This design comes from an exercise in tuning for small area on the open sky130 flow, not from production work. At most, simulation tests tie the RTL to the original design; equivalence was not proved. Some runs may be left out. An edit can pass the tests and still lose a function that they never use. Only the layout flow was run in runs 13, 14 and 16; the RTL was not checked for function there.

==> flow/design.v, too long to show whole: its modules and the start of the top module <==
// module cordic_amplitude_angle: 5045 lines
module cordic_amplitude_angle (
    input                clk,
    input                rst_n,
    input  signed [31:0] x,
    input  signed [31:0] y,
    input                pre_vaild,
    output signed [31:0] amplitude,
    output signed [31:0] angle,
    output reg           post_vaild
);
  // ...
==> flow/run.sh <==
#!/bin/bash
# synth_recipe.tcl (not shown) runs the flow's synth.tcl, then flattens the netlist and writes it again
# the make line also repeats each setting of config.mk as NAME=value (left out here)
make -C /OpenROAD-flow-scripts/flow DESIGN_CONFIG=/design/flow/config.mk WORK_HOME=/design/flow/orfs CLKGATE_MAP_FILE= SYNTH_SCRIPT=/design/flow/synth_recipe.tcl finish
==> flow/config.mk <==
export PLATFORM = sky130hd
export DESIGN_NAME = cordic_amplitude_angle
export DESIGN_NICKNAME = cordic_amplitude_angle
export VERILOG_FILES = /design/flow/design.v
export SDC_FILE = /design/flow/constraint.sdc
export NUM_CORES = 4
export LEC_CHECK = 0
export CAP_MARGIN = 20
export CORE_MARGIN = 2
export CORE_UTILIZATION = 40
export SLEW_MARGIN = 20
==> flow/constraint.sdc <==
create_clock -name core_clock -period 7.5 [get_ports {clk}]
set_input_delay 1.5000 -clock core_clock [delete_from_list [all_inputs] [get_ports {clk}]]
set_output_delay 1.5000 -clock core_clock [all_outputs]
set_load 0.01 [all_outputs]
Run 1, cell sizes after repair:
Scale: 1.5 px per um.
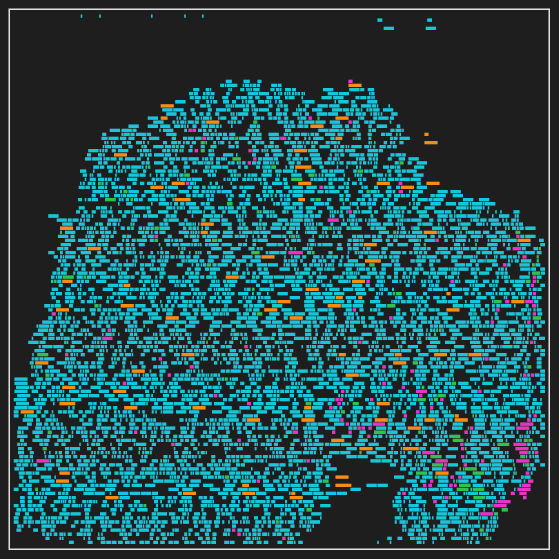
legend:
  green:
    size: x2
    cells: 113
    share: 2.0%
    most_used: or2_2
  cyan:
    size: x1 and smaller
    cells: 5193
    share: 94%
    most_used: ha_1
  magenta:
    size: x3 and x4
    cells: 131
    share: 2.4%
    most_used: buf_4
  orange:
    size: x6 and larger
    cells: 84
    share: 1.5%
    most_used: clkbuf_16
fin area: 56400 um^2
area added between synthesis and finish: 11.8%
Non-CTS buffers: 214
final worst setup slack: 0.216 ns

Run 1, placed cells, one colour a class:
Scale: 1.5 px per um.
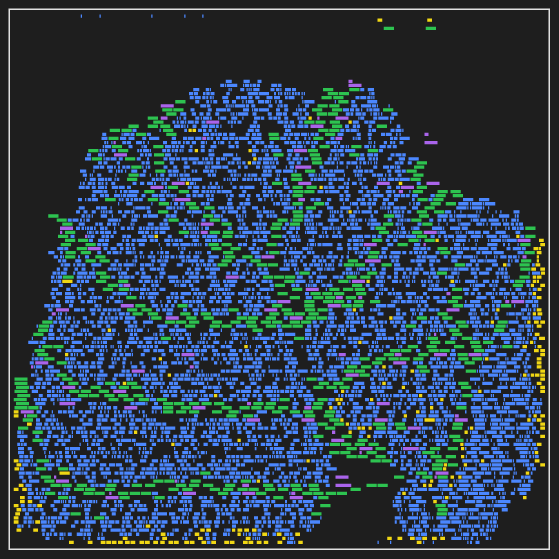
legend:
  yellow:
    class: remaining buffers and delay cells
    cells: 214
    share_of_their_area: 3.5%
  green:
    class: registers
    cells: 511
    share_of_their_area: 19%
  purple:
    class: clock drivers and dummy loads
    cells: 103
    share_of_their_area: 3.7%
  blue:
    class: remaining logic cells
    cells: 4693
    share_of_their_area: 74%
Finished Core Util: 45.0%
Core Area: 125000 um^2

Run 1, port wiring:
Scale: 1.5 px per um.
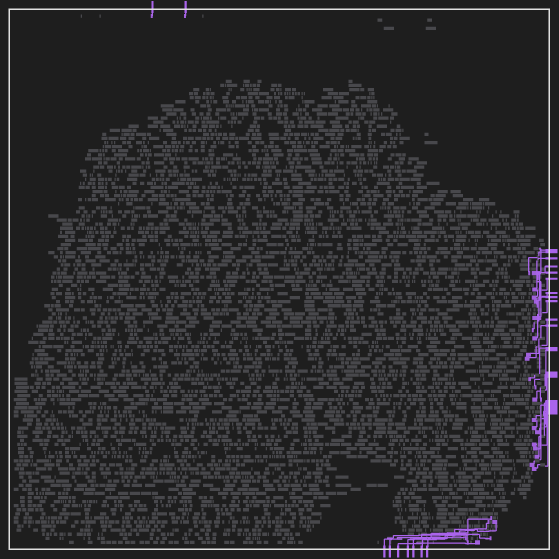
legend:
  purple:
    port: amplitude
    direction: output
    edge: 23 right, 7 bottom, 2 top
    end_cells: 32
    buffers: 30
    wire: 1110 um
IO Count: 132
I/O Buffers: 118

Run 1, CTS result over the die:
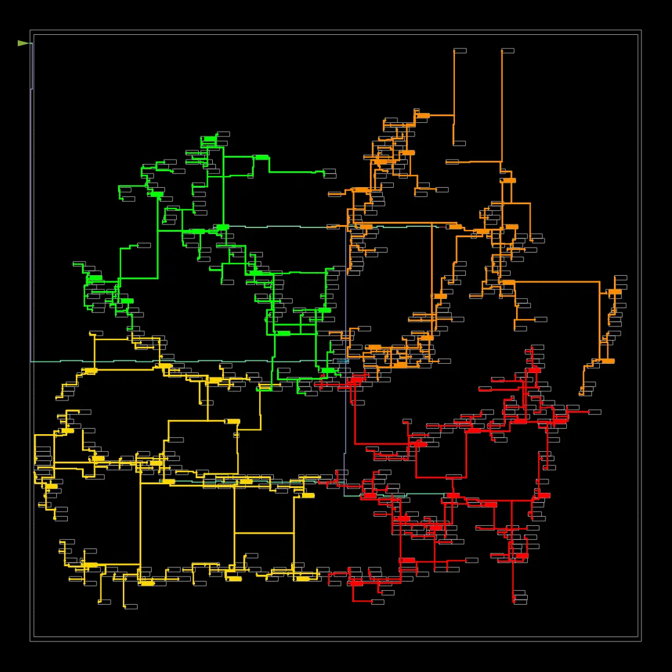
Seq Cell Count: 511
clock sinks: 511
root buffer cell: clkbuf_16
number of H-tree levels: 2
Num CTS Buffers: 58

==> qor.yml, run 1 <==
status:
  status: "complete, no violations"
yosys:
  muxShareOfSynthArea_pct: 0.342
  synth-adder-area-share_pct: 33.2
  yosys-top-cells-area: "dfxtp_1 20%, ha_1 20%, fa_1 14%"
  yosysUniqueCellTypes: 85
  synth-seq-cells: 511
  synth_area_leader_cell: "dfxtp_1"
placement:
  hpwl_mm: 96.2
route:
  dr.pass1.iters: 8
  dr_wl_met3_mm: 3.27
  met1Wirelength_mm: 51.7
  routed.top_layer: "met4"
setup_path:
  cp_slowest_stage_delay_ns: 0.52
  path_cells: "inv_2, fa_2, inv_1, fa_1, fa_2, fa_1, inv_1, ha_4, nand4_1, a31oi_1, a211oi_2, nand2b_4, nand3_4, o31a_1, o21ai_2, o211ai_1, o211ai_1, a21boi_1, o21a_1, nor2_2, xnor2_2, buf_2"
  path_class: "flop to output port"
  cp-start-kind: "flop"
layout:
  final-nonclk-buf-share_pct: 3.40
  clk_share_pct: 3.55
timing:
  finalHoldViolCount: 0
  post-route-period-util_pct: 97.1
grt:
  grt_max_degree: 45
  grtUsageMet2_pct: 30.6
clocking:
  cts_tree: "built"
worst_hold_path:
  hold_class: "flop to flop"
==> run 1: cells in the mapped netlist (21+ instances only) <==
cell type,number
a211oi_1,21
a21o_1,233
a21oi_1,239
a31oi_1,27
and2_1,33
and3_1,39
buf_1,38
clkbuf_1,34
dfxtp_1,503
fa_1,343
ha_1,789
inv_1,555
nand2_1,183
nand2b_1,60
nand3_1,73
nand4_1,50
nor2_1,260
nor2b_1,48
nor3_1,79
o21a_1,84
o21ai_0,108
o21bai_1,36
or2_2,22
xnor2_1,645
xor2_1,495
==> run 1: through the flow <==
stage	setup TNS, ns	area (um^2)	setup WS, ns	std cells
after floorplan	0	50400	0.0158	5298
after global placement	-0.0775	53900	-0.0521	7052
after detailed placement	-0.230	53900	-0.110	7052
after CTS	0	56100	0.0100	7162
after global routing	-0.226	56400	-0.116	7171
final	0	56400	0.216	7171
==> run 1: what timing repair did <==
item | CTS | global route
gates resized for setup | 52 | 45
setup buffers | 7 | 9
setup endpoints to repair | 16 | 15
hold buffers | 0 | 0
pin swaps | 7 | 29
==> run 1 -> run 2 <==
==> flow/flow/run.sh (new file) <==
#!/bin/bash
# The standard layout flow (standard.sh) with one change: the buffers that
# global placement puts on every input and output port are
# sky130_fd_sc_hd__buf_1 cells instead of the default choice (the resizer may
# still upsize them). standard.sh's own output goes to standard_flow.log; each
# ORFS step keeps its full log under orfs/logs/.
export BUFFER_PORTS_ARGS="-buffer_cell sky130_fd_sc_hd__buf_1"
bash standard.sh > standard_flow.log 2>&1
==> flow/standard.sh (new file) <==
#!/bin/bash
# synth_recipe.tcl (not shown) runs the flow's synth.tcl, then flattens the netlist and writes it again
# the make line also repeats each setting of config.mk as NAME=value (left out here)
make -C /OpenROAD-flow-scripts/flow DESIGN_CONFIG=/design/flow/config.mk WORK_HOME=/design/flow/orfs CLKGATE_MAP_FILE= SYNTH_SCRIPT=/design/flow/synth_recipe.tcl "${@:-finish}"
removed: flow/run.sh
Run 2, cell sizes after repair:
Scale: 1.5 px per um.
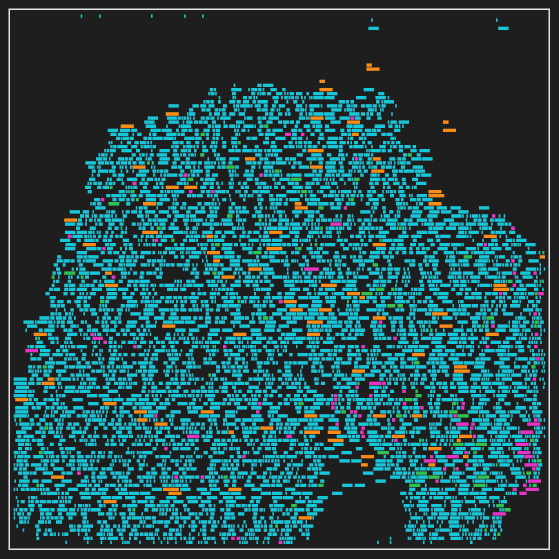
legend:
  orange:
    size: x6 and larger
    cells: 91
    share: 1.7%
    most_used: clkbuf_16
  cyan:
    size: x1 and smaller
    cells: 5204
    share: 95%
    most_used: ha_1
  magenta:
    size: x3 and x4
    cells: 105
    share: 1.9%
    most_used: buf_4
  green:
    size: x2
    cells: 106
    share: 1.9%
    most_used: or2_2

==> run 2 against run 1 <==
Net effect:
- still clean on timing, DRC and antenna
- critical path depth unchanged
- die area unchanged
- synthesized area unchanged
- maximum frequency decreased by 0.94%
- routed wire length increased by 0.43%
- register-to-register slack got worse by 0.15 ns
- count of clock-buffer cells in the layout decreased by 1
- utilization decreased by 0.60 points
- setup slack got worse by 0.069 ns
- cell area decreased by 1.3%
- critical endpoint unchanged
- largest cell class unchanged
==> qor.yml, run 2 <==
setup_path:
  path_class: "flop to output port"
  cp-start-kind: "flop"
timing:
  finalHoldViolCount: 0
yosys:
  synth-adder-area-share_pct: 33.2
  synth_most_common_cell: "ha_1"
  yosys-top-cells-area: "dfxtp_1 20%, ha_1 20%, fa_1 14%"
  synth_area_leader_cell: "dfxtp_1"
  synth-seq-cells: 511
  muxShareOfSynthArea_pct: 0.342
  ys_top_cells_by_count: "789 x ha_1, 645 x xnor2_1, 555 x inv_1"
layout:
  final_area_um2: 55600
  clk_share_pct: 3.89
  seq_cells: 511
  syn_to_final_growth_pct: 10.3
  buffers: 194
floorplanning:
  pin_count: 132
  core_area_um2: 125000
placement:
  place_area_um2: 53100
  hpwl_mm: 96.6
  port_buffers: 118
clocking:
  root_buffer: "clkbuf_16"
  cts_sinks: 511
worst_hold_path:
  hold_class: "flop to flop"
route:
  dr.pass1.iters: 5
  dr_wl_met3_mm: 3.15
status:
  status: "complete, no violations"
grt:
  grt_max_degree: 46
  grtUsageMet2_pct: 31.3
Run 2, placed cells, one colour a class:
Scale: 1.5 px per um.
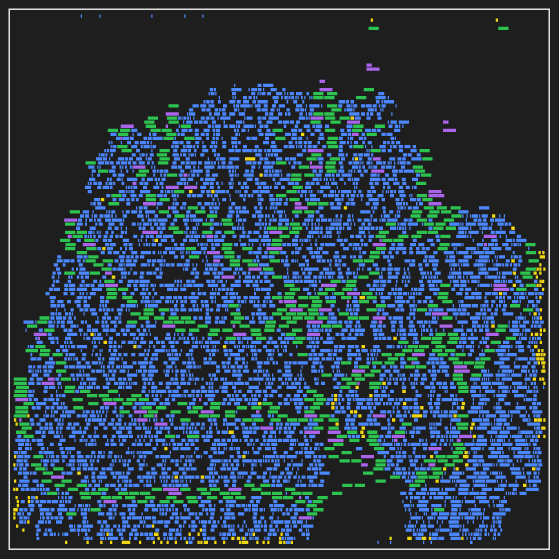
legend:
  green:
    class: registers
    cells: 511
    share_of_their_area: 19%
  yellow:
    class: remaining buffers and delay cells
    cells: 194
    share_of_their_area: 2.0%
  blue:
    class: remaining logic cells
    cells: 4693
    share_of_their_area: 75%
  purple:
    class: clock drivers and dummy loads
    cells: 108
    share_of_their_area: 4.0%

run 2: changes by cell type in the layout (fill, tap and decap cells not counted), sizes merged:
cell | before | now
buf | 100 | 193
bufinv | 5 | 11
clkbuf | 76 | 75
clkdlybuf4s50 | 109 | 0
clkinv | 17 | 12
clkinvlp | 1 | 5
dlygate4sd2 | 3 | 0
dlymetal6s2s | 1 | 0
inv | 561 | 562
run 2: stage by stage:
| stage | TNS [ns] | std cells | hold slack [ns] | worst slack, ns |
|---|---|---|---|---|
| 4_1_cts | -0.0149 | 7146 | 0.314 | -0.0149 |
| 3_5_place_dp | -0.843 | 7035 | 0.312 | -0.286 |
| 3_3_place_gp | -0.445 | 7035 | 0.310 | -0.178 |
| 2_1_floorplan | 0 | 5298 | 0.310 | 0.0158 |
| 5_1_grt | -0.254 | 7156 | 0.328 | -0.107 |
| 6_report | 0 | 7156 | 0.319 | 0.146 |
run 2: timing repair:
item | 4_1_cts | 5_1_grt
endpoints found under the setup margin | 10 | 15
pin swaps | 11 | 29
gates resized for setup | 28 | 45
buffers inserted | 3 | 10
hold buffers | 0 | 0
==> run 2 -> run 3 <==
--- a/flow/config.mk
+++ b/flow/config.mk
@@ -8,4 +8,6 @@
 export CAP_MARGIN = 20
 export CORE_MARGIN = 2
 export CORE_UTILIZATION = 40
+export CTS_CLUSTER_DIAMETER = 70
+export CTS_CLUSTER_SIZE = 25
 export SLEW_MARGIN = 20
Run 3, placed cells, one colour a class:
Scale: 1.5 px per um.
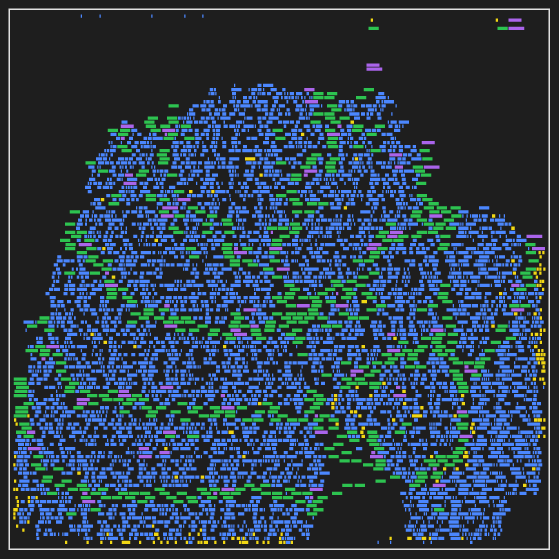
legend:
  blue:
    class: remaining logic cells
    cells: 4693
    share_of_their_area: 75%
  green:
    class: registers
    cells: 511
    share_of_their_area: 19%
  purple:
    class: clock drivers and dummy loads
    cells: 87
    share_of_their_area: 3.3%
  yellow:
    class: remaining buffers and delay cells
    cells: 194
    share_of_their_area: 2.0%

==> run 3 against run 2 <==
Net effect:
- critical path depth is the same
- final cell count shrank 0.28%
- synthesized area is the same
- sequential share of layout area grew 0.12 points
- routed wire length shrank 0.62%
- clock skew grew 0.0073 ns
- maximum frequency shrank 0.11%
- critical path type unchanged
==> qor.yml, run 3 <==
clocking:
  cts_buffers: 47
  postCtsHoldBufs: 0
  cts_tree: "built"
  root_buffer: "clkbuf_16"
  htree_num_levels: 2
layout:
  seq_cells: 511
  seqCellArea_um2: 10300
  layoutNonFillerInstCount: 7136
  final_area_um2: 55200
  syn_to_final_growth_pct: 9.56
  final_util_pct: 44.0
  buffers: 194
  seq-cell-share_pct: 18.6
  clk_share_pct: 3.21
placement:
  dp_worst_setup_slack_ns: -0.286
  hpwl_mm: 96.6
  port_buffers: 118
  dpl.cell_count: 7035
  place_area_um2: 53100
timing:
  hold_slack_ns: 0.325
  fin_ws_ns: 0.139
  max_slew_margin_pct: 33.9
  post-route-period-util_pct: 98.2
  tightest_slew_ns: 0.984
  setup_tns_ns: 0
grt:
  grtUsageMet2_pct: 31.4
  grt_max_degree: 46
yosys:
  yosysUniqueCellTypes: 85
  muxShareOfSynthArea_pct: 0.342
  synth-adder-area-share_pct: 33.2
  synth-seq-cells: 511
  ys_top_cells_by_count: "789 x ha_1, 645 x xnor2_1, 555 x inv_1"
  synth_most_common_cell: "ha_1"
  yosys-top-cells-area: "dfxtp_1 20%, ha_1 20%, fa_1 14%"
  ys.warnings.count: 1
setup_path:
  path_class: "flop to output port"
  path_cells: "buf_6, fa_1, fa_1, inv_2, fa_1, fa_1, inv_2, ha_4, a21o_1, a21oi_2, o211ai_1, a21oi_2, nand3_4, o31a_1, o21ai_2, o211ai_1, o211ai_1, a21boi_1, o21a_1, nor2_2, xnor2_1, buf_2"
  cp_slowest_stage_delay_ns: 0.53
  cp-start-kind: "flop"
status:
  status: "complete, no violations"
worst_hold_path:
  hold_class: "flop to flop"
floorplanning:
  pin_count: 132
route:
  dr.pass1.iters: 5
Run 3, clock routing:
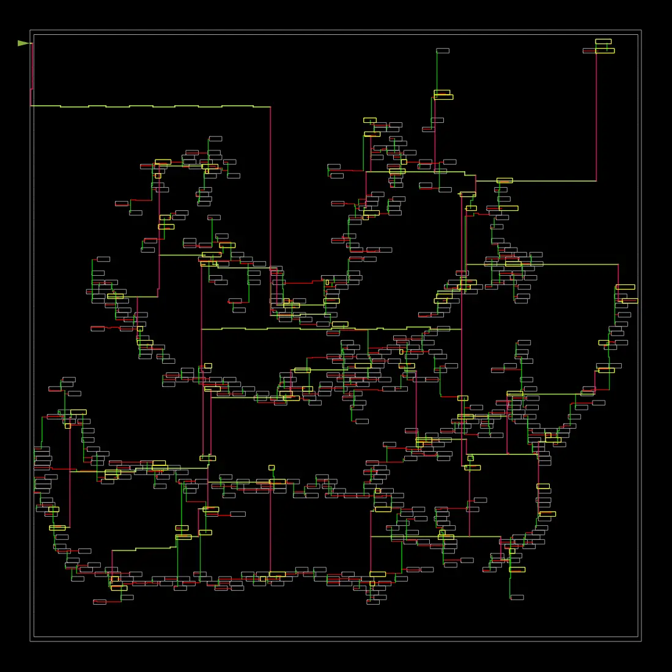
Clock Latency Late Sink: 0.67 ns
skew final: 0.0608 ns
clkbuf count: 48

run 3: changes by cell type in the layout (fill, tap and decap cells not counted), moves of 3 or more:
| cell | previous run | this run |
|---|---|---|
| inv_6 | 1 | 10 |
| clkinv_16 | 1 | 5 |
| inv_16 | 1 | 9 |
| clkbuf_1 | 7 | 1 |
| clkinv_8 | 1 | 4 |
| clkinvlp_4 | 5 | 2 |
| clkbuf_16 | 59 | 47 |
| bufinv_16 | 11 | 0 |
| clkbuf_8 | 8 | 0 |
| clkinv_2 | 6 | 2 |
run 3: metal layers:
layer | routed length (um) | up-vias
met5 | 0 | -
met4 | 2620 | 0
met3 | 2940 | 132
met2 | 54600 | 422
met1 | 51500 | 16800
li1 | - | 18100
run 3: what timing repair did:
| action | 4_1_cts | 5_1_grt |
|---|---|---|
| resized for setup | 23 | 52 |
| pin swaps | 9 | 28 |
| endpoints found under the setup margin | 10 | 17 |
| setup buffers | 3 | 10 |
--- run 4: outline of the changes from run 3 ---
flow/design.v: 5045 -> 4968 lines; modules unchanged: 0
  cordic_amplitude_angle: edited, 5045 -> 4968 lines
--- a/flow/flow/run.sh
+++ b/flow/flow/run.sh
@@ -6,3 +6,4 @@
 # ORFS step keeps its full log under orfs/logs/.
 export BUFFER_PORTS_ARGS="-buffer_cell sky130_fd_sc_hd__buf_1"
+export RECOVER_POWER=100
 bash standard.sh > standard_flow.log 2>&1
--- a/flow/config.mk
+++ b/flow/config.mk
@@ -9,5 +9,3 @@
 export CORE_MARGIN = 2
 export CORE_UTILIZATION = 40
-export CTS_CLUSTER_DIAMETER = 70
-export CTS_CLUSTER_SIZE = 25
 export SLEW_MARGIN = 20
Run 4, clock wires, drivers and flops:
Scale: 1.5 px per um.
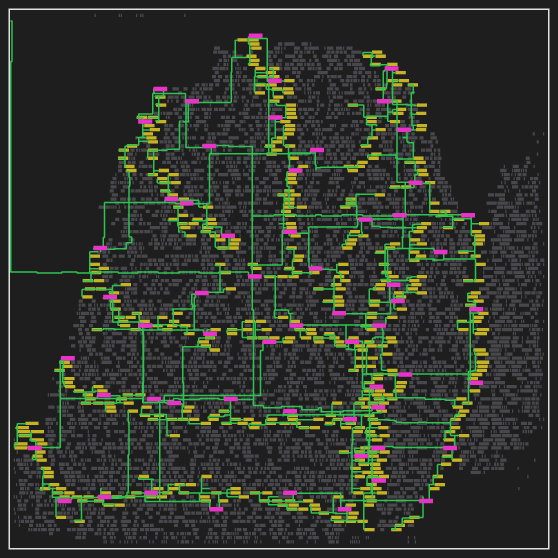
legend:
  green:
    item: clock wires
    length: 7460 um
  magenta:
    item: clock-net drivers
    count: 59
  yellow:
    item: flip-flops
    count: 511
routed clock nets: 60
Clock Latency Late Sink: 0.69 ns
skew final: 0.0339 ns

==> run 4 against run 3 <==
Net effect:
- clock skew is 0.027 ns lower
- count of clock-buffer cells in the layout is 30 higher
- critical path type is now flop to flop
- largest cell class unchanged
- highest routed layer unchanged
- maximum frequency is 12% lower
- the layout now fails its checks (capacitance limit, slew limit, setup timing)
- cell area is 1.1% higher
- utilization up 0.55 points
==> qor.yml, run 4 <==
timing:
  max_slew_margin_pct: -0.407
  setup_tns_ns: -24.91
  tightest_slew_ns: 1.50
  hold_slack_ns: 0.319
  finalHoldViolCount: 0
  setup_viol: 95
  final_max_slew_viol_count: 25
  post-route-period-util_pct: 111
  fin_ws_ns: -0.840
layout:
  layoutNonFillerInstCount: 7217
  syn_to_final_growth_pct: 11.1
  final_util_pct: 44.6
  final_area_um2: 55900
status:
  status: "failed layout checks"
  failed_checks: "capacitance limit, slew limit, setup timing"
placement:
  port_buffers: 118
  place_area_um2: 53700
  dp_worst_setup_slack_ns: -1.30
  hpwl_mm: 98.3
route:
  dr.pass1.iters: 5
yosys:
  ys_top_cells_by_count: "780 x ha_1, 672 x xnor2_1, 571 x inv_1"
  synth_area_leader_cell: "dfxtp_1"
  yosysSeqAreaShare_pct: 20.4
  synthDominantCellAreaShare_pct: 20.0
  yosysUniqueCellTypes: 87
  synth-seq-cells: 511
  synth_compound_area_share_pct: 12.3
  synth-adder-area-share_pct: 33.2
  muxShareOfSynthArea_pct: 0.318
  synth_most_common_cell: "ha_1"
  yosys-top-cells-area: "dfxtp_1 20%, ha_1 19%, fa_1 14%"
job:
  cap_violations: 1
setup_path:
  cp_slowest_stage_delay_ns: 0.52
  path_class: "flop to flop"
worst_hold_path:
  hold_class: "flop to flop"
clocking:
  cts_tree: "built"
  htree_num_levels: 2
  cts_buffers: 59
  root_buffer: "clkbuf_16"
floorplanning:
  pin_count: 132
  start_util_pct: 40.2
  core_area_um2: 125000
grt:
  grt_pass1_wl_mm: 186
Run 4, port wiring:
Scale: 1.5 px per um.
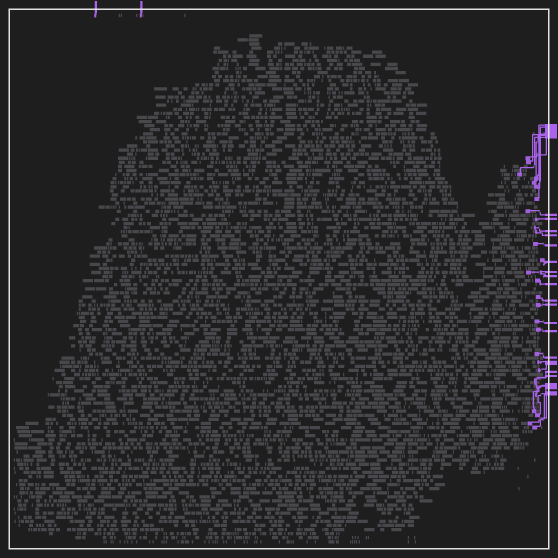

==> run 4: cell type report <==
class / count / area (um^2)
fill: 12200 / 69400
clock inverter: 33 / 402
inverter: 572 / 2150
multi-input combinational: 4105 / 37800
clock buffer: 78 / 1640
sequential: 511 / 10300
tap: 1650 / 2060
antenna: 1 / 2.50
timing repair buffer: 267 / 1550
==> run 4: timing repair <==
action	4_1_cts	5_1_grt
pin swaps	36	15
setup buffers	13	9
setup endpoints to repair	18	24
gates resized for setup	30	15
cloned	0	0
hold buffers	0	0
==> run 4: per-layer routing <==
metal | GRT usage [%] | vias to the layer above | wire, um
li1 | - | 18200 | -
met1 | 22.2 | 17000 | 51200
met2 | 32.2 | 482 | 55300
met3 | 2.43 | 146 | 4010
met4 | 4.94 | 0 | 3110
met5 | 0 | - | 0
==> run 4 -> run 5 <==
--- a/flow/flow/run.sh
+++ b/flow/flow/run.sh
@@ -5,5 +5,4 @@
 # still upsize them). standard.sh's own output goes to standard_flow.log; each
 # ORFS step keeps its full log under orfs/logs/.
 export BUFFER_PORTS_ARGS="-buffer_cell sky130_fd_sc_hd__buf_1"
-export RECOVER_POWER=100
 bash standard.sh > standard_flow.log 2>&1
Run 5, clock wires, drivers and flops:
Scale: 1.5 px per um.
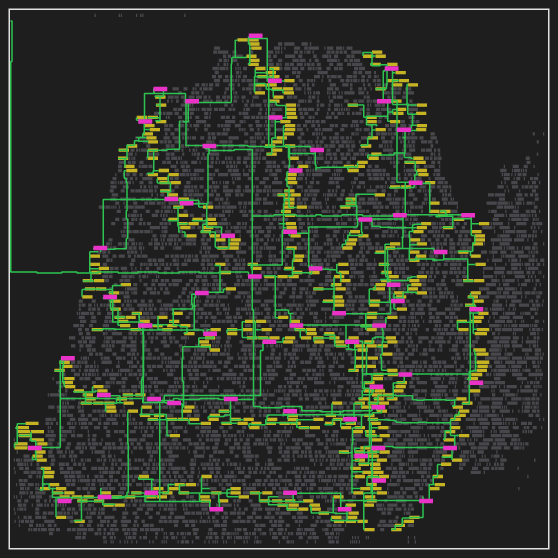
legend:
  green:
    item: clock wires
    length: 7440 um
  magenta:
    item: clock-net drivers
    count: 59
  yellow:
    item: flip-flops
    count: 511
routed clock nets: 60
skew final: 0.0334 ns
Clock Latency Late Sink: 0.68 ns

==> run 5 against run 4 <==
Net effect:
- the layout fails its checks (setup timing)
- critical path depth is the same
- count of clock-buffer cells in the layout is the same
- flip-flop and latch count is the same
- cell area grew 0.33%
- setup slack lost 0.0029 ns
- highest routed layer unchanged
- routed wire length is essentially flat
==> qor.yml, run 5 <==
timing:
  fin_ws_ns: -0.843
  setup_viol: 8
  max_slew_margin_pct: 29.5
  setup_tns_ns: -3.85
  tightest_slew_ns: 1.05
yosys:
  synth-seq-cells: 511
  synthDominantCellAreaShare_pct: 20.0
  yosysUniqueCellTypes: 87
  ys_top_cells_by_count: "780 x ha_1, 672 x xnor2_1, 571 x inv_1"
layout:
  seq-cell-share_pct: 18.4
  inv_count: 572
  final_area_um2: 56000
  clk_share_pct: 3.64
  multi_input_area_share_pct: 67.5
clocking:
  cts_buffers: 59
  cts_sinks: 511
  root_buffer: "clkbuf_16"
status:
  status: "failed layout checks"
  failed_checks: "setup timing"
grt:
  grtUsageMet2_pct: 32.2
  grt_max_degree: 46
setup_path:
  path_class: "flop to flop"
  cp_slowest_stage_delay_ns: 0.51
placement:
  place_area_um2: 53700
  dpl.cell_count: 7083
  port_buffers: 118
worst_hold_path:
  hold_class: "flop to flop"
job:
  cap_violations: 0
floorplanning:
  nWellTaps: 1650
Run 5, cell sizes after repair:
Scale: 1.5 px per um.
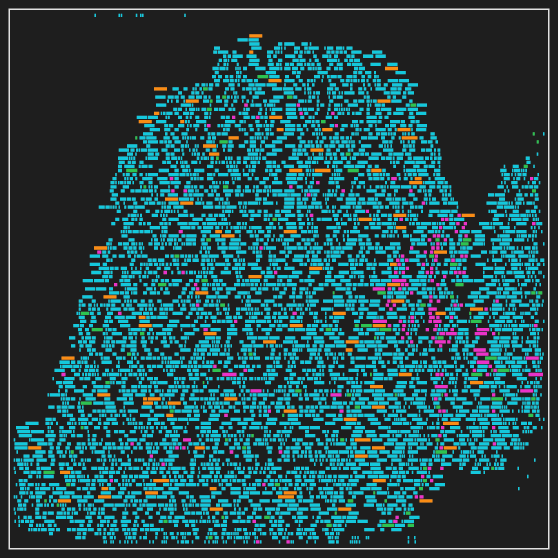
Non-CTS buffers: 267
final worst setup slack: -0.843 ns
area added between synthesis and finish: 11.4%

==> run 5: changes by cell type in the layout (fill, tap and decap cells not counted), sizes merged <==
| cell | before | now |
|---|---|---|
| buf | 234 | 266 |
| clkbuf | 111 | 79 |
==> run 5: timing repair <==
item                                    in CTS  in global routing
hold buffers                                 0                  0
pin swaps                                   36                 15
gates cloned                                 0                  0
endpoints found under the setup margin      18                 24
gates resized for setup                     30                 15
buffers inserted                            13                  9
==> run 5: logic make-up (layout without fill, tap and decap cells) <==
logic type | count (synthesis) | count (layout) | synth area share [%]
XOR/XNOR | 1129 | 1129 | 19.7
adder cells (fa/ha/maj) | 1127 | 1127 | 33.2
AO/OA/AOI/OAI | 923 | 923 | 12.3
AND/OR/NAND/NOR | 902 | 902 | 8.97
buffers and inverters | 659 | 950 | 5.07
flip-flops | 511 | 511 | 20.4
multiplexers | 15 | 15 | 0.318
other | 2 | 10 | 0.0149
==> run 5: critical path, delay by kind of cell, from the launching register on <==
kind,cells,cell delay [ns]
adders and majority gates,6,2.10
buffers and inverters,3,0.32
and+or+nand+nor,7,1.10
AOI/OAI and AO/OA,22,3.71
DFF,1,0.38
xor gates and xnor gates,4,0.60
--- run 6: outline of the changes from run 5 ---
flow/design.v: 4968 -> 5055 lines; modules unchanged: 0
  cordic_amplitude_angle: edited, 4968 -> 5055 lines
Run 6, clock wires, drivers and flops:
Scale: 1.5 px per um.
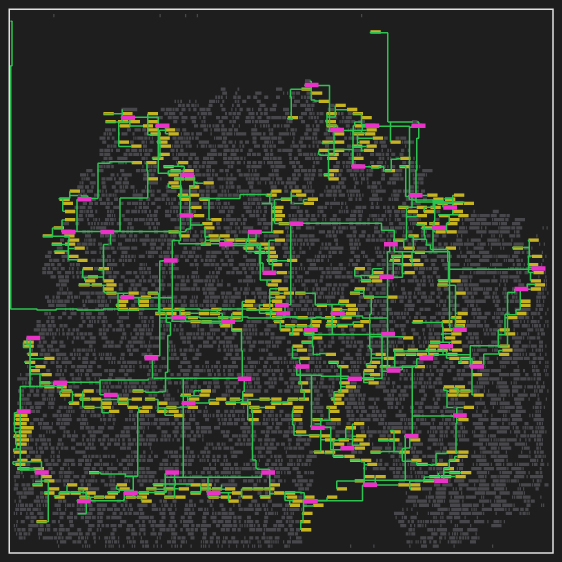
legend:
  yellow:
    item: flip-flops
    count: 511
  green:
    item: clock wires
    length: 7670 um
  magenta:
    item: clock-net drivers
    count: 59
routed clock nets: 60

==> run 6 against run 5 <==
Net effect:
- flip-flop and latch count is the same
- final cell count about the same
- critical path type is now flop to output port
- now clean on timing, DRC and antenna
- register-to-register slack gained 1.4 ns
==> qor.yml, run 6 <==
route:
  met1Wirelength_mm: 52.1
  routed.top_layer: "met4"
  route.met2.wl_mm: 55.7
grt:
  grtUsageMet2_pct: 31.5
  use_met3_pct: 1.78
setup_path:
  cp.buffers_inverters: 3
  cp-start-kind: "flop"
  path_depth: 17
  crit_family: "compound AO/OA/AOI/OAI gates"
  cp_slowest_stage_delay_ns: 0.54
yosys:
  synth-seq-cells: 511
  synth_top_family_by_area: "adder cells"
  yosysUniqueCellTypes: 98
  yosys-top-cells-area: "dfxtp_1 20%, ha_1 19%, fa_1 14%"
  synthXorXnorAreaFrac_pct: 20.0
  synth_most_common_cell: "ha_1"
  ys_top_cells_by_count: "784 x ha_1, 661 x xnor2_1, 562 x inv_1"
  synthDominantCellAreaShare_pct: 19.7
  muxShareOfSynthArea_pct: 0.355
timing:
  tightest_slew_ns: 0.981
  post-route-period-util_pct: 95.0
  max_slew_margin_pct: 34.1
  hold_slack_ns: 0.310
  setup_tns_ns: 0
  setup_viol: 0
  fin_ws_ns: 0.375
placement:
  port_buffers: 118
  dp_worst_setup_slack_ns: 0.197
job:
  cap_violations: 0
status:
  status: "complete, no violations"
clocking:
  root_buffer: "clkbuf_16"
  htree_num_levels: 2
  cts_tree: "built"
  postCtsHoldBufs: 0
floorplanning:
  pin_count: 132
layout:
  syn_to_final_growth_pct: 9.41
  diodes: 0
Run 6, clock routing:
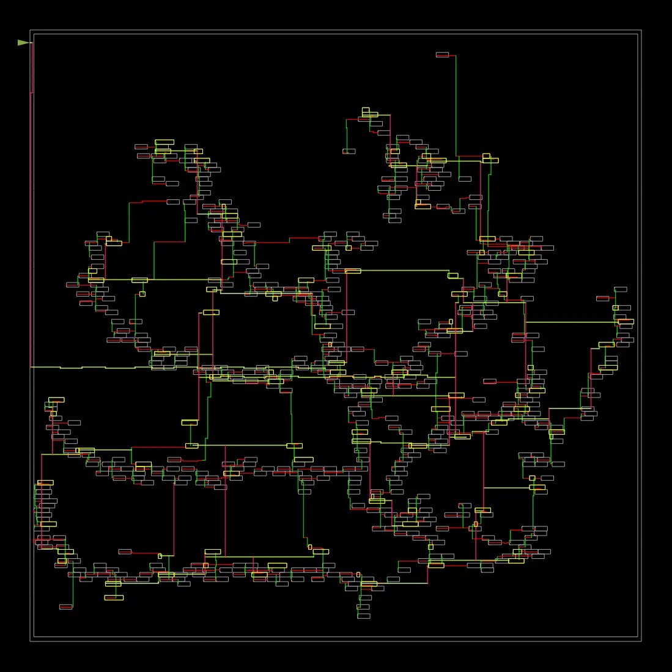
skew final: 0.0338 ns
Clock Latency Late Sink: 0.66 ns
Num CTS Buffers: 59
clkbuf count: 72

run 6: changes by cell type after synthesis, sizes merged, moves of 9 or more:
cell    delta
o21ai     +14
nor3       -9
o21a      -21
a211oi    +10
a21oi     +26
nand2     +19
nand2b    -12
nand4     +16
xnor2     -11
nor2b     +12
xor2      +43
inv        -9
nor2      -19
run 6: what timing repair did:
item / 4_1_cts / 5_1_grt
resized for setup: 3 / 23
pin swaps: 0 / 4
endpoints found under the setup margin: 2 / 15
buffers inserted: 0 / 2
gates cloned: 0 / 0
run 6: layout make-up:
class	instances	area (um^2)	share of cell area [%]
well taps	1662	2080	3.72
inverters	563	2120	3.79
flip-flops and latches	511	10300	18.4
clock buffers	72	1640	2.93
multi-input cells	4200	38500	68.8
repair buffers	166	823	1.47
clock inverters	37	504	0.902
run 6: stage by stage:
step / instance area [um^2] / cells
finish: 55900 / 7211
detailed placement: 53700 / 7100
CTS: 55800 / 7209
global route: 55900 / 7211
global placement: 53700 / 7100
floorplan: 51100 / 5365
==> run 6 -> run 7 <==
--- a/flow/config.mk
+++ b/flow/config.mk
@@ -8,4 +8,6 @@
 export CAP_MARGIN = 20
 export CORE_MARGIN = 2
 export CORE_UTILIZATION = 40
+export CTS_CLUSTER_DIAMETER = 70
+export CTS_CLUSTER_SIZE = 25
 export SLEW_MARGIN = 20
Run 7, clock routing:
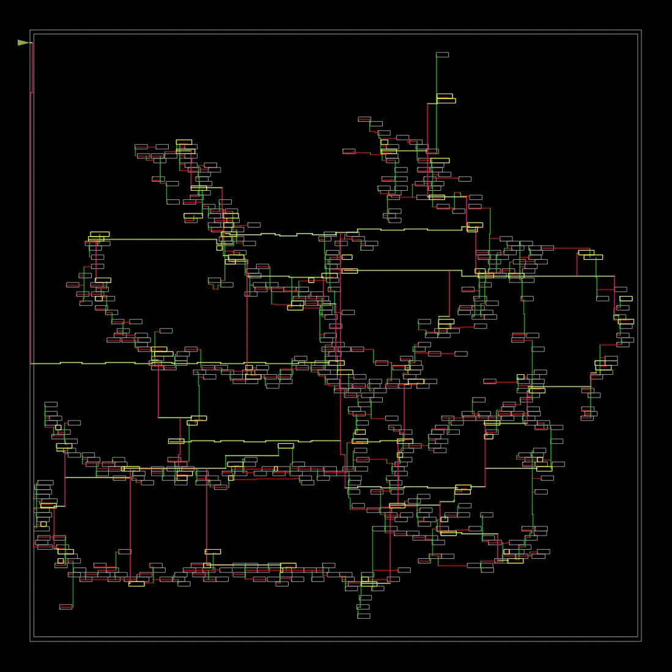
skew final: 0.0255 ns
clkbuf count: 51
Num CTS Buffers: 47
Clock Latency Late Sink: 0.65 ns

==> run 7 against run 6 <==
Net effect:
- cell area down 0.58%
- critical endpoint unchanged
- via count decreased by 0.19%
==> qor.yml, run 7 <==
clocking:
  postCtsHoldBufs: 0
  cts_sinks: 511
  cts_tree: "built"
floorplanning:
  start_util_pct: 40.2
  nWellTaps: 1662
timing:
  setup_viol: 0
  final_max_slew_viol_count: 0
  setup_tns_ns: 0
  post-route-period-util_pct: 95.0
  fin_ws_ns: 0.372
  hold_slack_ns: 0.313
layout:
  seqCellArea_um2: 10300
  layout.comb_gates.multi_input: 4200
  inv_count: 563
  final-nonclk-buf-share_pct: 1.48
  nFillCells: 12400
  multi_input_area_um2: 38500
  buffers: 166
  multi_input_area_share_pct: 69.2
  seq_cells: 511
  syn_to_final_growth_pct: 8.77
  diodes: 1
yosys:
  synth-seq-cells: 511
  yosys-top-cells-area: "dfxtp_1 20%, ha_1 19%, fa_1 14%"
  muxShareOfSynthArea_pct: 0.355
  synthDominantCellAreaShare_pct: 19.7
  ys.warnings.count: 1
  synth_area_leader_cell: "dfxtp_1"
  synth_top_family_by_area: "adder cells"
setup_path:
  path_class: "flop to output port"
  cp_slowest_stage_delay_ns: 0.54
  path_cells: "inv_1, fa_1, fa_1, fa_1, ha_1, or3_1, a211oi_1, nor3_1, o21a_2, a221oi_2, buf_4, o21bai_2, a211oi_2, o21ai_2, a2111o_1, o211a_1, buf_1"
placement:
  dpl.cell_count: 7100
  dp_worst_setup_slack_ns: 0.197
worst_hold_path:
  hold_class: "flop to flop"
route:
  dr.pass1.iters: 5
status:
  status: "complete, no violations"
Run 7, CTS result over the die:
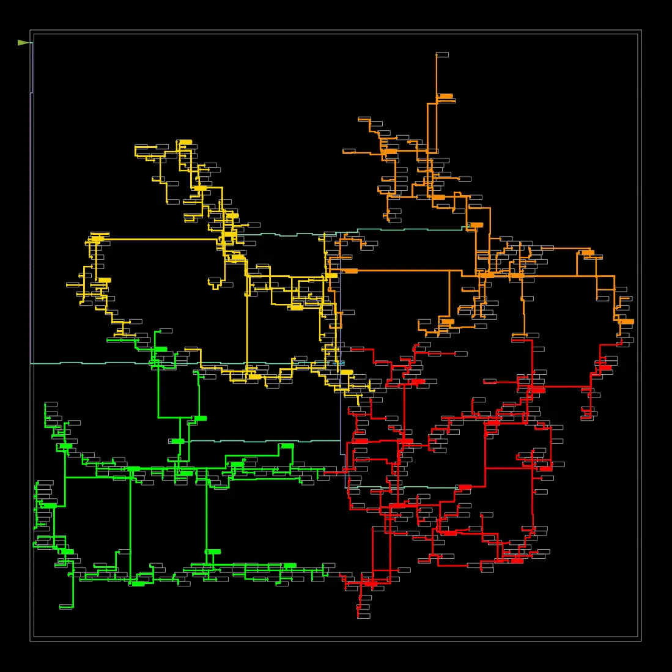

[run 7: cell types whose count changed in the layout (fill, tap and decap cells not counted), sizes merged]
cell | before | now
bufinv | 9 | 3
clkinvlp | 8 | 2
diode | 0 | 1
clkbuf | 73 | 52
inv | 570 | 583
clkinv | 13 | 12
[run 7: routing by layer]
layer	part of all wire (%)	track usage, %	wire length (um)
met1	45	22.5	51800
met2	49	31.5	55700
met4	2.5	4.46	2820
met3	3.5	1.94	4050
met5	0	0	0
[run 7: critical path: cells and delay by family, from the launching register on]
kind            cells  cell delay, ns
fa+ha+maj           4            1.69
simple gates        2            0.42
compound gates      8            1.97
buf+inv             3            0.44
flops               1            0.45
[run 7: repair_timing]
action / in CTS / in global routing
pin swaps: 0 / 4
setup buffers: 0 / 2
endpoints found under the setup margin: 2 / 15
resized for setup: 3 / 25
==> run 7 -> run 8 <==
--- a/flow/config.mk
+++ b/flow/config.mk
@@ -8,6 +8,6 @@
 export CAP_MARGIN = 20
 export CORE_MARGIN = 2
 export CORE_UTILIZATION = 40
-export CTS_CLUSTER_DIAMETER = 70
-export CTS_CLUSTER_SIZE = 25
+export CTS_CLUSTER_DIAMETER = 85
+export CTS_CLUSTER_SIZE = 32
 export SLEW_MARGIN = 20
Run 8, clock wires, drivers and flops:
Scale: 1.5 px per um.
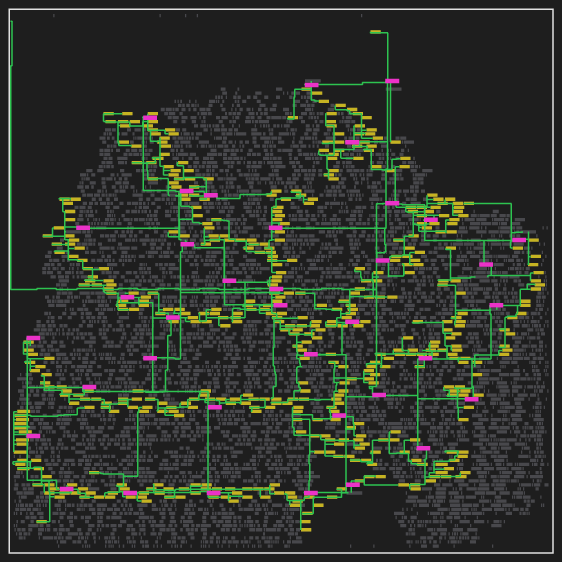
Clock Latency Late Sink: 0.62 ns
skew final: 0.0439 ns

==> run 8 against run 7 <==
Net effect:
- still clean on timing, DRC and antenna
- die area unchanged
- final cell count down 0.29%
- sequential share of layout area is 0.11 points higher
- non-clock buffer count did not move
- maximum frequency down 0.16%
- critical endpoint unchanged
- highest routed layer unchanged
==> qor.yml, run 8 <==
placement:
  place_area_um2: 53700
  dpl.cell_count: 7100
  dp_worst_setup_slack_ns: 0.197
  port_buffers: 118
yosys:
  ys_top_cells_by_count: "784 x ha_1, 661 x xnor2_1, 562 x inv_1"
  yosysSeqAreaShare_pct: 20.1
  yosys-top-cells-area: "dfxtp_1 20%, ha_1 19%, fa_1 14%"
status:
  status: "complete, no violations"
layout:
  final_util_pct: 43.4
  diodes: 1
  seqCellArea_um2: 10300
  nFillCells: 12400
  final.clkbuf_count: 40
  multi_input_area_share_pct: 69.6
  layoutNonFillerInstCount: 7170
timing:
  fin_ws_ns: 0.361
  setup_viol: 0
  max_slew_margin_pct: 31.6
clocking:
  htree_num_levels: 2
  cts_sinks: 511
setup_path:
  cp.buffers_inverters: 3
  path_depth: 17
  cp_slowest_stage_delay_ns: 0.54
job:
  cap_violations: 0
floorplanning:
  pin_count: 132
Run 8, placed cells, one colour a class:
Scale: 1.5 px per um.
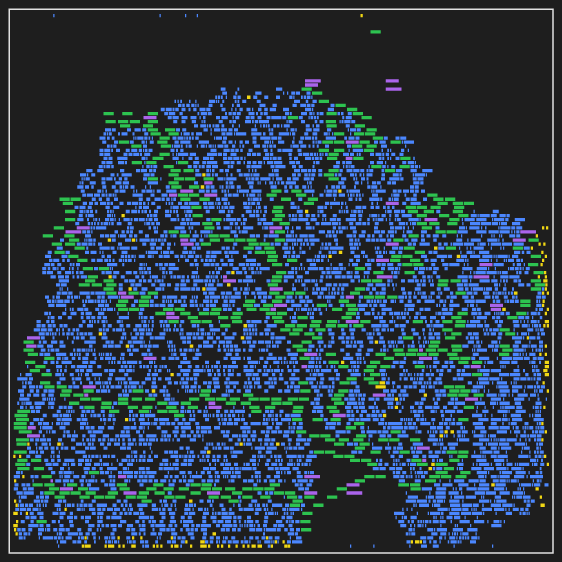
sequential cell area share: 18.6%
fin area: 55300 um^2
row cnt: 131

==> run 8: per-layer routing <==
| metal | vias up | track usage [%] | routed length, um |
|---|---|---|---|
| met3 | 133 | 1.64 | 3420 |
| met5 | - | 0 | 0 |
| met2 | 476 | 31.3 | 55300 |
| li1 | 18300 | - | - |
| met4 | 0 | 4.58 | 2880 |
| met1 | 17000 | 22.6 | 52300 |
==> run 8: repair_timing <==
| action | CTS | global route |
|---|---|---|
| endpoints found under the setup margin | 2 | 16 |
| resized for setup | 3 | 24 |
| pin swaps | 0 | 4 |
| setup buffers | 0 | 2 |
| endpoints found under the hold margin | 0 | 0 |
==> run 8: cell families (layout without fill, tap and decap cells) <==
| kind of cell | Yosys count | count (layout) | share of synthesized area [%] |
|---|---|---|---|
| AO/OA/AOI/OAI | 979 | 979 | 13.0 |
| XOR/XNOR | 1162 | 1162 | 20.0 |
| adder cells (fa/ha/maj) | 1130 | 1130 | 32.7 |
| buffers and inverters | 654 | 796 | 4.96 |
| flip-flops | 511 | 511 | 20.1 |
| multiplexers | 17 | 17 | 0.355 |
| other | 2 | 10 | 0.0147 |
| AND/OR/NAND/NOR | 903 | 903 | 8.91 |
==> run 8 -> run 9 <==
==> flow/flow/run.sh (replaced) <==
#!/bin/bash
# The standard layout flow (standard.sh) with two changes:
# - the buffers that global placement puts on every input and output port are
#   sky130_fd_sc_hd__buf_1 cells instead of the default choice (the resizer may
#   still upsize them);
# - clock tree synthesis clusters up to 25 flip-flops within 70 um per leaf
#   buffer and inserts no dummy loads.
# standard.sh's own output goes to standard_flow.log; each ORFS step keeps its
# full log under orfs/logs/.
export BUFFER_PORTS_ARGS="-buffer_cell sky130_fd_sc_hd__buf_1"
export CTS_ARGS="-sink_clustering_enable -repair_clock_nets -sink_clustering_size 25 -sink_clustering_max_diameter 70 -dont_use_dummy_load"
bash standard.sh > standard_flow.log 2>&1
--- a/flow/config.mk
+++ b/flow/config.mk
@@ -8,6 +8,5 @@
 export CAP_MARGIN = 20
 export CORE_MARGIN = 2
 export CORE_UTILIZATION = 40
-export CTS_CLUSTER_DIAMETER = 85
-export CTS_CLUSTER_SIZE = 32
+export GPL_TIMING_DRIVEN = 0
 export SLEW_MARGIN = 20
Run 9, clock wires, drivers and flops:
Scale: 1.5 px per um.
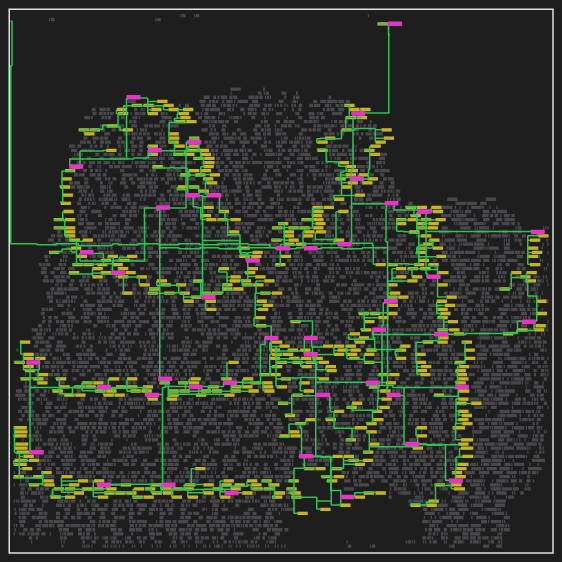
Clock Latency Late Sink: 0.66 ns
skew final: 0.111 ns

==> run 9 against run 8 <==
Net effect:
- still clean on timing, DRC and antenna
- first-iteration DRC count grew 15%
- clock skew grew 0.067 ns
- setup slack lost 0.011 ns
- maximum frequency shrank 0.15%
- register-to-register slack lost 0.16 ns
- count of clock-buffer cells in the layout grew 6
- hold slack lost 0.056 ns
- critical path type is now flop to flop
- highest routed layer unchanged
==> qor.yml, run 9 <==
status:
  status: "complete, no violations"
floorplanning:
  pin_count: 132
  start_util_pct: 40.2
  nWellTaps: 1662
  rows: 131
layout:
  seq_cells: 511
  buffers: 223
  inv_count: 563
  nFillCells: 12400
  layout.comb_gates.multi_input: 4200
  diodes: 0
  final_area_um2: 55300
  seqCellArea_um2: 10300
  final_util_pct: 43.5
  final-nonclk-buf-share_pct: 1.99
  syn_to_final_growth_pct: 8.21
  multi_input_area_share_pct: 69.7
grt:
  grt_pass1_wl_mm: 193
  grt_max_degree: 26
job:
  cap_violations: 0
yosys:
  synth-seq-cells: 511
  ys_top_cells_by_count: "784 x ha_1, 661 x xnor2_1, 562 x inv_1"
  yosys-top-cells-area: "dfxtp_1 20%, ha_1 19%, fa_1 14%"
  synth_area_leader_cell: "dfxtp_1"
  yosysUniqueCellTypes: 98
  synth_most_common_cell: "ha_1"
timing:
  tightest_slew_ns: 0.950
  hold_slack_ns: 0.247
  setup_viol: 0
  fin_ws_ns: 0.350
setup_path:
  cp.buffers_inverters: 4
  cp_slowest_stage_delay_ns: 0.83
  cp-start-kind: "flop"
  path_class: "flop to flop"
placement:
  hpwl_mm: 105
  dpl.cell_count: 7144
  dp_worst_setup_slack_ns: -2.02
  port_buffers: 117
clocking:
  postCtsHoldBufs: 0
  root_buffer: "clkbuf_16"
  cts_sinks: 511
worst_hold_path:
  hold_class: "flop to flop"
route:
  dr.pass1.iters: 5
Run 9, clock routing:
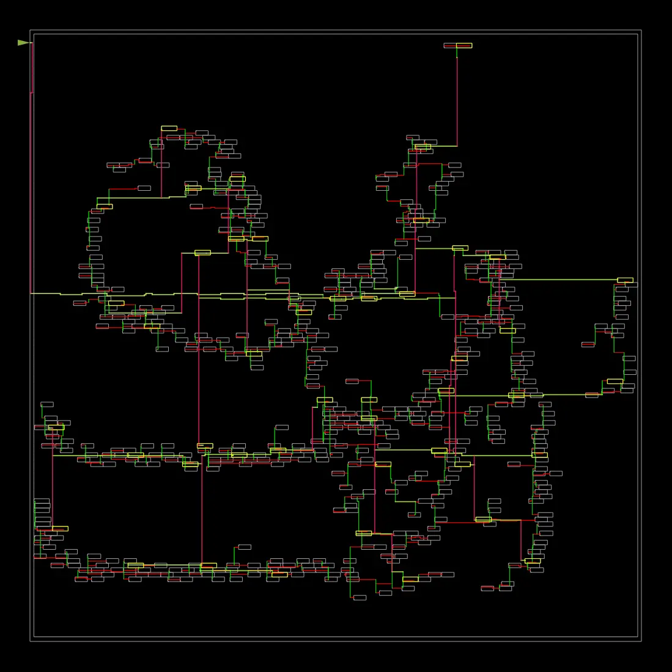
Num CTS Buffers: 46
clkbuf count: 46

## run 9: cell count changes in the layout (fill, tap and decap cells not counted), moves of 9 or more
cell and change:
clkbuf_16 +9, clkbuf_4 +13, clkbuf_1 +14, buf_4 -12, clkbuf_2 +11, buf_2 +16, buf_1 +12
## run 9: per-layer routing
metal  part of all wire (%)  GRT usage, %  routed length (um)  vias up
met5                      0             0                   0        -
li1                       -             -                   -    18500
met2                     48          32.4               58100      590
met3                    3.4          1.67                4060      151
met4                    2.4          4.88                2920        0
met1                     46          23.8               55200    17500
## run 9: kinds of logic (layout without fill, tap and decap cells)
kind of cell	after synthesis	count (layout)	synth area share [%]
compound gates	979	979	13.0
xor+xnor	1162	1162	20.0
fa+ha+maj	1130	1130	32.7
buf+inv	654	832	4.96
flops	511	511	20.1
mux	17	17	0.355
other cells	2	9	0.0147
simple gates	903	903	8.91
## run 9: what timing repair did
action,CTS,global route
resized for setup,49,80
pin swaps,6,11
setup endpoints to repair,121,99
buffers inserted,12,4
hold endpoints to repair,0,0
==> run 9 -> run 10 <==
--- a/flow/config.mk
+++ b/flow/config.mk
@@ -8,5 +8,4 @@
 export CAP_MARGIN = 20
 export CORE_MARGIN = 2
 export CORE_UTILIZATION = 40
-export GPL_TIMING_DRIVEN = 0
 export SLEW_MARGIN = 20
Run 10, placed cells, one colour a class:
Scale: 1.5 px per um.
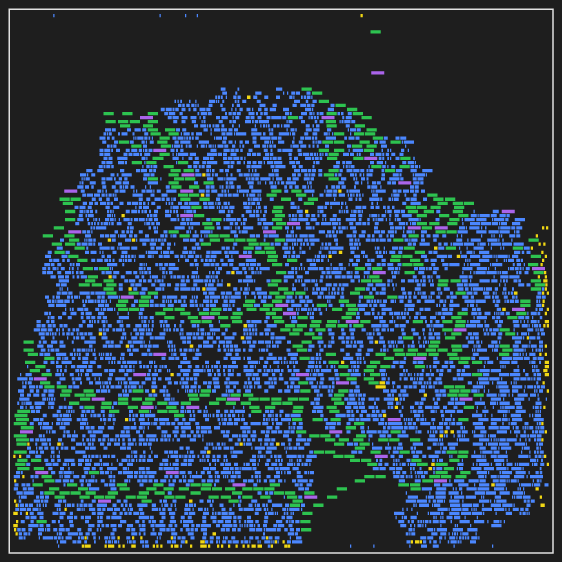
fin area: 55000 um^2
Finished Core Util: 43.2%
sequential cell area share: 18.7%

==> run 10 against run 9 <==
Net effect:
- hold slack better by 0.029 ns
- critical path depth down 3
- routed wire length decreased by 5.3%
- die area unchanged
- maximum frequency up 0.35%
- synthesized cell count unchanged
- count of clock-buffer cells in the layout is 1 higher
- flip-flop and latch count unchanged
- non-clock buffer count fell by 57
- via count is 2.2% lower
==> qor.yml, run 10 <==
route:
  dr.pass1.iters: 5
  met1Wirelength_mm: 51.9
  routed.top_layer: "met4"
  dr_wl_met3_mm: 3.76
  route.met2.wl_mm: 55.5
timing:
  post-route-period-util_pct: 95.0
  max_slew_margin_pct: 34.6
  finalHoldViolCount: 0
  setup_tns_ns: 0
grt:
  grt_pass1_wl_mm: 187
  use_met3_pct: 1.94
  grtUsageMet2_pct: 31.4
  grt_max_degree: 59
  globalRouteMet1Util_pct: 22.5
placement:
  port_buffers: 118
  hpwl_mm: 99.0
clocking:
  postCtsHoldBufs: 0
  htree_num_levels: 2
setup_path:
  cp-start-kind: "flop"
  cp_slowest_stage_delay_ns: 0.54
  crit_family: "compound AO/OA/AOI/OAI gates"
  path_depth: 17
  path_cells: "inv_1, fa_1, fa_1, fa_1, ha_1, or3_1, a211oi_1, nor3_1, o21a_1, a221oi_2, buf_4, o21bai_2, a211oi_2, o21ai_2, a2111o_1, o211a_1, buf_1"
layout:
  nFillCells: 12400
  syn_to_final_growth_pct: 7.53
  layoutNonFillerInstCount: 7150
  multi_input_area_um2: 38500
  seqCellArea_um2: 10300
floorplanning:
  rows: 131
  pin_count: 132
  core_area_um2: 127000
yosys:
  ys_top_cells_by_count: "784 x ha_1, 661 x xnor2_1, 562 x inv_1"
  synth-seq-cells: 511
  ys.warnings.count: 1
  synth_most_common_cell: "ha_1"
  synth_area_leader_cell: "dfxtp_1"
  synthDominantCellAreaShare_pct: 19.7
worst_hold_path:
  hold_class: "flop to flop"
status:
  status: "complete, no violations"
job:
  cap_violations: 0
Run 10, clock routing:
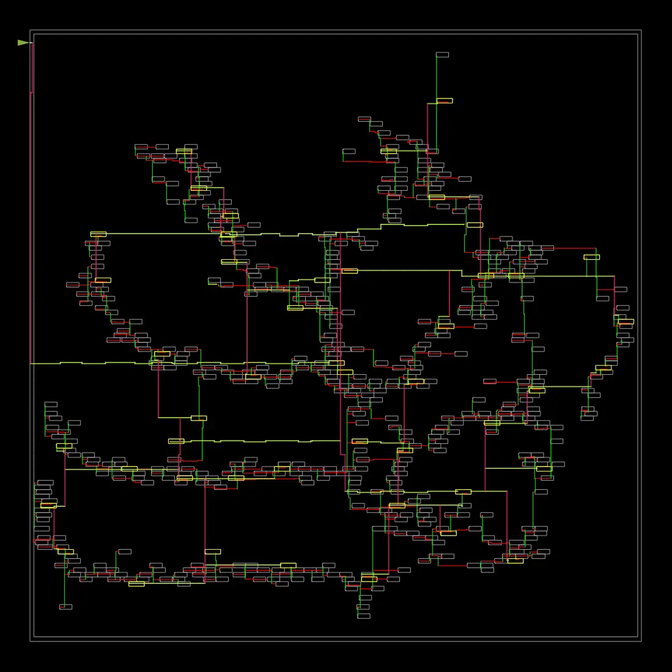
clkbuf count: 47
Num CTS Buffers: 47
skew final: 0.0675 ns
Clock Latency Late Sink: 0.64 ns

-- run 10: per-stage QoR --
stage,cell area [um^2],setup WS (ns),hold slack [ns],utilization (%)
after floorplan,51100,0.0951,0.310,-
after CTS,54900,0.0885,0.283,43.1
after detailed placement,53700,0.197,0.312,42.2
after global placement,53700,0.268,0.310,42.2
after global routing,55000,0.00980,0.290,43.2
final,55000,0.375,0.276,43.2
-- run 10: kinds of logic after synthesis --
kind of cell	synth area share, %
xor gates and xnor gates	20.0
adders and majority gates	32.7
AOI/OAI and AO/OA	13.0
and+or+nand+nor	8.91
buffers and inverters	4.96
DFF	20.1
muxes	0.355
other	0.0147
-- run 10: final cells by class --
cell class,instances,share of cell area [%]
Antenna cell,1,0.00455
Inverter,563,3.85
Multi-Input combinational cell,4200,70.0
Tap cell,1662,3.78
Clock buffer,47,2.14
Sequential cell,511,18.7
Timing Repair Buffer,166,1.50
-- run 10: timing repair --
item,CTS,global route
pin swaps,0,4
gates cloned,0,0
buffers inserted,0,2
endpoints found under the setup margin,2,15
gates resized for setup,3,24
==> run 10 -> run 11 <==
==> flow/flow/run.sh (replaced) <==
#!/bin/bash
# The standard layout flow (standard.sh) with two changes:
# - the buffers that global placement puts on every input and output port are
#   sky130_fd_sc_hd__buf_1 cells instead of the default choice (the resizer may
#   still upsize them);
# - clock tree synthesis clusters up to 30 flip-flops within 80 um per leaf
#   buffer and inserts no dummy loads.
# standard.sh's own output goes to standard_flow.log; each ORFS step keeps its
# full log under orfs/logs/.
export BUFFER_PORTS_ARGS="-buffer_cell sky130_fd_sc_hd__buf_1"
export CTS_ARGS="-sink_clustering_enable -repair_clock_nets -sink_clustering_size 30 -sink_clustering_max_diameter 80 -dont_use_dummy_load"
bash standard.sh > standard_flow.log 2>&1
Run 11, placed cells, one colour a class:
Scale: 1.5 px per um.
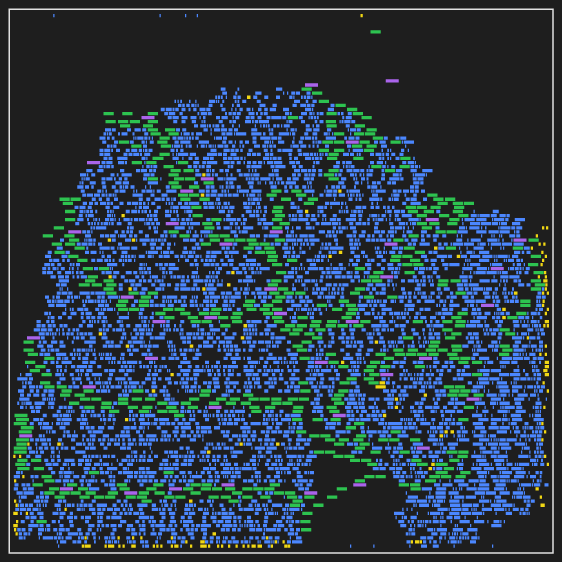
legend:
  green:
    class: registers
    cells: 511
    share_of_their_area: 20%
  yellow:
    class: remaining buffers and delay cells
    cells: 166
    share_of_their_area: 1.6%
  purple:
    class: clock-net drivers
    cells: 40
    share_of_their_area: 1.9%
  blue:
    class: remaining logic cells
    cells: 4763
    share_of_their_area: 77%

==> run 11 against run 10 <==
Net effect:
- maximum frequency down 0.71%
- count of clock-buffer cells in the layout down 7
- register-to-register slack worse by 0.03 ns
- routed wire length about the same
- critical endpoint unchanged
- sequential share of layout area up 0.063 points
- highest routed layer unchanged
- final cell count about the same
- still clean
- cell area down 0.36%
- critical path type unchanged
==> qor.yml, run 11 <==
status:
  status: "complete, no violations"
floorplanning:
  start_util_pct: 40.2
  core_area_um2: 127000
  rows: 131
  pin_count: 132
grt:
  grt_max_degree: 59
  grt_pass1_wl_mm: 187
layout:
  multi_input_area_um2: 38400
  final_util_pct: 43.1
  nFillCells: 12400
  layoutNonFillerInstCount: 7143
  seqCellArea_um2: 10300
  final_area_um2: 54800
yosys:
  synthDominantCellAreaShare_pct: 19.7
  ys_top_cells_by_count: "784 x ha_1, 661 x xnor2_1, 562 x inv_1"
  synth_area_leader_cell: "dfxtp_1"
  yosys-top-cells-area: "dfxtp_1 20%, ha_1 19%, fa_1 14%"
  synth_most_common_cell: "ha_1"
  synthSimpleGateAreaFrac_pct: 8.91
  yosysSeqAreaShare_pct: 20.1
  synth_compound_area_share_pct: 13.0
clocking:
  cts_sinks: 511
  cts_buffers: 40
  post_cts_buffers: 0
  cts_tree: "built"
  root_buffer: "clkbuf_16"
  clk-insertion-delay-late_ns: 0.61
job:
  cap_violations: 0
timing:
  fin_ws_ns: 0.324
  max_slew_margin_pct: 32.9
  clock_skew_ns: 0.0639
  post-route-period-util_pct: 95.7
  setup_tns_ns: 0
  final_max_slew_viol_count: 0
  finalHoldViolCount: 0
placement:
  hpwl_mm: 99.0
  place_area_um2: 53700
  dp_worst_setup_slack_ns: 0.197
route:
  dr.pass1.iters: 5
setup_path:
  cp_slowest_stage_delay_ns: 0.54
  path_cells: "inv_1, fa_1, fa_1, fa_1, ha_1, or3_1, a211oi_1, nor3_1, o21a_1, a221oi_2, buf_4, o21bai_1, a211oi_2, o21ai_2, a2111o_1, o211a_1, buf_1"
  path_class: "flop to output port"
  cp-start-kind: "flop"
Run 11, port wiring:
Scale: 1.5 px per um.
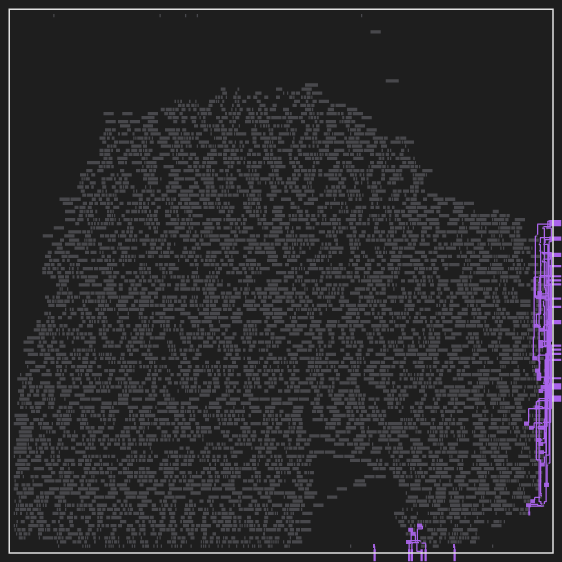
legend:
  purple:
    port: amplitude
    direction: output
    edge: 26 right, 6 bottom
    end_cells: 32
    buffers: 30
    wire: 1820 um

-- run 11: cell counts after synthesis --
Identical to the previous run, type by type.
-- run 11: worst max-delay path, delay by kind of cell (launching register included) --
family,cells,cell delay (ns)
buf+inv,3,0.52
compound gates,8,2.05
flops,1,0.45
fa+ha+maj,4,1.68
simple gates,2,0.42
-- run 11: routing by layer --
layer,vias up,track usage [%],routed length [um]
li1,18300,-,-
met1,17000,22.5,52000
met2,494,31.4,55400
met3,141,1.52,3570
met4,0,4.56,2940
met5,-,0,0
-- run 11: layout make-up --
class | count | share of cell area (%)
antenna | 1 | 0.00457
clock buffer | 40 | 1.83
inverter | 563 | 3.86
multi-input combinational | 4200 | 70.2
sequential | 511 | 18.8
tap | 1662 | 3.80
timing repair buffer | 166 | 1.50
-- run 11: cell families after synthesis --
kind of cell,count (synthesis)
other cells,2
fa+ha+maj,1130
simple gates,903
flops,511
mux,17
xor+xnor,1162
buf+inv,654
compound gates,979
==> run 11 -> run 12 <==
--- a/flow/config.mk
+++ b/flow/config.mk
@@ -7,5 +7,6 @@
 export LEC_CHECK = 0
 export CAP_MARGIN = 20
 export CORE_MARGIN = 2
-export CORE_UTILIZATION = 40
+export CORE_UTILIZATION = 55
+export PLACE_DENSITY = 0.65
 export SLEW_MARGIN = 20
Run 12, port wiring:
Scale: 2 px per um.
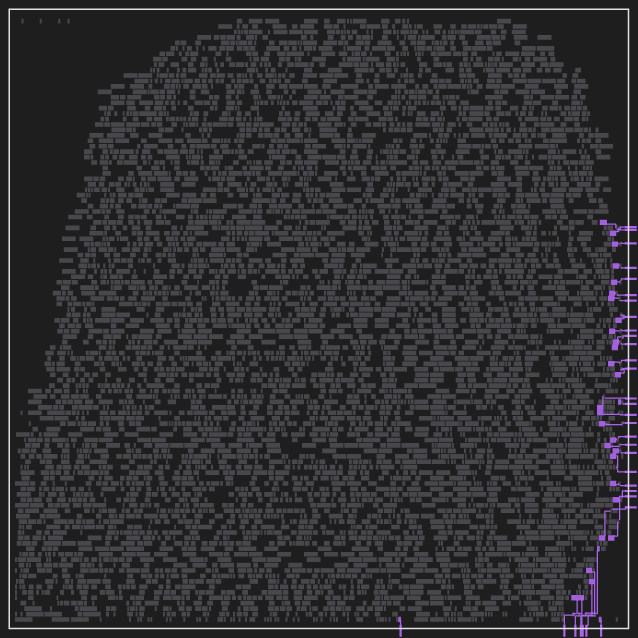
legend:
  purple:
    port: amplitude
    direction: output
    edge: 25 right, 7 bottom
    end_cells: 32
    buffers: 30
    wire: 386 um

==> run 12 against run 11 <==
Net effect:
- critical endpoint unchanged
- synthesized cell count stayed put
- hold slack better by 0.022 ns
- global-route usage is 5.6 points higher
- synthesized area stayed put
- largest cell class unchanged
- utilization up 16 points
- critical path depth up 2
- register-to-register slack worse by 0.11 ns
==> qor.yml, run 12 <==
setup_path:
  cp-start-kind: "flop"
  path_class: "flop to output port"
layout:
  layoutNonFillerInstCount: 6722
  final_area_um2: 54200
  multi_input_area_um2: 38400
  diodes: 0
  nFillCells: 8146
  seqCellArea_um2: 10300
  syn_to_final_growth_pct: 6.04
  final_util_pct: 58.9
yosys:
  synth_compound_area_share_pct: 13.0
  synth_top_family_by_area: "adder cells"
  yosysSeqAreaShare_pct: 20.1
  yosys-top-cells-area: "dfxtp_1 20%, ha_1 19%, fa_1 14%"
  synth_area_leader_cell: "dfxtp_1"
  muxShareOfSynthArea_pct: 0.355
  ys_top_cells_by_count: "784 x ha_1, 661 x xnor2_1, 562 x inv_1"
  yosysUniqueCellTypes: 98
grt:
  grtUsageMet2_pct: 40.6
  grt_max_degree: 38
  grt_pass1_wl_mm: 179
  grt.busiest_layer: "met2"
placement:
  hpwl_mm: 94.5
  place_area_um2: 53100
  dpl.cell_count: 6679
  port_buffers: 118
clocking:
  cts_resized: 4
  cts_sinks: 511
  post_cts_buffers: 2
  cts_tree: "built"
  clk-insertion-delay-late_ns: 0.61
  postCtsHoldBufs: 0
  cts_buffers: 39
route:
  routed.top_layer: "met4"
  dr_wl_met3_mm: 3.60
  dr.pass1.iters: 5
  met1Wirelength_mm: 50.7
status:
  status: "complete, no violations"
timing:
  setup_viol: 0
  finalHoldViolCount: 0
  final_max_slew_viol_count: 0
  max_slew_margin_pct: 38.3
  fin_ws_ns: 0.330
  hold_slack_ns: 0.308
  setup_tns_ns: 0
  post-route-period-util_pct: 95.6
floorplanning:
  core_area_um2: 91900
  pin_count: 132
  rows: 111
worst_hold_path:
  hold_class: "flop to flop"
job:
  cap_violations: 0
Run 12, clock routing:
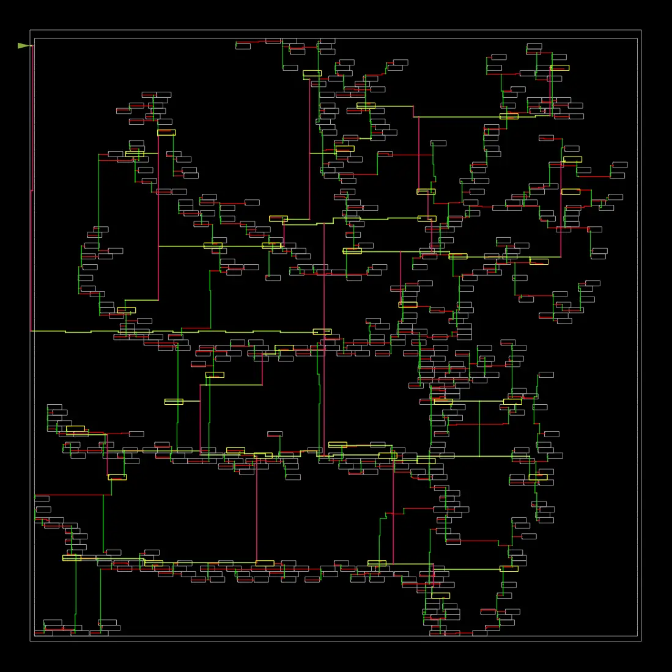
skew final: 0.0952 ns
clkbuf count: 39

run 12: cell counts after synthesis:
No cell type changed its count.
run 12: layout make-up:
type,instances,area share (%)
multi-input combinational,4200,70.9
sequential,511,19.0
inverter,563,3.90
clock buffer,39,1.80
timing repair buffer,166,1.53
tap,1243,2.87
run 12: critical path: stages, from the launching register on:
cell and delay [ns]:
dfxtp_1 0.57, fa_1 0.48, fa_1 0.49, inv_1 0.05
fa_1 0.46, fa_1 0.51, inv_1 0.04, ha_1 0.33
a21o_1 0.20, a21o_1 0.18, a21oi_1 0.14, nor2b_1 0.05
o21ai_0 0.20, a211oi_1 0.12, o21bai_1 0.24, a211oi_2 0.26
o21ai_1 0.16, a2111o_1 0.40, o211a_1 0.14, buf_1 0.12
run 12: kinds of logic (layout without fill, tap and decap cells):
kind of cell / after synthesis / count (layout)
AO/OA/AOI/OAI: 979 / 979
flip-flops: 511 / 511
adder cells (fa/ha/maj): 1130 / 1130
multiplexers: 17 / 17
other: 2 / 9
buffers and inverters: 654 / 768
AND/OR/NAND/NOR: 903 / 903
XOR/XNOR: 1162 / 1162
## Run 13: large edit since run 12, in outline
flow/design.v: 5055 -> 4887 lines; modules unchanged: 0
  cordic_amplitude_angle: edited, 5055 -> 4887 lines
==> flow/flow/run.sh (replaced) <==
#!/bin/bash
# The standard layout flow (standard.sh) with two changes:
# - the buffers that global placement puts on every input and output port are
#   sky130_fd_sc_hd__buf_1 cells instead of the default choice (the resizer may
#   still upsize them);
# - clock tree synthesis clusters up to 25 flip-flops within 70 um per leaf
#   buffer and inserts no dummy loads.
# standard.sh's own output goes to standard_flow.log; each ORFS step keeps its
# full log under orfs/logs/.
export BUFFER_PORTS_ARGS="-buffer_cell sky130_fd_sc_hd__buf_1"
export CTS_ARGS="-sink_clustering_enable -repair_clock_nets -sink_clustering_size 25 -sink_clustering_max_diameter 70 -dont_use_dummy_load"
bash standard.sh > standard_flow.log 2>&1
--- a/flow/config.mk
+++ b/flow/config.mk
@@ -8,5 +8,4 @@
 export CAP_MARGIN = 20
 export CORE_MARGIN = 2
-export CORE_UTILIZATION = 55
-export PLACE_DENSITY = 0.65
+export CORE_UTILIZATION = 40
 export SLEW_MARGIN = 20
Run 13, placed cells, one colour a class:
Scale: 1.5 px per um.
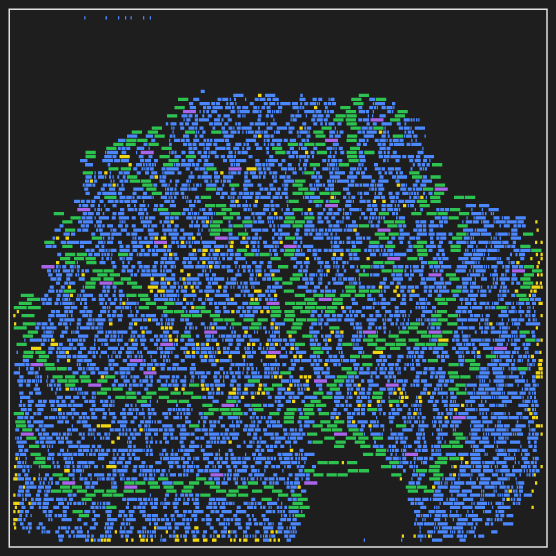
legend:
  green:
    class: registers
    cells: 511
    share_of_their_area: 19%
  purple:
    class: clock-net drivers
    cells: 40
    share_of_their_area: 1.9%
  yellow:
    class: remaining buffers and delay cells
    cells: 330
    share_of_their_area: 4.1%
  blue:
    class: remaining logic cells
    cells: 4476
    share_of_their_area: 75%

==> run 13 against run 12 <==
Net effect:
- maximum frequency is 2.0% lower
- final cell count grew 4.1%
- still clean
- setup slack lost 0.15 ns
==> qor.yml, run 13 <==
status:
  status: "complete, no violations"
layout:
  inv_count: 530
  multi_input_area_share_pct: 68.4
  buffers: 330
  seqCellArea_um2: 10300
  clk_share_pct: 1.80
  final.clkbuf_count: 40
  seq_cells: 511
route:
  route.met2.wl_mm: 53.6
  routed.top_layer: "met4"
  met1Wirelength_mm: 50.8
  dr.pass1.iters: 5
clocking:
  root_buffer: "clkbuf_16"
  postCtsHoldBufs: 0
  cts_tree: "built"
timing:
  post-route-period-util_pct: 97.6
  setup_tns_ns: 0
  finalHoldViolCount: 0
  final_max_slew_viol_count: 0
  fin_ws_ns: 0.181
floorplanning:
  start_util_pct: 40.4
  rows: 129
setup_path:
  path_class: "flop to flop"
placement:
  place_area_um2: 53700
  dp_worst_setup_slack_ns: -0.229
  hpwl_mm: 95.6
grt:
  globalRouteMet1Util_pct: 22.5
  grt_max_degree: 59
yosys:
  yosysUniqueCellTypes: 84
  synthDominantCellAreaShare_pct: 20.1
Run 13, port wiring:
Scale: 1.5 px per um.
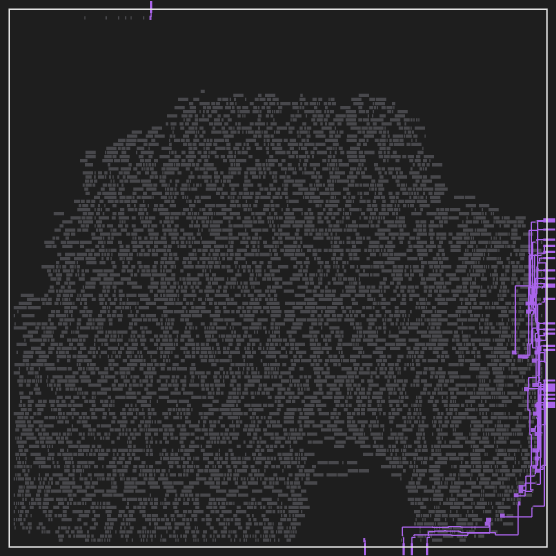
legend:
  purple:
    port: amplitude
    direction: output
    edge: 27 right, 4 bottom, 1 top
    end_cells: 32
    buffers: 30
    wire: 1820 um

run 13: changes by cell type after synthesis, moves of 31 or more:
cell     change
a21oi_1     -51
fa_1        +50
inv_1       -36
nor2b_1     -31
o21ai_0     -38
xnor2_1     -94
xor2_1      +42
run 13: timing repair:
item                       in CTS  in global routing
resized for setup              47                 98
pin swaps                      25                 56
setup buffers                   5                 18
setup endpoints to repair      41                 77
cloned                          0                  0
run 13: metrics by stage:
step                      utilization, %  hold slack (ns)  cells
final                               44.9            0.298   6995
after global routing                44.9            0.314   6994
after CTS                           44.4            0.306   6977
after detailed placement            43.4            0.312   6932
after global placement              43.4            0.311   6932
after floorplan                        -            0.310   5080
run 13: cell families after synthesis:
logic type / synth area share (%)
AO/OA/AOI/OAI: 11.3
XOR/XNOR: 19.7
adder cells (fa/ha/maj): 35.4
buffers and inverters: 4.83
flip-flops: 20.5
multiplexers: 0.348
other: 0.0150
AND/OR/NAND/NOR: 7.95
run 13: critical path, delay by kind of cell, from the launching register on:
family / cells / cell delay, ns
buf+inv: 2 / 0.29
simple gates: 7 / 0.78
fa+ha+maj: 4 / 1.20
compound gates: 16 / 3.60
flops: 1 / 0.40
xor+xnor: 4 / 0.91
==> run 13 -> run 14 <==
--- a/flow/design.v
+++ b/flow/design.v
@@ -3647,65 +3647,51 @@
 wire Yn13_P8 = Yn13_p[14] & Yn13_p[13];
 wire Yn13_G9 = Yn13_g[16] | (Yn13_p[16] & Yn13_g[15]);
 wire Yn13_P9 = Yn13_p[16] & Yn13_p[15];
-wire Yn13_G10 = Yn13_g[1] | (Yn13_p[1] & Yn13_G1);
-wire Yn13_G11 = Yn13_G2 | (Yn13_P2 & Yn13_G1);
-wire Yn13_G12 = Yn13_g[5] | (Yn13_p[5] & Yn13_G3);
-wire Yn13_P12 = Yn13_p[5] & Yn13_P3;
-wire Yn13_G13 = Yn13_G4 | (Yn13_P4 & Yn13_G3);
-wire Yn13_P13 = Yn13_P4 & Yn13_P3;
-wire Yn13_G14 = Yn13_g[9] | (Yn13_p[9] & Yn13_G5);
-wire Yn13_P14 = Yn13_p[9] & Yn13_P5;
-wire Yn13_G15 = Yn13_G6 | (Yn13_P6 & Yn13_G5);
-wire Yn13_P15 = Yn13_P6 & Yn13_P5;
-wire Yn13_G16 = Yn13_g[13] | (Yn13_p[13] & Yn13_G7);
-wire Yn13_P16 = Yn13_p[13] & Yn13_P7;
-wire Yn13_G17 = Yn13_G8 | (Yn13_P8 & Yn13_G7);
-wire Yn13_P17 = Yn13_P8 & Yn13_P7;
-wire Yn13_G18 = Yn13_g[17] | (Yn13_p[17] & Yn13_G9);
-wire Yn13_P18 = Yn13_p[17] & Yn13_P9;
-wire Yn13_G19 = Yn13_g[3] | (Yn13_p[3] & Yn13_G11);
-wire Yn13_G20 = Yn13_G3 | (Yn13_P3 & Yn13_G11);
-wire Yn13_G21 = Yn13_G12 | (Yn13_P12 & Yn13_G11);
-wire Yn13_G22 = Yn13_G13 | (Yn13_P13 & Yn13_G11);
-wire Yn13_G23 = Yn13_g[11] | (Yn13_p[11] & Yn13_G15);
-wire Yn13_P23 = Yn13_p[11] & Yn13_P15;
-wire Yn13_G24 = Yn13_G7 | (Yn13_P7 & Yn13_G15);
-wire Yn13_P24 = Yn13_P7 & Yn13_P15;
-wire Yn13_G25 = Yn13_G16 | (Yn13_P16 & Yn13_G15);
-wire Yn13_P25 = Yn13_P16 & Yn13_P15;
-wire Yn13_G26 = Yn13_G17 | (Yn13_P17 & Yn13_G15);
-wire Yn13_P26 = Yn13_P17 & Yn13_P15;
-wire Yn13_G27 = Yn13_g[7] | (Yn13_p[7] & Yn13_G22);
-wire Yn13_G28 = Yn13_G5 | (Yn13_P5 & Yn13_G22);
-wire Yn13_G29 = Yn13_G14 | (Yn13_P14 & Yn13_G22);
-wire Yn13_G30 = Yn13_G15 | (Yn13_P15 & Yn13_G22);
-wire Yn13_G31 = Yn13_G23 | (Yn13_P23 & Yn13_G22);
-wire Yn13_G32 = Yn13_G24 | (Yn13_P24 & Yn13_G22);
-wire Yn13_G33 = Yn13_G25 | (Yn13_P25 & Yn13_G22);
-wire Yn13_G34 = Yn13_G26 | (Yn13_P26 & Yn13_G22);
-wire Yn13_G35 = Yn13_g[15] | (Yn13_p[15] & Yn13_G34);
-wire Yn13_G36 = Yn13_G9 | (Yn13_P9 & Yn13_G34);
-wire Yn13_G37 = Yn13_G18 | (Yn13_P18 & Yn13_G34);
+wire Yn13_G10 = Yn13_G2 | (Yn13_P2 & Yn13_G1);
+wire Yn13_G11 = Yn13_G4 | (Yn13_P4 & Yn13_G3);
+wire Yn13_P11 = Yn13_P4 & Yn13_P3;
+wire Yn13_G12 = Yn13_G6 | (Yn13_P6 & Yn13_G5);
+wire Yn13_P12 = Yn13_P6 & Yn13_P5;
+wire Yn13_G13 = Yn13_G8 | (Yn13_P8 & Yn13_G7);
+wire Yn13_P13 = Yn13_P8 & Yn13_P7;
+wire Yn13_G14 = Yn13_G11 | (Yn13_P11 & Yn13_G10);
+wire Yn13_G15 = Yn13_G13 | (Yn13_P13 & Yn13_G12);
+wire Yn13_P15 = Yn13_P13 & Yn13_P12;
+wire Yn13_G16 = Yn13_G15 | (Yn13_P15 & Yn13_G14);
+wire Yn13_G17 = Yn13_G12 | (Yn13_P12 & Yn13_G14);
+wire Yn13_G18 = Yn13_G3 | (Yn13_P3 & Yn13_G10);
+wire Yn13_G19 = Yn13_G5 | (Yn13_P5 & Yn13_G14);
+wire Yn13_G20 = Yn13_G7 | (Yn13_P7 & Yn13_G17);
+wire Yn13_G21 = Yn13_G9 | (Yn13_P9 & Yn13_G16);
+wire Yn13_G22 = Yn13_g[1] | (Yn13_p[1] & Yn13_G1);
+wire Yn13_G23 = Yn13_g[3] | (Yn13_p[3] & Yn13_G10);
+wire Yn13_G24 = Yn13_g[5] | (Yn13_p[5] & Yn13_G18);
+wire Yn13_G25 = Yn13_g[7] | (Yn13_p[7] & Yn13_G14);
+wire Yn13_G26 = Yn13_g[9] | (Yn13_p[9] & Yn13_G19);
+wire Yn13_G27 = Yn13_g[11] | (Yn13_p[11] & Yn13_G17);
+wire Yn13_G28 = Yn13_g[13] | (Yn13_p[13] & Yn13_G20);
+wire Yn13_G29 = Yn13_g[15] | (Yn13_p[15] & Yn13_G16);
+wire Yn13_G30 = Yn13_g[17] | (Yn13_p[17] & Yn13_G21);
 wire [18:0] Yn13;
 assign Yn13[0] = Yn13_p[0] ^ yc13;
 assign Yn13[1] = Yn13_p[1] ^ Yn13_G1;
-assign Yn13[2] = Yn13_p[2] ^ Yn13_G10;
-assign Yn13[3] = Yn13_p[3] ^ Yn13_G11;
-assign Yn13[4] = Yn13_p[4] ^ Yn13_G19;
-assign Yn13[5] = Yn13_p[5] ^ Yn13_G20;
-assign Yn13[6] = Yn13_p[6] ^ Yn13_G21;
-assign Yn13[7] = Yn13_p[7] ^ Yn13_G22;
-assign Yn13[8] = Yn13_p[8] ^ Yn13_G27;
-assign Yn13[9] = Yn13_p[9] ^ Yn13_G28;
-assign Yn13[10] = Yn13_p[10] ^ Yn13_G29;
-assign Yn13[11] = Yn13_p[11] ^ Yn13_G30;
-assign Yn13[12] = Yn13_p[12] ^ Yn13_G31;
-assign Yn13[13] = Yn13_p[13] ^ Yn13_G32;
-assign Yn13[14] = Yn13_p[14] ^ Yn13_G33;
-assign Yn13[15] = Yn13_p[15] ^ Yn13_G34;
-assign Yn13[16] = Yn13_p[16] ^ Yn13_G35;
-assign Yn13[17] = Yn13_p[17] ^ Yn13_G36;
-assign Yn13[18] = Yn13_p[18] ^ Yn13_G37;
+assign Yn13[2] = Yn13_p[2] ^ Yn13_G22;
+assign Yn13[3] = Yn13_p[3] ^ Yn13_G10;
+assign Yn13[4] = Yn13_p[4] ^ Yn13_G23;
+assign Yn13[5] = Yn13_p[5] ^ Yn13_G18;
+assign Yn13[6] = Yn13_p[6] ^ Yn13_G24;
+assign Yn13[7] = Yn13_p[7] ^ Yn13_G14;
+assign Yn13[8] = Yn13_p[8] ^ Yn13_G25;
+assign Yn13[9] = Yn13_p[9] ^ Yn13_G19;
+assign Yn13[10] = Yn13_p[10] ^ Yn13_G26;
+assign Yn13[11] = Yn13_p[11] ^ Yn13_G17;
+assign Yn13[12] = Yn13_p[12] ^ Yn13_G27;
+assign Yn13[13] = Yn13_p[13] ^ Yn13_G20;
+assign Yn13[14] = Yn13_p[14] ^ Yn13_G28;
+assign Yn13[15] = Yn13_p[15] ^ Yn13_G16;
+assign Yn13[16] = Yn13_p[16] ^ Yn13_G29;
+assign Yn13[17] = Yn13_p[17] ^ Yn13_G21;
+assign Yn13[18] = Yn13_p[18] ^ Yn13_G30;
 wire [16:0] Un13 = U_s13[17:1];
 wire d14 = Yn13[18];
 wire nd14 = ~d14;
Run 14, CTS result over the die:
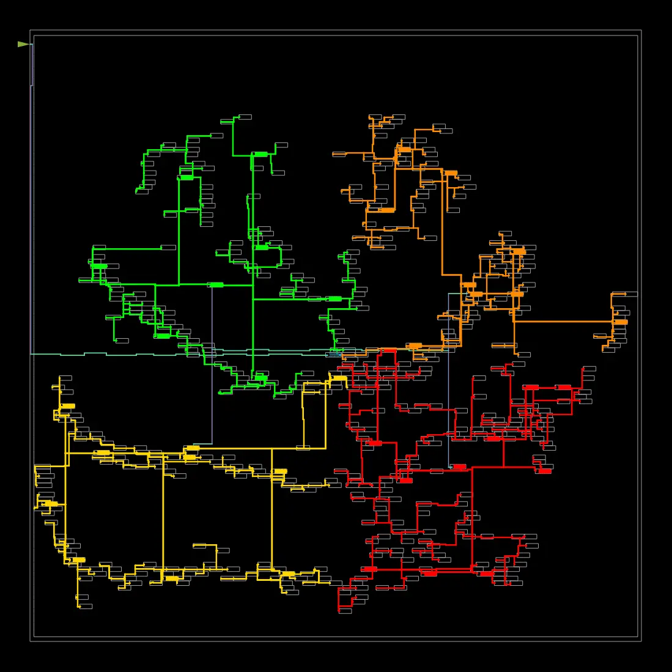
Num CTS Buffers: 39

==> run 14 against run 13 <==
Net effect:
- now fails the layout checks on setup timing
- hold slack worse by 0.022 ns
- count of clock-buffer cells in the layout down 1
- register-to-register slack worse by 0.20 ns
- non-clock buffer count up 17
- die area down 0.37%
- clock skew up 0.0080 ns
- via count down 0.38%
- critical path depth up 2
- flip-flop and latch count unchanged
- synthesized cell count down 2.1%
- synthesized area down 0.37%
==> qor.yml, run 14 <==
timing:
  fin_ws_ns: -0.0172
  final_max_slew_viol_count: 0
  tightest_slew_ns: 0.849
  hold_slack_ns: 0.276
  post-route-period-util_pct: 100
  setup_viol: 2
grt:
  use_met3_pct: 1.45
  grtUsageMet2_pct: 31.7
  grt_max_degree: 54
  globalRouteMet1Util_pct: 22.1
floorplanning:
  pin_count: 132
  start_util_pct: 40.3
  rows: 129
yosys:
  muxShareOfSynthArea_pct: 0.377
  synthDominantCellAreaShare_pct: 20.2
  ys_top_cells_by_count: "778 x ha_1, 563 x xor2_1, 552 x xnor2_1"
  synth_most_common_cell: "ha_1"
  ys.warnings.count: 1
  synthXorXnorAreaFrac_pct: 19.9
  synth_compound_area_share_pct: 11.5
  synthSimpleGateAreaFrac_pct: 7.33
  yosysUniqueCellTypes: 87
  yosys-top-cells-area: "dfxtp_1 20%, ha_1 20%, fa_1 16%"
clocking:
  cts_tree: "built"
  root_buffer: "clkbuf_16"
  cts_resized: 27
route:
  met1Wirelength_mm: 49.6
setup_path:
  path_class: "flop to flop"
  cp-start-kind: "flop"
placement:
  port_buffers: 118
  dp_worst_setup_slack_ns: -0.473
  place_area_um2: 53700
status:
  failed_checks: "setup timing"
  status: "failed layout checks"
job:
  cap_violations: 0
worst_hold_path:
  hold_class: "flop to flop"
Run 14, cell sizes after repair:
Scale: 1.5 px per um.
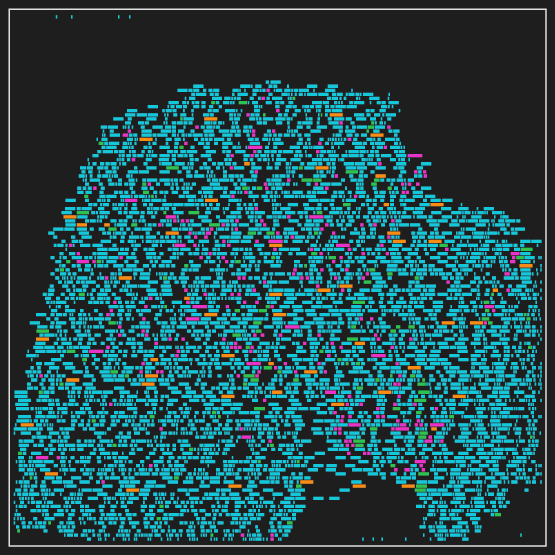
legend:
  magenta:
    size: x3 and x4
    cells: 248
    share: 4.7%
    most_used: buf_4
  green:
    size: x2
    cells: 136
    share: 2.6%
    most_used: a31o_2
  cyan:
    size: x1 and smaller
    cells: 4832
    share: 92%
    most_used: ha_1
  orange:
    size: x6 and larger
    cells: 52
    share: 0.99%
    most_used: clkbuf_16
area added between synthesis and finish: 11.1%
fin area: 55300 um^2
Non-CTS buffers: 347
final worst setup slack: -0.0172 ns

run 14: changes by cell type after synthesis, sizes merged, moves of 12 or more:
cell | before | now
nand2 | 152 | 133
a21o | 202 | 255
xor2 | 541 | 563
a31o | 10 | 25
inv | 530 | 487
or3 | 37 | 19
nor2 | 202 | 189
nand4 | 26 | 38
o21ai | 122 | 108
a21oi | 217 | 182
xnor2 | 568 | 553
nor3 | 96 | 81
nor2b | 43 | 29
run 14: critical path, delay by kind of cell, from the launching register on:
family,cells,cell delay [ns]
buffers and inverters,3,0.32
and+or+nand+nor,6,0.95
adders and majority gates,5,1.74
xor gates and xnor gates,5,0.95
AOI/OAI and AO/OA,16,3.05
DFF,1,0.38
run 14: final cells by class:
class | instances | area, um^2
fill | 12000 | 68300
multi-input combinational | 3884 | 37900
sequential | 511 | 10300
timing repair buffer | 347 | 2270
tap | 1637 | 2050
inverter | 487 | 1830
clock buffer | 39 | 976
antenna | 1 | 2.50
--- run 15: outline of the changes from run 14 ---
flow/design.v: 4873 -> 5595 lines; modules unchanged: 0
  cordic_amplitude_angle: edited, 4873 -> 5595 lines
==> flow/run.sh (new file) <==
#!/bin/bash
# synth_recipe.tcl (not shown) runs the flow's synth.tcl, then flattens the netlist and writes it again
# the make line also repeats each setting of config.mk as NAME=value (left out here)
make -C /OpenROAD-flow-scripts/flow DESIGN_CONFIG=/design/flow/config.mk WORK_HOME=/design/flow/orfs CLKGATE_MAP_FILE= SYNTH_SCRIPT=/design/flow/synth_recipe.tcl finish
removed: flow/flow/run.sh
removed: flow/standard.sh
Run 15, clock wires, drivers and flops:
Scale: 1.5 px per um.
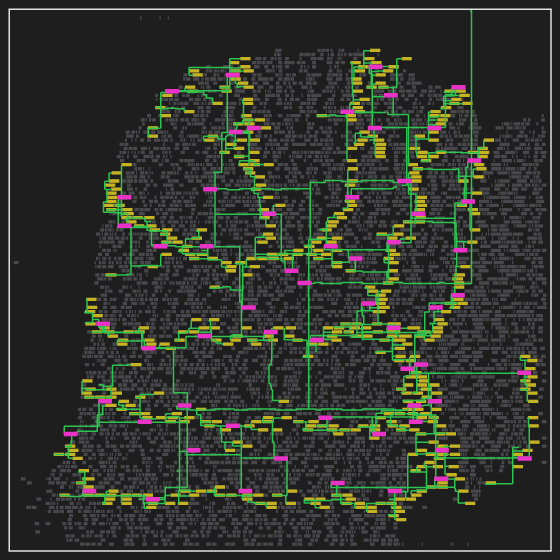
legend:
  magenta:
    item: clock-net drivers
    count: 60
  yellow:
    item: flip-flops
    count: 511
  green:
    item: clock wires
    length: 7220 um
routed clock nets: 61

==> run 15 against run 14 <==
Net effect:
- flip-flop and latch count unchanged
- critical path type is now flop to output port
- sequential share of layout area decreased by 0.36 points
- utilization increased by 0.085 points
- count of clock-buffer cells in the layout increased by 47
- now clean on timing, DRC and antenna
==> qor.yml, run 15 <==
status:
  status: "complete, no violations"
timing:
  finalHoldViolCount: 0
  setup_tns_ns: 0
  tightest_slew_ns: 0.937
  clock_skew_ns: 0.0312
  post-route-period-util_pct: 99.3
  max_slew_margin_pct: 37.5
  final_max_slew_viol_count: 0
  setup_viol: 0
layout:
  syn_to_final_growth_pct: 11.1
  nets: 6717
  final_util_pct: 44.8
  layoutNonFillerInstCount: 7354
  final_cell_mix: "773 x xnor2_1, 731 x ha_1, 514 x inv_1"
  diodes: 0
setup_path:
  cp-end-kind: "output port"
  cp_slowest_stage_delay_ns: 0.56
  crit_family: "adder cells"
  cp.buffers_inverters: 5
  path_depth: 22
  cp-start-kind: "flop"
  crit_top_cell: "fa_1"
  cp_slowest_cell: "fa_1"
  path_class: "flop to output port"
floorplanning:
  core_area_um2: 126000
  rows: 130
  pin_count: 132
  start_util_pct: 40.4
yosys:
  muxShareOfSynthArea_pct: 0.362
  synth-seq-cells: 511
  synth_compound_area_share_pct: 14.3
  synthSimpleGateAreaFrac_pct: 10.1
  synth_top_family_by_area: "adder cells"
  yosys-top-cells-area: "dfxtp_1 20%, ha_1 18%, xnor2_1 13%"
  synthXorXnorAreaFrac_pct: 21.7
  ys_top_cells_by_count: "778 x xnor2_1, 733 x ha_1, 518 x inv_1"
  yosysSeqAreaShare_pct: 20.2
  synth_area_leader_cell: "dfxtp_1"
  synthDominantCellAreaShare_pct: 19.8
  yosysUniqueCellTypes: 108
grt:
  grtUsageMet2_pct: 30.2
  antenna_found_initial: 0
  grt_max_degree: 60
  grt_pass1_wl_mm: 193
  use_met3_pct: 1.82
  globalRouteMet1Util_pct: 25.3
  grt.busiest_layer: "met2"
worst_hold_path:
  min_path_cells: 0
  hold_class: "flop to flop"
clocking:
  htree_num_levels: 2
  clk-insertion-delay-late_ns: 0.68
  cts_tree: "built"
  cts_sinks: 511
placement:
  hpwl_mm: 101
  dpl.cell_count: 7233
route:
  dr.pass1.iters: 5
job:
  cap_violations: 0
Run 15, CTS result over the die:
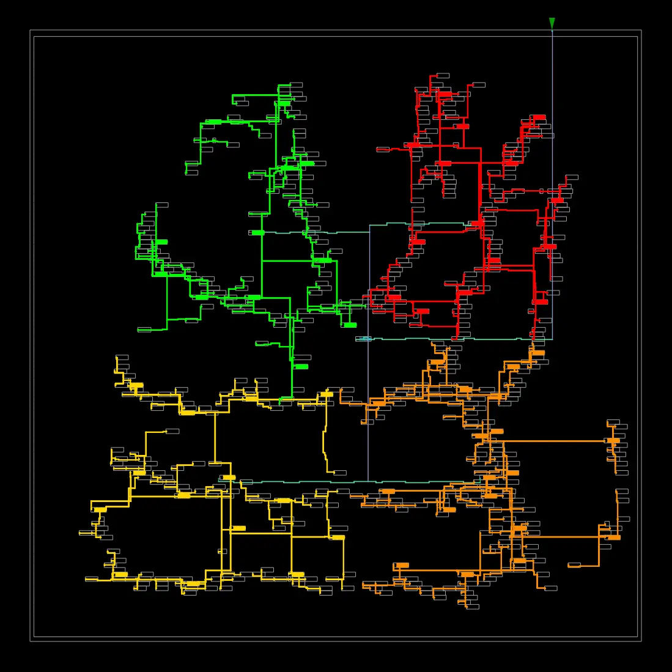
Num CTS Buffers: 60

[run 15: cell type report]
cell class | count | area (um^2)
multi-input cells | 4368 | 38300
repair buffers | 195 | 1800
inverters | 519 | 1950
fillers | 12100 | 69400
clock inverters | 25 | 264
flip-flops and latches | 511 | 10300
well taps | 1650 | 2060
clock buffers | 86 | 1730
[run 15: repair_timing]
action | in CTS | in global routing
gates resized for setup | 42 | 40
buffers inserted | 5 | 5
pin swaps | 14 | 21
endpoints found under the setup margin | 15 | 28
[run 15: per-stage QoR]
step	instance area [um^2]	hold WS [ns]	setup WS [ns]
after global placement	54100	0.310	0.0279
after global routing	56400	0.330	-0.248
final	56400	0.323	0.0538
after CTS	56200	0.321	-0.0451
after detailed placement	54100	0.312	0.0300
after floorplan	50800	0.310	0.0396
[run 15: metal layers]
metal	wire [um]	share of wire (%)
met4	2160	1.8
met2	53000	45
met1	58100	50
met3	3910	3.3
met5	0	0
==> run 16: too many edits to list; what changed since run 15 <==
flow/design.v: 5595 -> 5524 lines; modules unchanged: 0
  cordic_amplitude_angle: edited, 5595 -> 5524 lines
Run 16, clock wires, drivers and flops:
Scale: 1.5 px per um.
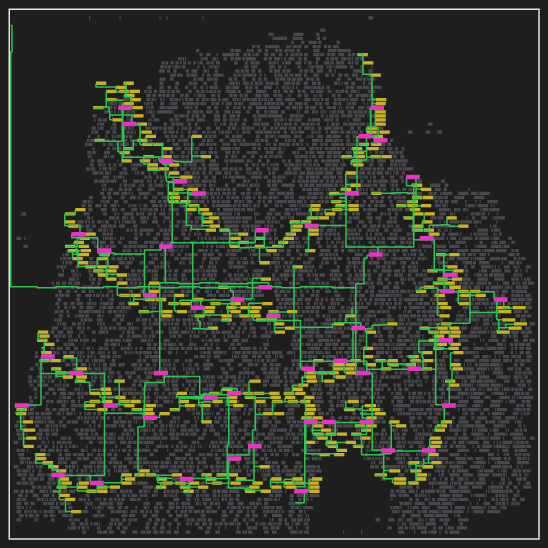
skew final: 0.0328 ns
Clock Latency Late Sink: 0.61 ns

==> run 16 against run 15 <==
Net effect:
- clock skew rose by 0.0016 ns
- synthesized cell count decreased by 3.1%
- register-to-register slack lost 0.90 ns
- maximum frequency decreased by 6.2%
- highest routed layer unchanged
- routed wire length increased by 4.4%
- non-clock buffer count up 647
- synthesized area down 4.5%
- die area down 4.4%
- sequential share of layout area decreased by 3.4 points
- now fails the layout checks on setup timing
- flip-flop and latch count is 67 lower
- final cell count is 5.6% higher
==> qor.yml, run 16 <==
status:
  status: "failed layout checks"
  failed_checks: "setup timing"
setup_path:
  cp.buffers_inverters: 3
  cp_slowest_cell: "a2111oi_4"
  cp-end-kind: "flop"
  crit_family: "compound AO/OA/AOI/OAI gates"
  path_class: "flop to flop"
layout:
  syn_to_final_growth_pct: 24.7
  multi_input_area_um2: 38800
  final_area_um2: 60500
  nets: 7180
  nFillCells: 11300
  layout.comb_gates.multi_input: 4267
  final_cell_mix: "721 x xnor2_1, 708 x ha_1, 659 x buf_4"
  final_util_pct: 50.3
  seq_cells: 444
  final.clkbuf_count: 69
  diodes: 0
timing:
  setup_tns_ns: -8.04
  post-route-period-util_pct: 106
  fin_ws_ns: -0.439
  max_slew_margin_pct: 36.0
  setup_viol: 41
  tightest_slew_ns: 0.953
job:
  cap_violations: 0
route:
  met1Wirelength_mm: 54.4
  routed.top_layer: "met4"
  dr.pass1.iters: 7
  dr_wl_met3_mm: 3.34
yosys:
  yosys-top-cells-area: "ha_1 19%, dfxtp_1 18%, xnor2_1 14%"
  ys.warnings.count: 1
  synth_most_common_cell: "xnor2_1"
  synth_area_leader_cell: "ha_1"
  ys_top_cells_by_count: "766 x xnor2_1, 726 x ha_1, 514 x inv_1"
  yosysSeqAreaShare_pct: 18.4
  synth-seq-cells: 444
  synthDominantCellAreaShare_pct: 18.7
placement:
  hpwl_mm: 105
  port_buffers: 118
clocking:
  htree_num_levels: 2
  cts_tree: "built"
  cts_resized: 173
  cts_buffers: 51
  root_buffer: "clkbuf_16"
grt:
  grt_pass1_wl_mm: 196
  grt.busiest_layer: "met2"
  globalRouteMet1Util_pct: 23.9
  grtUsageMet2_pct: 35.1
worst_hold_path:
  hold_class: "flop to flop"
floorplanning:
  nWellTaps: 1612
Run 16, port wiring:
Scale: 1.5 px per um.
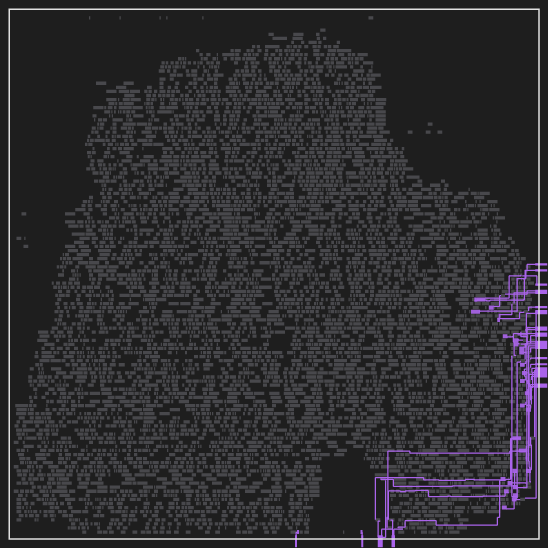

[run 16: cell types whose count changed after synthesis, moves of 12 or more]
cell,before,now
or2_2,29,17
nand2_1,176,191
o211ai_1,20,8
xnor2_1,778,766
dfxtp_1,503,437
nor2_1,297,279
nand2b_1,45,61
a21o_1,207,182
[run 16: logic make-up (layout without fill, tap and decap cells)]
| group | after synthesis | count (layout) | synth area share [%] |
|---|---|---|---|
| AO/OA/AOI/OAI | 969 | 969 | 13.2 |
| XOR/XNOR | 1234 | 1234 | 22.4 |
| adder cells (fa/ha/maj) | 995 | 995 | 29.8 |
| buffers and inverters | 629 | 1445 | 5.04 |
| flip-flops | 444 | 444 | 18.4 |
| multiplexers | 15 | 15 | 0.330 |
| other | 2 | 9 | 0.0155 |
| AND/OR/NAND/NOR | 1045 | 1045 | 10.9 |
==> run 17: too many edits to list; what changed since run 16 <==
flow/design.v: 5524 -> 6000 lines; modules unchanged: 0
  cordic_amplitude_angle: edited, 5524 -> 6000 lines
Run 17, clock routing:
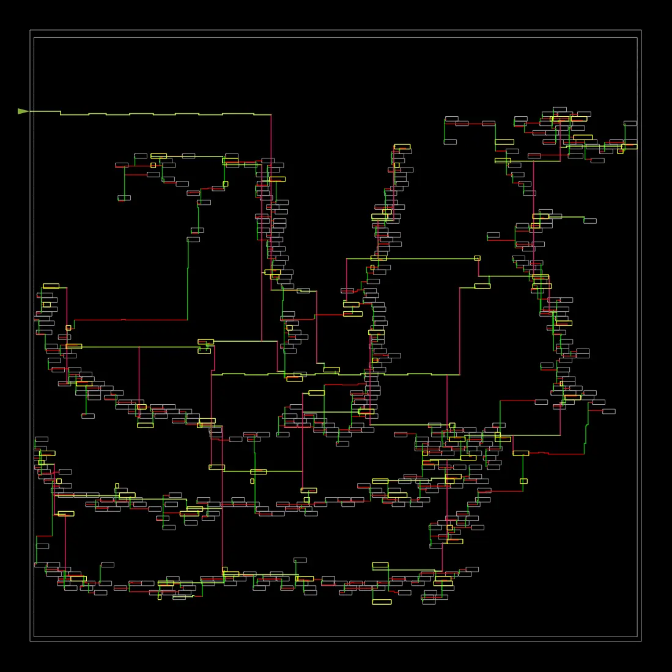
clock sinks: 442
Seq Cell Count: 442

==> run 17 against run 16 <==
Net effect:
- still fails the layout checks on setup timing
- setup slack got worse by 0.16 ns
- maximum frequency decreased by 2.0%
- hold slack got worse by 0.0051 ns
- clock skew increased by 0.0033 ns
- first-iteration DRC count increased by 11%
- synthesized area increased by 3.4%
- sequential share of layout area decreased by 0.79 points
- utilization increased by 0.96 points
- synthesized cell count increased by 5.3%
- final cell count increased by 6.2%
==> qor.yml, run 17 <==
timing:
  setup_viol: 51
  tightest_slew_ns: 1.00
  final_max_slew_viol_count: 0
  finalHoldViolCount: 0
  fin_ws_ns: -0.598
clocking:
  cts_buffers: 49
  post_cts_buffers: 52
  root_buffer: "clkbuf_16"
  htree_num_levels: 2
  cts_resized: 203
floorplanning:
  start_util_pct: 40.4
  core_area_um2: 124000
  rows: 129
job:
  cap_violations: 0
layout:
  syn_to_final_growth_pct: 26.8
  nets: 7606
  diodes: 0
setup_path:
  cp-end-kind: "flop"
route:
  met1Wirelength_mm: 62.1
status:
  failed_checks: "setup timing"
  status: "failed layout checks"
yosys:
  synth_area_leader_cell: "ha_1"
grt:
  grtUsageMet2_pct: 34.7
  grt.busiest_layer: "met2"
worst_hold_path:
  min_path_cells: 0
placement:
  dpl.cell_count: 8054
Run 17, port wiring:
Scale: 1.5 px per um.
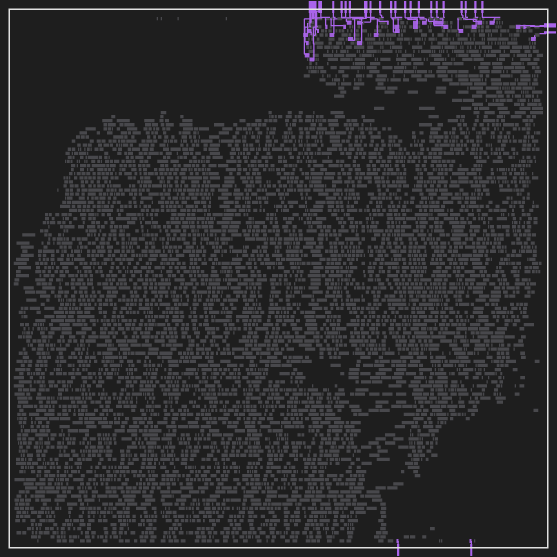
legend:
  purple:
    port: amplitude
    direction: output
    edge: 27 top, 3 right, 2 bottom
    end_cells: 32
    buffers: 30
    wire: 592 um

[run 17: worst max-delay path, delay by kind of cell, from the launching register on]
kind,cells,cell delay (ns)
XOR/XNOR,5,0.76
AO/OA/AOI/OAI,18,3.47
AND/OR/NAND/NOR,8,1.57
adder cells (fa/ha/maj),3,0.99
flip-flops,1,0.38
buffers and inverters,6,0.82
[run 17: layout make-up]
type                            count  share of cell area (%)
Clock inverter                     32                   0.693
Tap cell                         1637                    3.22
Timing Repair Buffer             1045                    13.5
Sequential cell                   442                    14.0
Clock buffer                       57                    2.05
Inverter                          502                    2.97
Multi-Input combinational cell   4535                    63.6
[run 17: kinds of logic after synthesis]
| kind of cell | count (synthesis) | share of synthesized area (%) |
|---|---|---|
| adders and majority gates | 967 | 28.0 |
| and+or+nand+nor | 1183 | 11.8 |
| muxes | 17 | 0.402 |
| DFF | 442 | 17.7 |
| AOI/OAI and AO/OA | 1049 | 14.2 |
| other | 2 | 0.0150 |
| buffers and inverters | 646 | 4.97 |
| xor gates and xnor gates | 1310 | 22.9 |

-- what the ideal ports hide --
How much do the figures lean on ideal ports? The routed layouts below were timed once more, with nothing changed but the port constraints.
Step 1 assumes that a clkbuf_16 drives the clock port and a buf_2 every other input.
Step 2 also shifts input and output timing later by t, the mid clock arrival at the registers, as if the neighbouring blocks saw the same clock.
Slacks: ideal / step 1 / step 2; pairs: ideal / step 1.
run	shift t [ns]	setup slack, ns	worst hold slack (ns)	slew at the worst register clock pin (ns)	cell pins on the clock port's net
run 1	0.722	0.216 / 0.144 / 0.545	0.305 / 0.305 / 0.305	0.06 / 0.06	1
run 2	0.724	0.146 / 0.080 / 0.402	0.319 / 0.319 / 0.319	0.07 / 0.07	1
run 3	0.709	0.139 / 0.068 / 0.429	0.325 / 0.325 / 0.325	0.09 / 0.09	1
run 4	0.734	-0.840 / -0.840 / -0.840	0.319 / 0.319 / 0.319	0.07 / 0.07	1
run 5	0.734	-0.843 / -0.843 / -0.843	0.319 / 0.319 / 0.319	0.07 / 0.07	1
run 6	0.709	0.375 / 0.306 / 0.542	0.310 / 0.310 / 0.310	0.07 / 0.07	1
run 7	0.711	0.372 / 0.301 / 0.541	0.313 / 0.313 / 0.313	0.09 / 0.09	1
run 8	0.672	0.361 / 0.292 / 0.509	0.303 / 0.303 / 0.303	0.11 / 0.11	1
run 9	0.667	0.350 / 0.312 / 0.350	0.247 / 0.247 / 0.247	0.09 / 0.09	1
run 10	0.681	0.375 / 0.304 / 0.537	0.276 / 0.276 / 0.276	0.09 / 0.09	1
run 11	0.643	0.324 / 0.257 / 0.510	0.286 / 0.286 / 0.286	0.11 / 0.11	1
run 12	0.626	0.330 / 0.268 / 0.397	0.308 / 0.308 / 0.308	0.11 / 0.11	1
run 13	0.645	0.181 / 0.158 / 0.181	0.298 / 0.298 / 0.298	0.10 / 0.10	1
run 14	0.649	-0.017 / -0.017 / -0.017	0.276 / 0.276 / 0.276	0.10 / 0.10	1
run 15	0.738	0.054 / -0.018 / 0.462	0.323 / 0.323 / 0.323	0.06 / 0.06	1
run 16	0.667	-0.439 / -0.439 / -0.439	0.321 / 0.321 / 0.321	0.07 / 0.07	1
run 17	0.684	-0.598 / -0.598 / -0.598	0.315 / 0.315 / 0.315	0.08 / 0.08	1
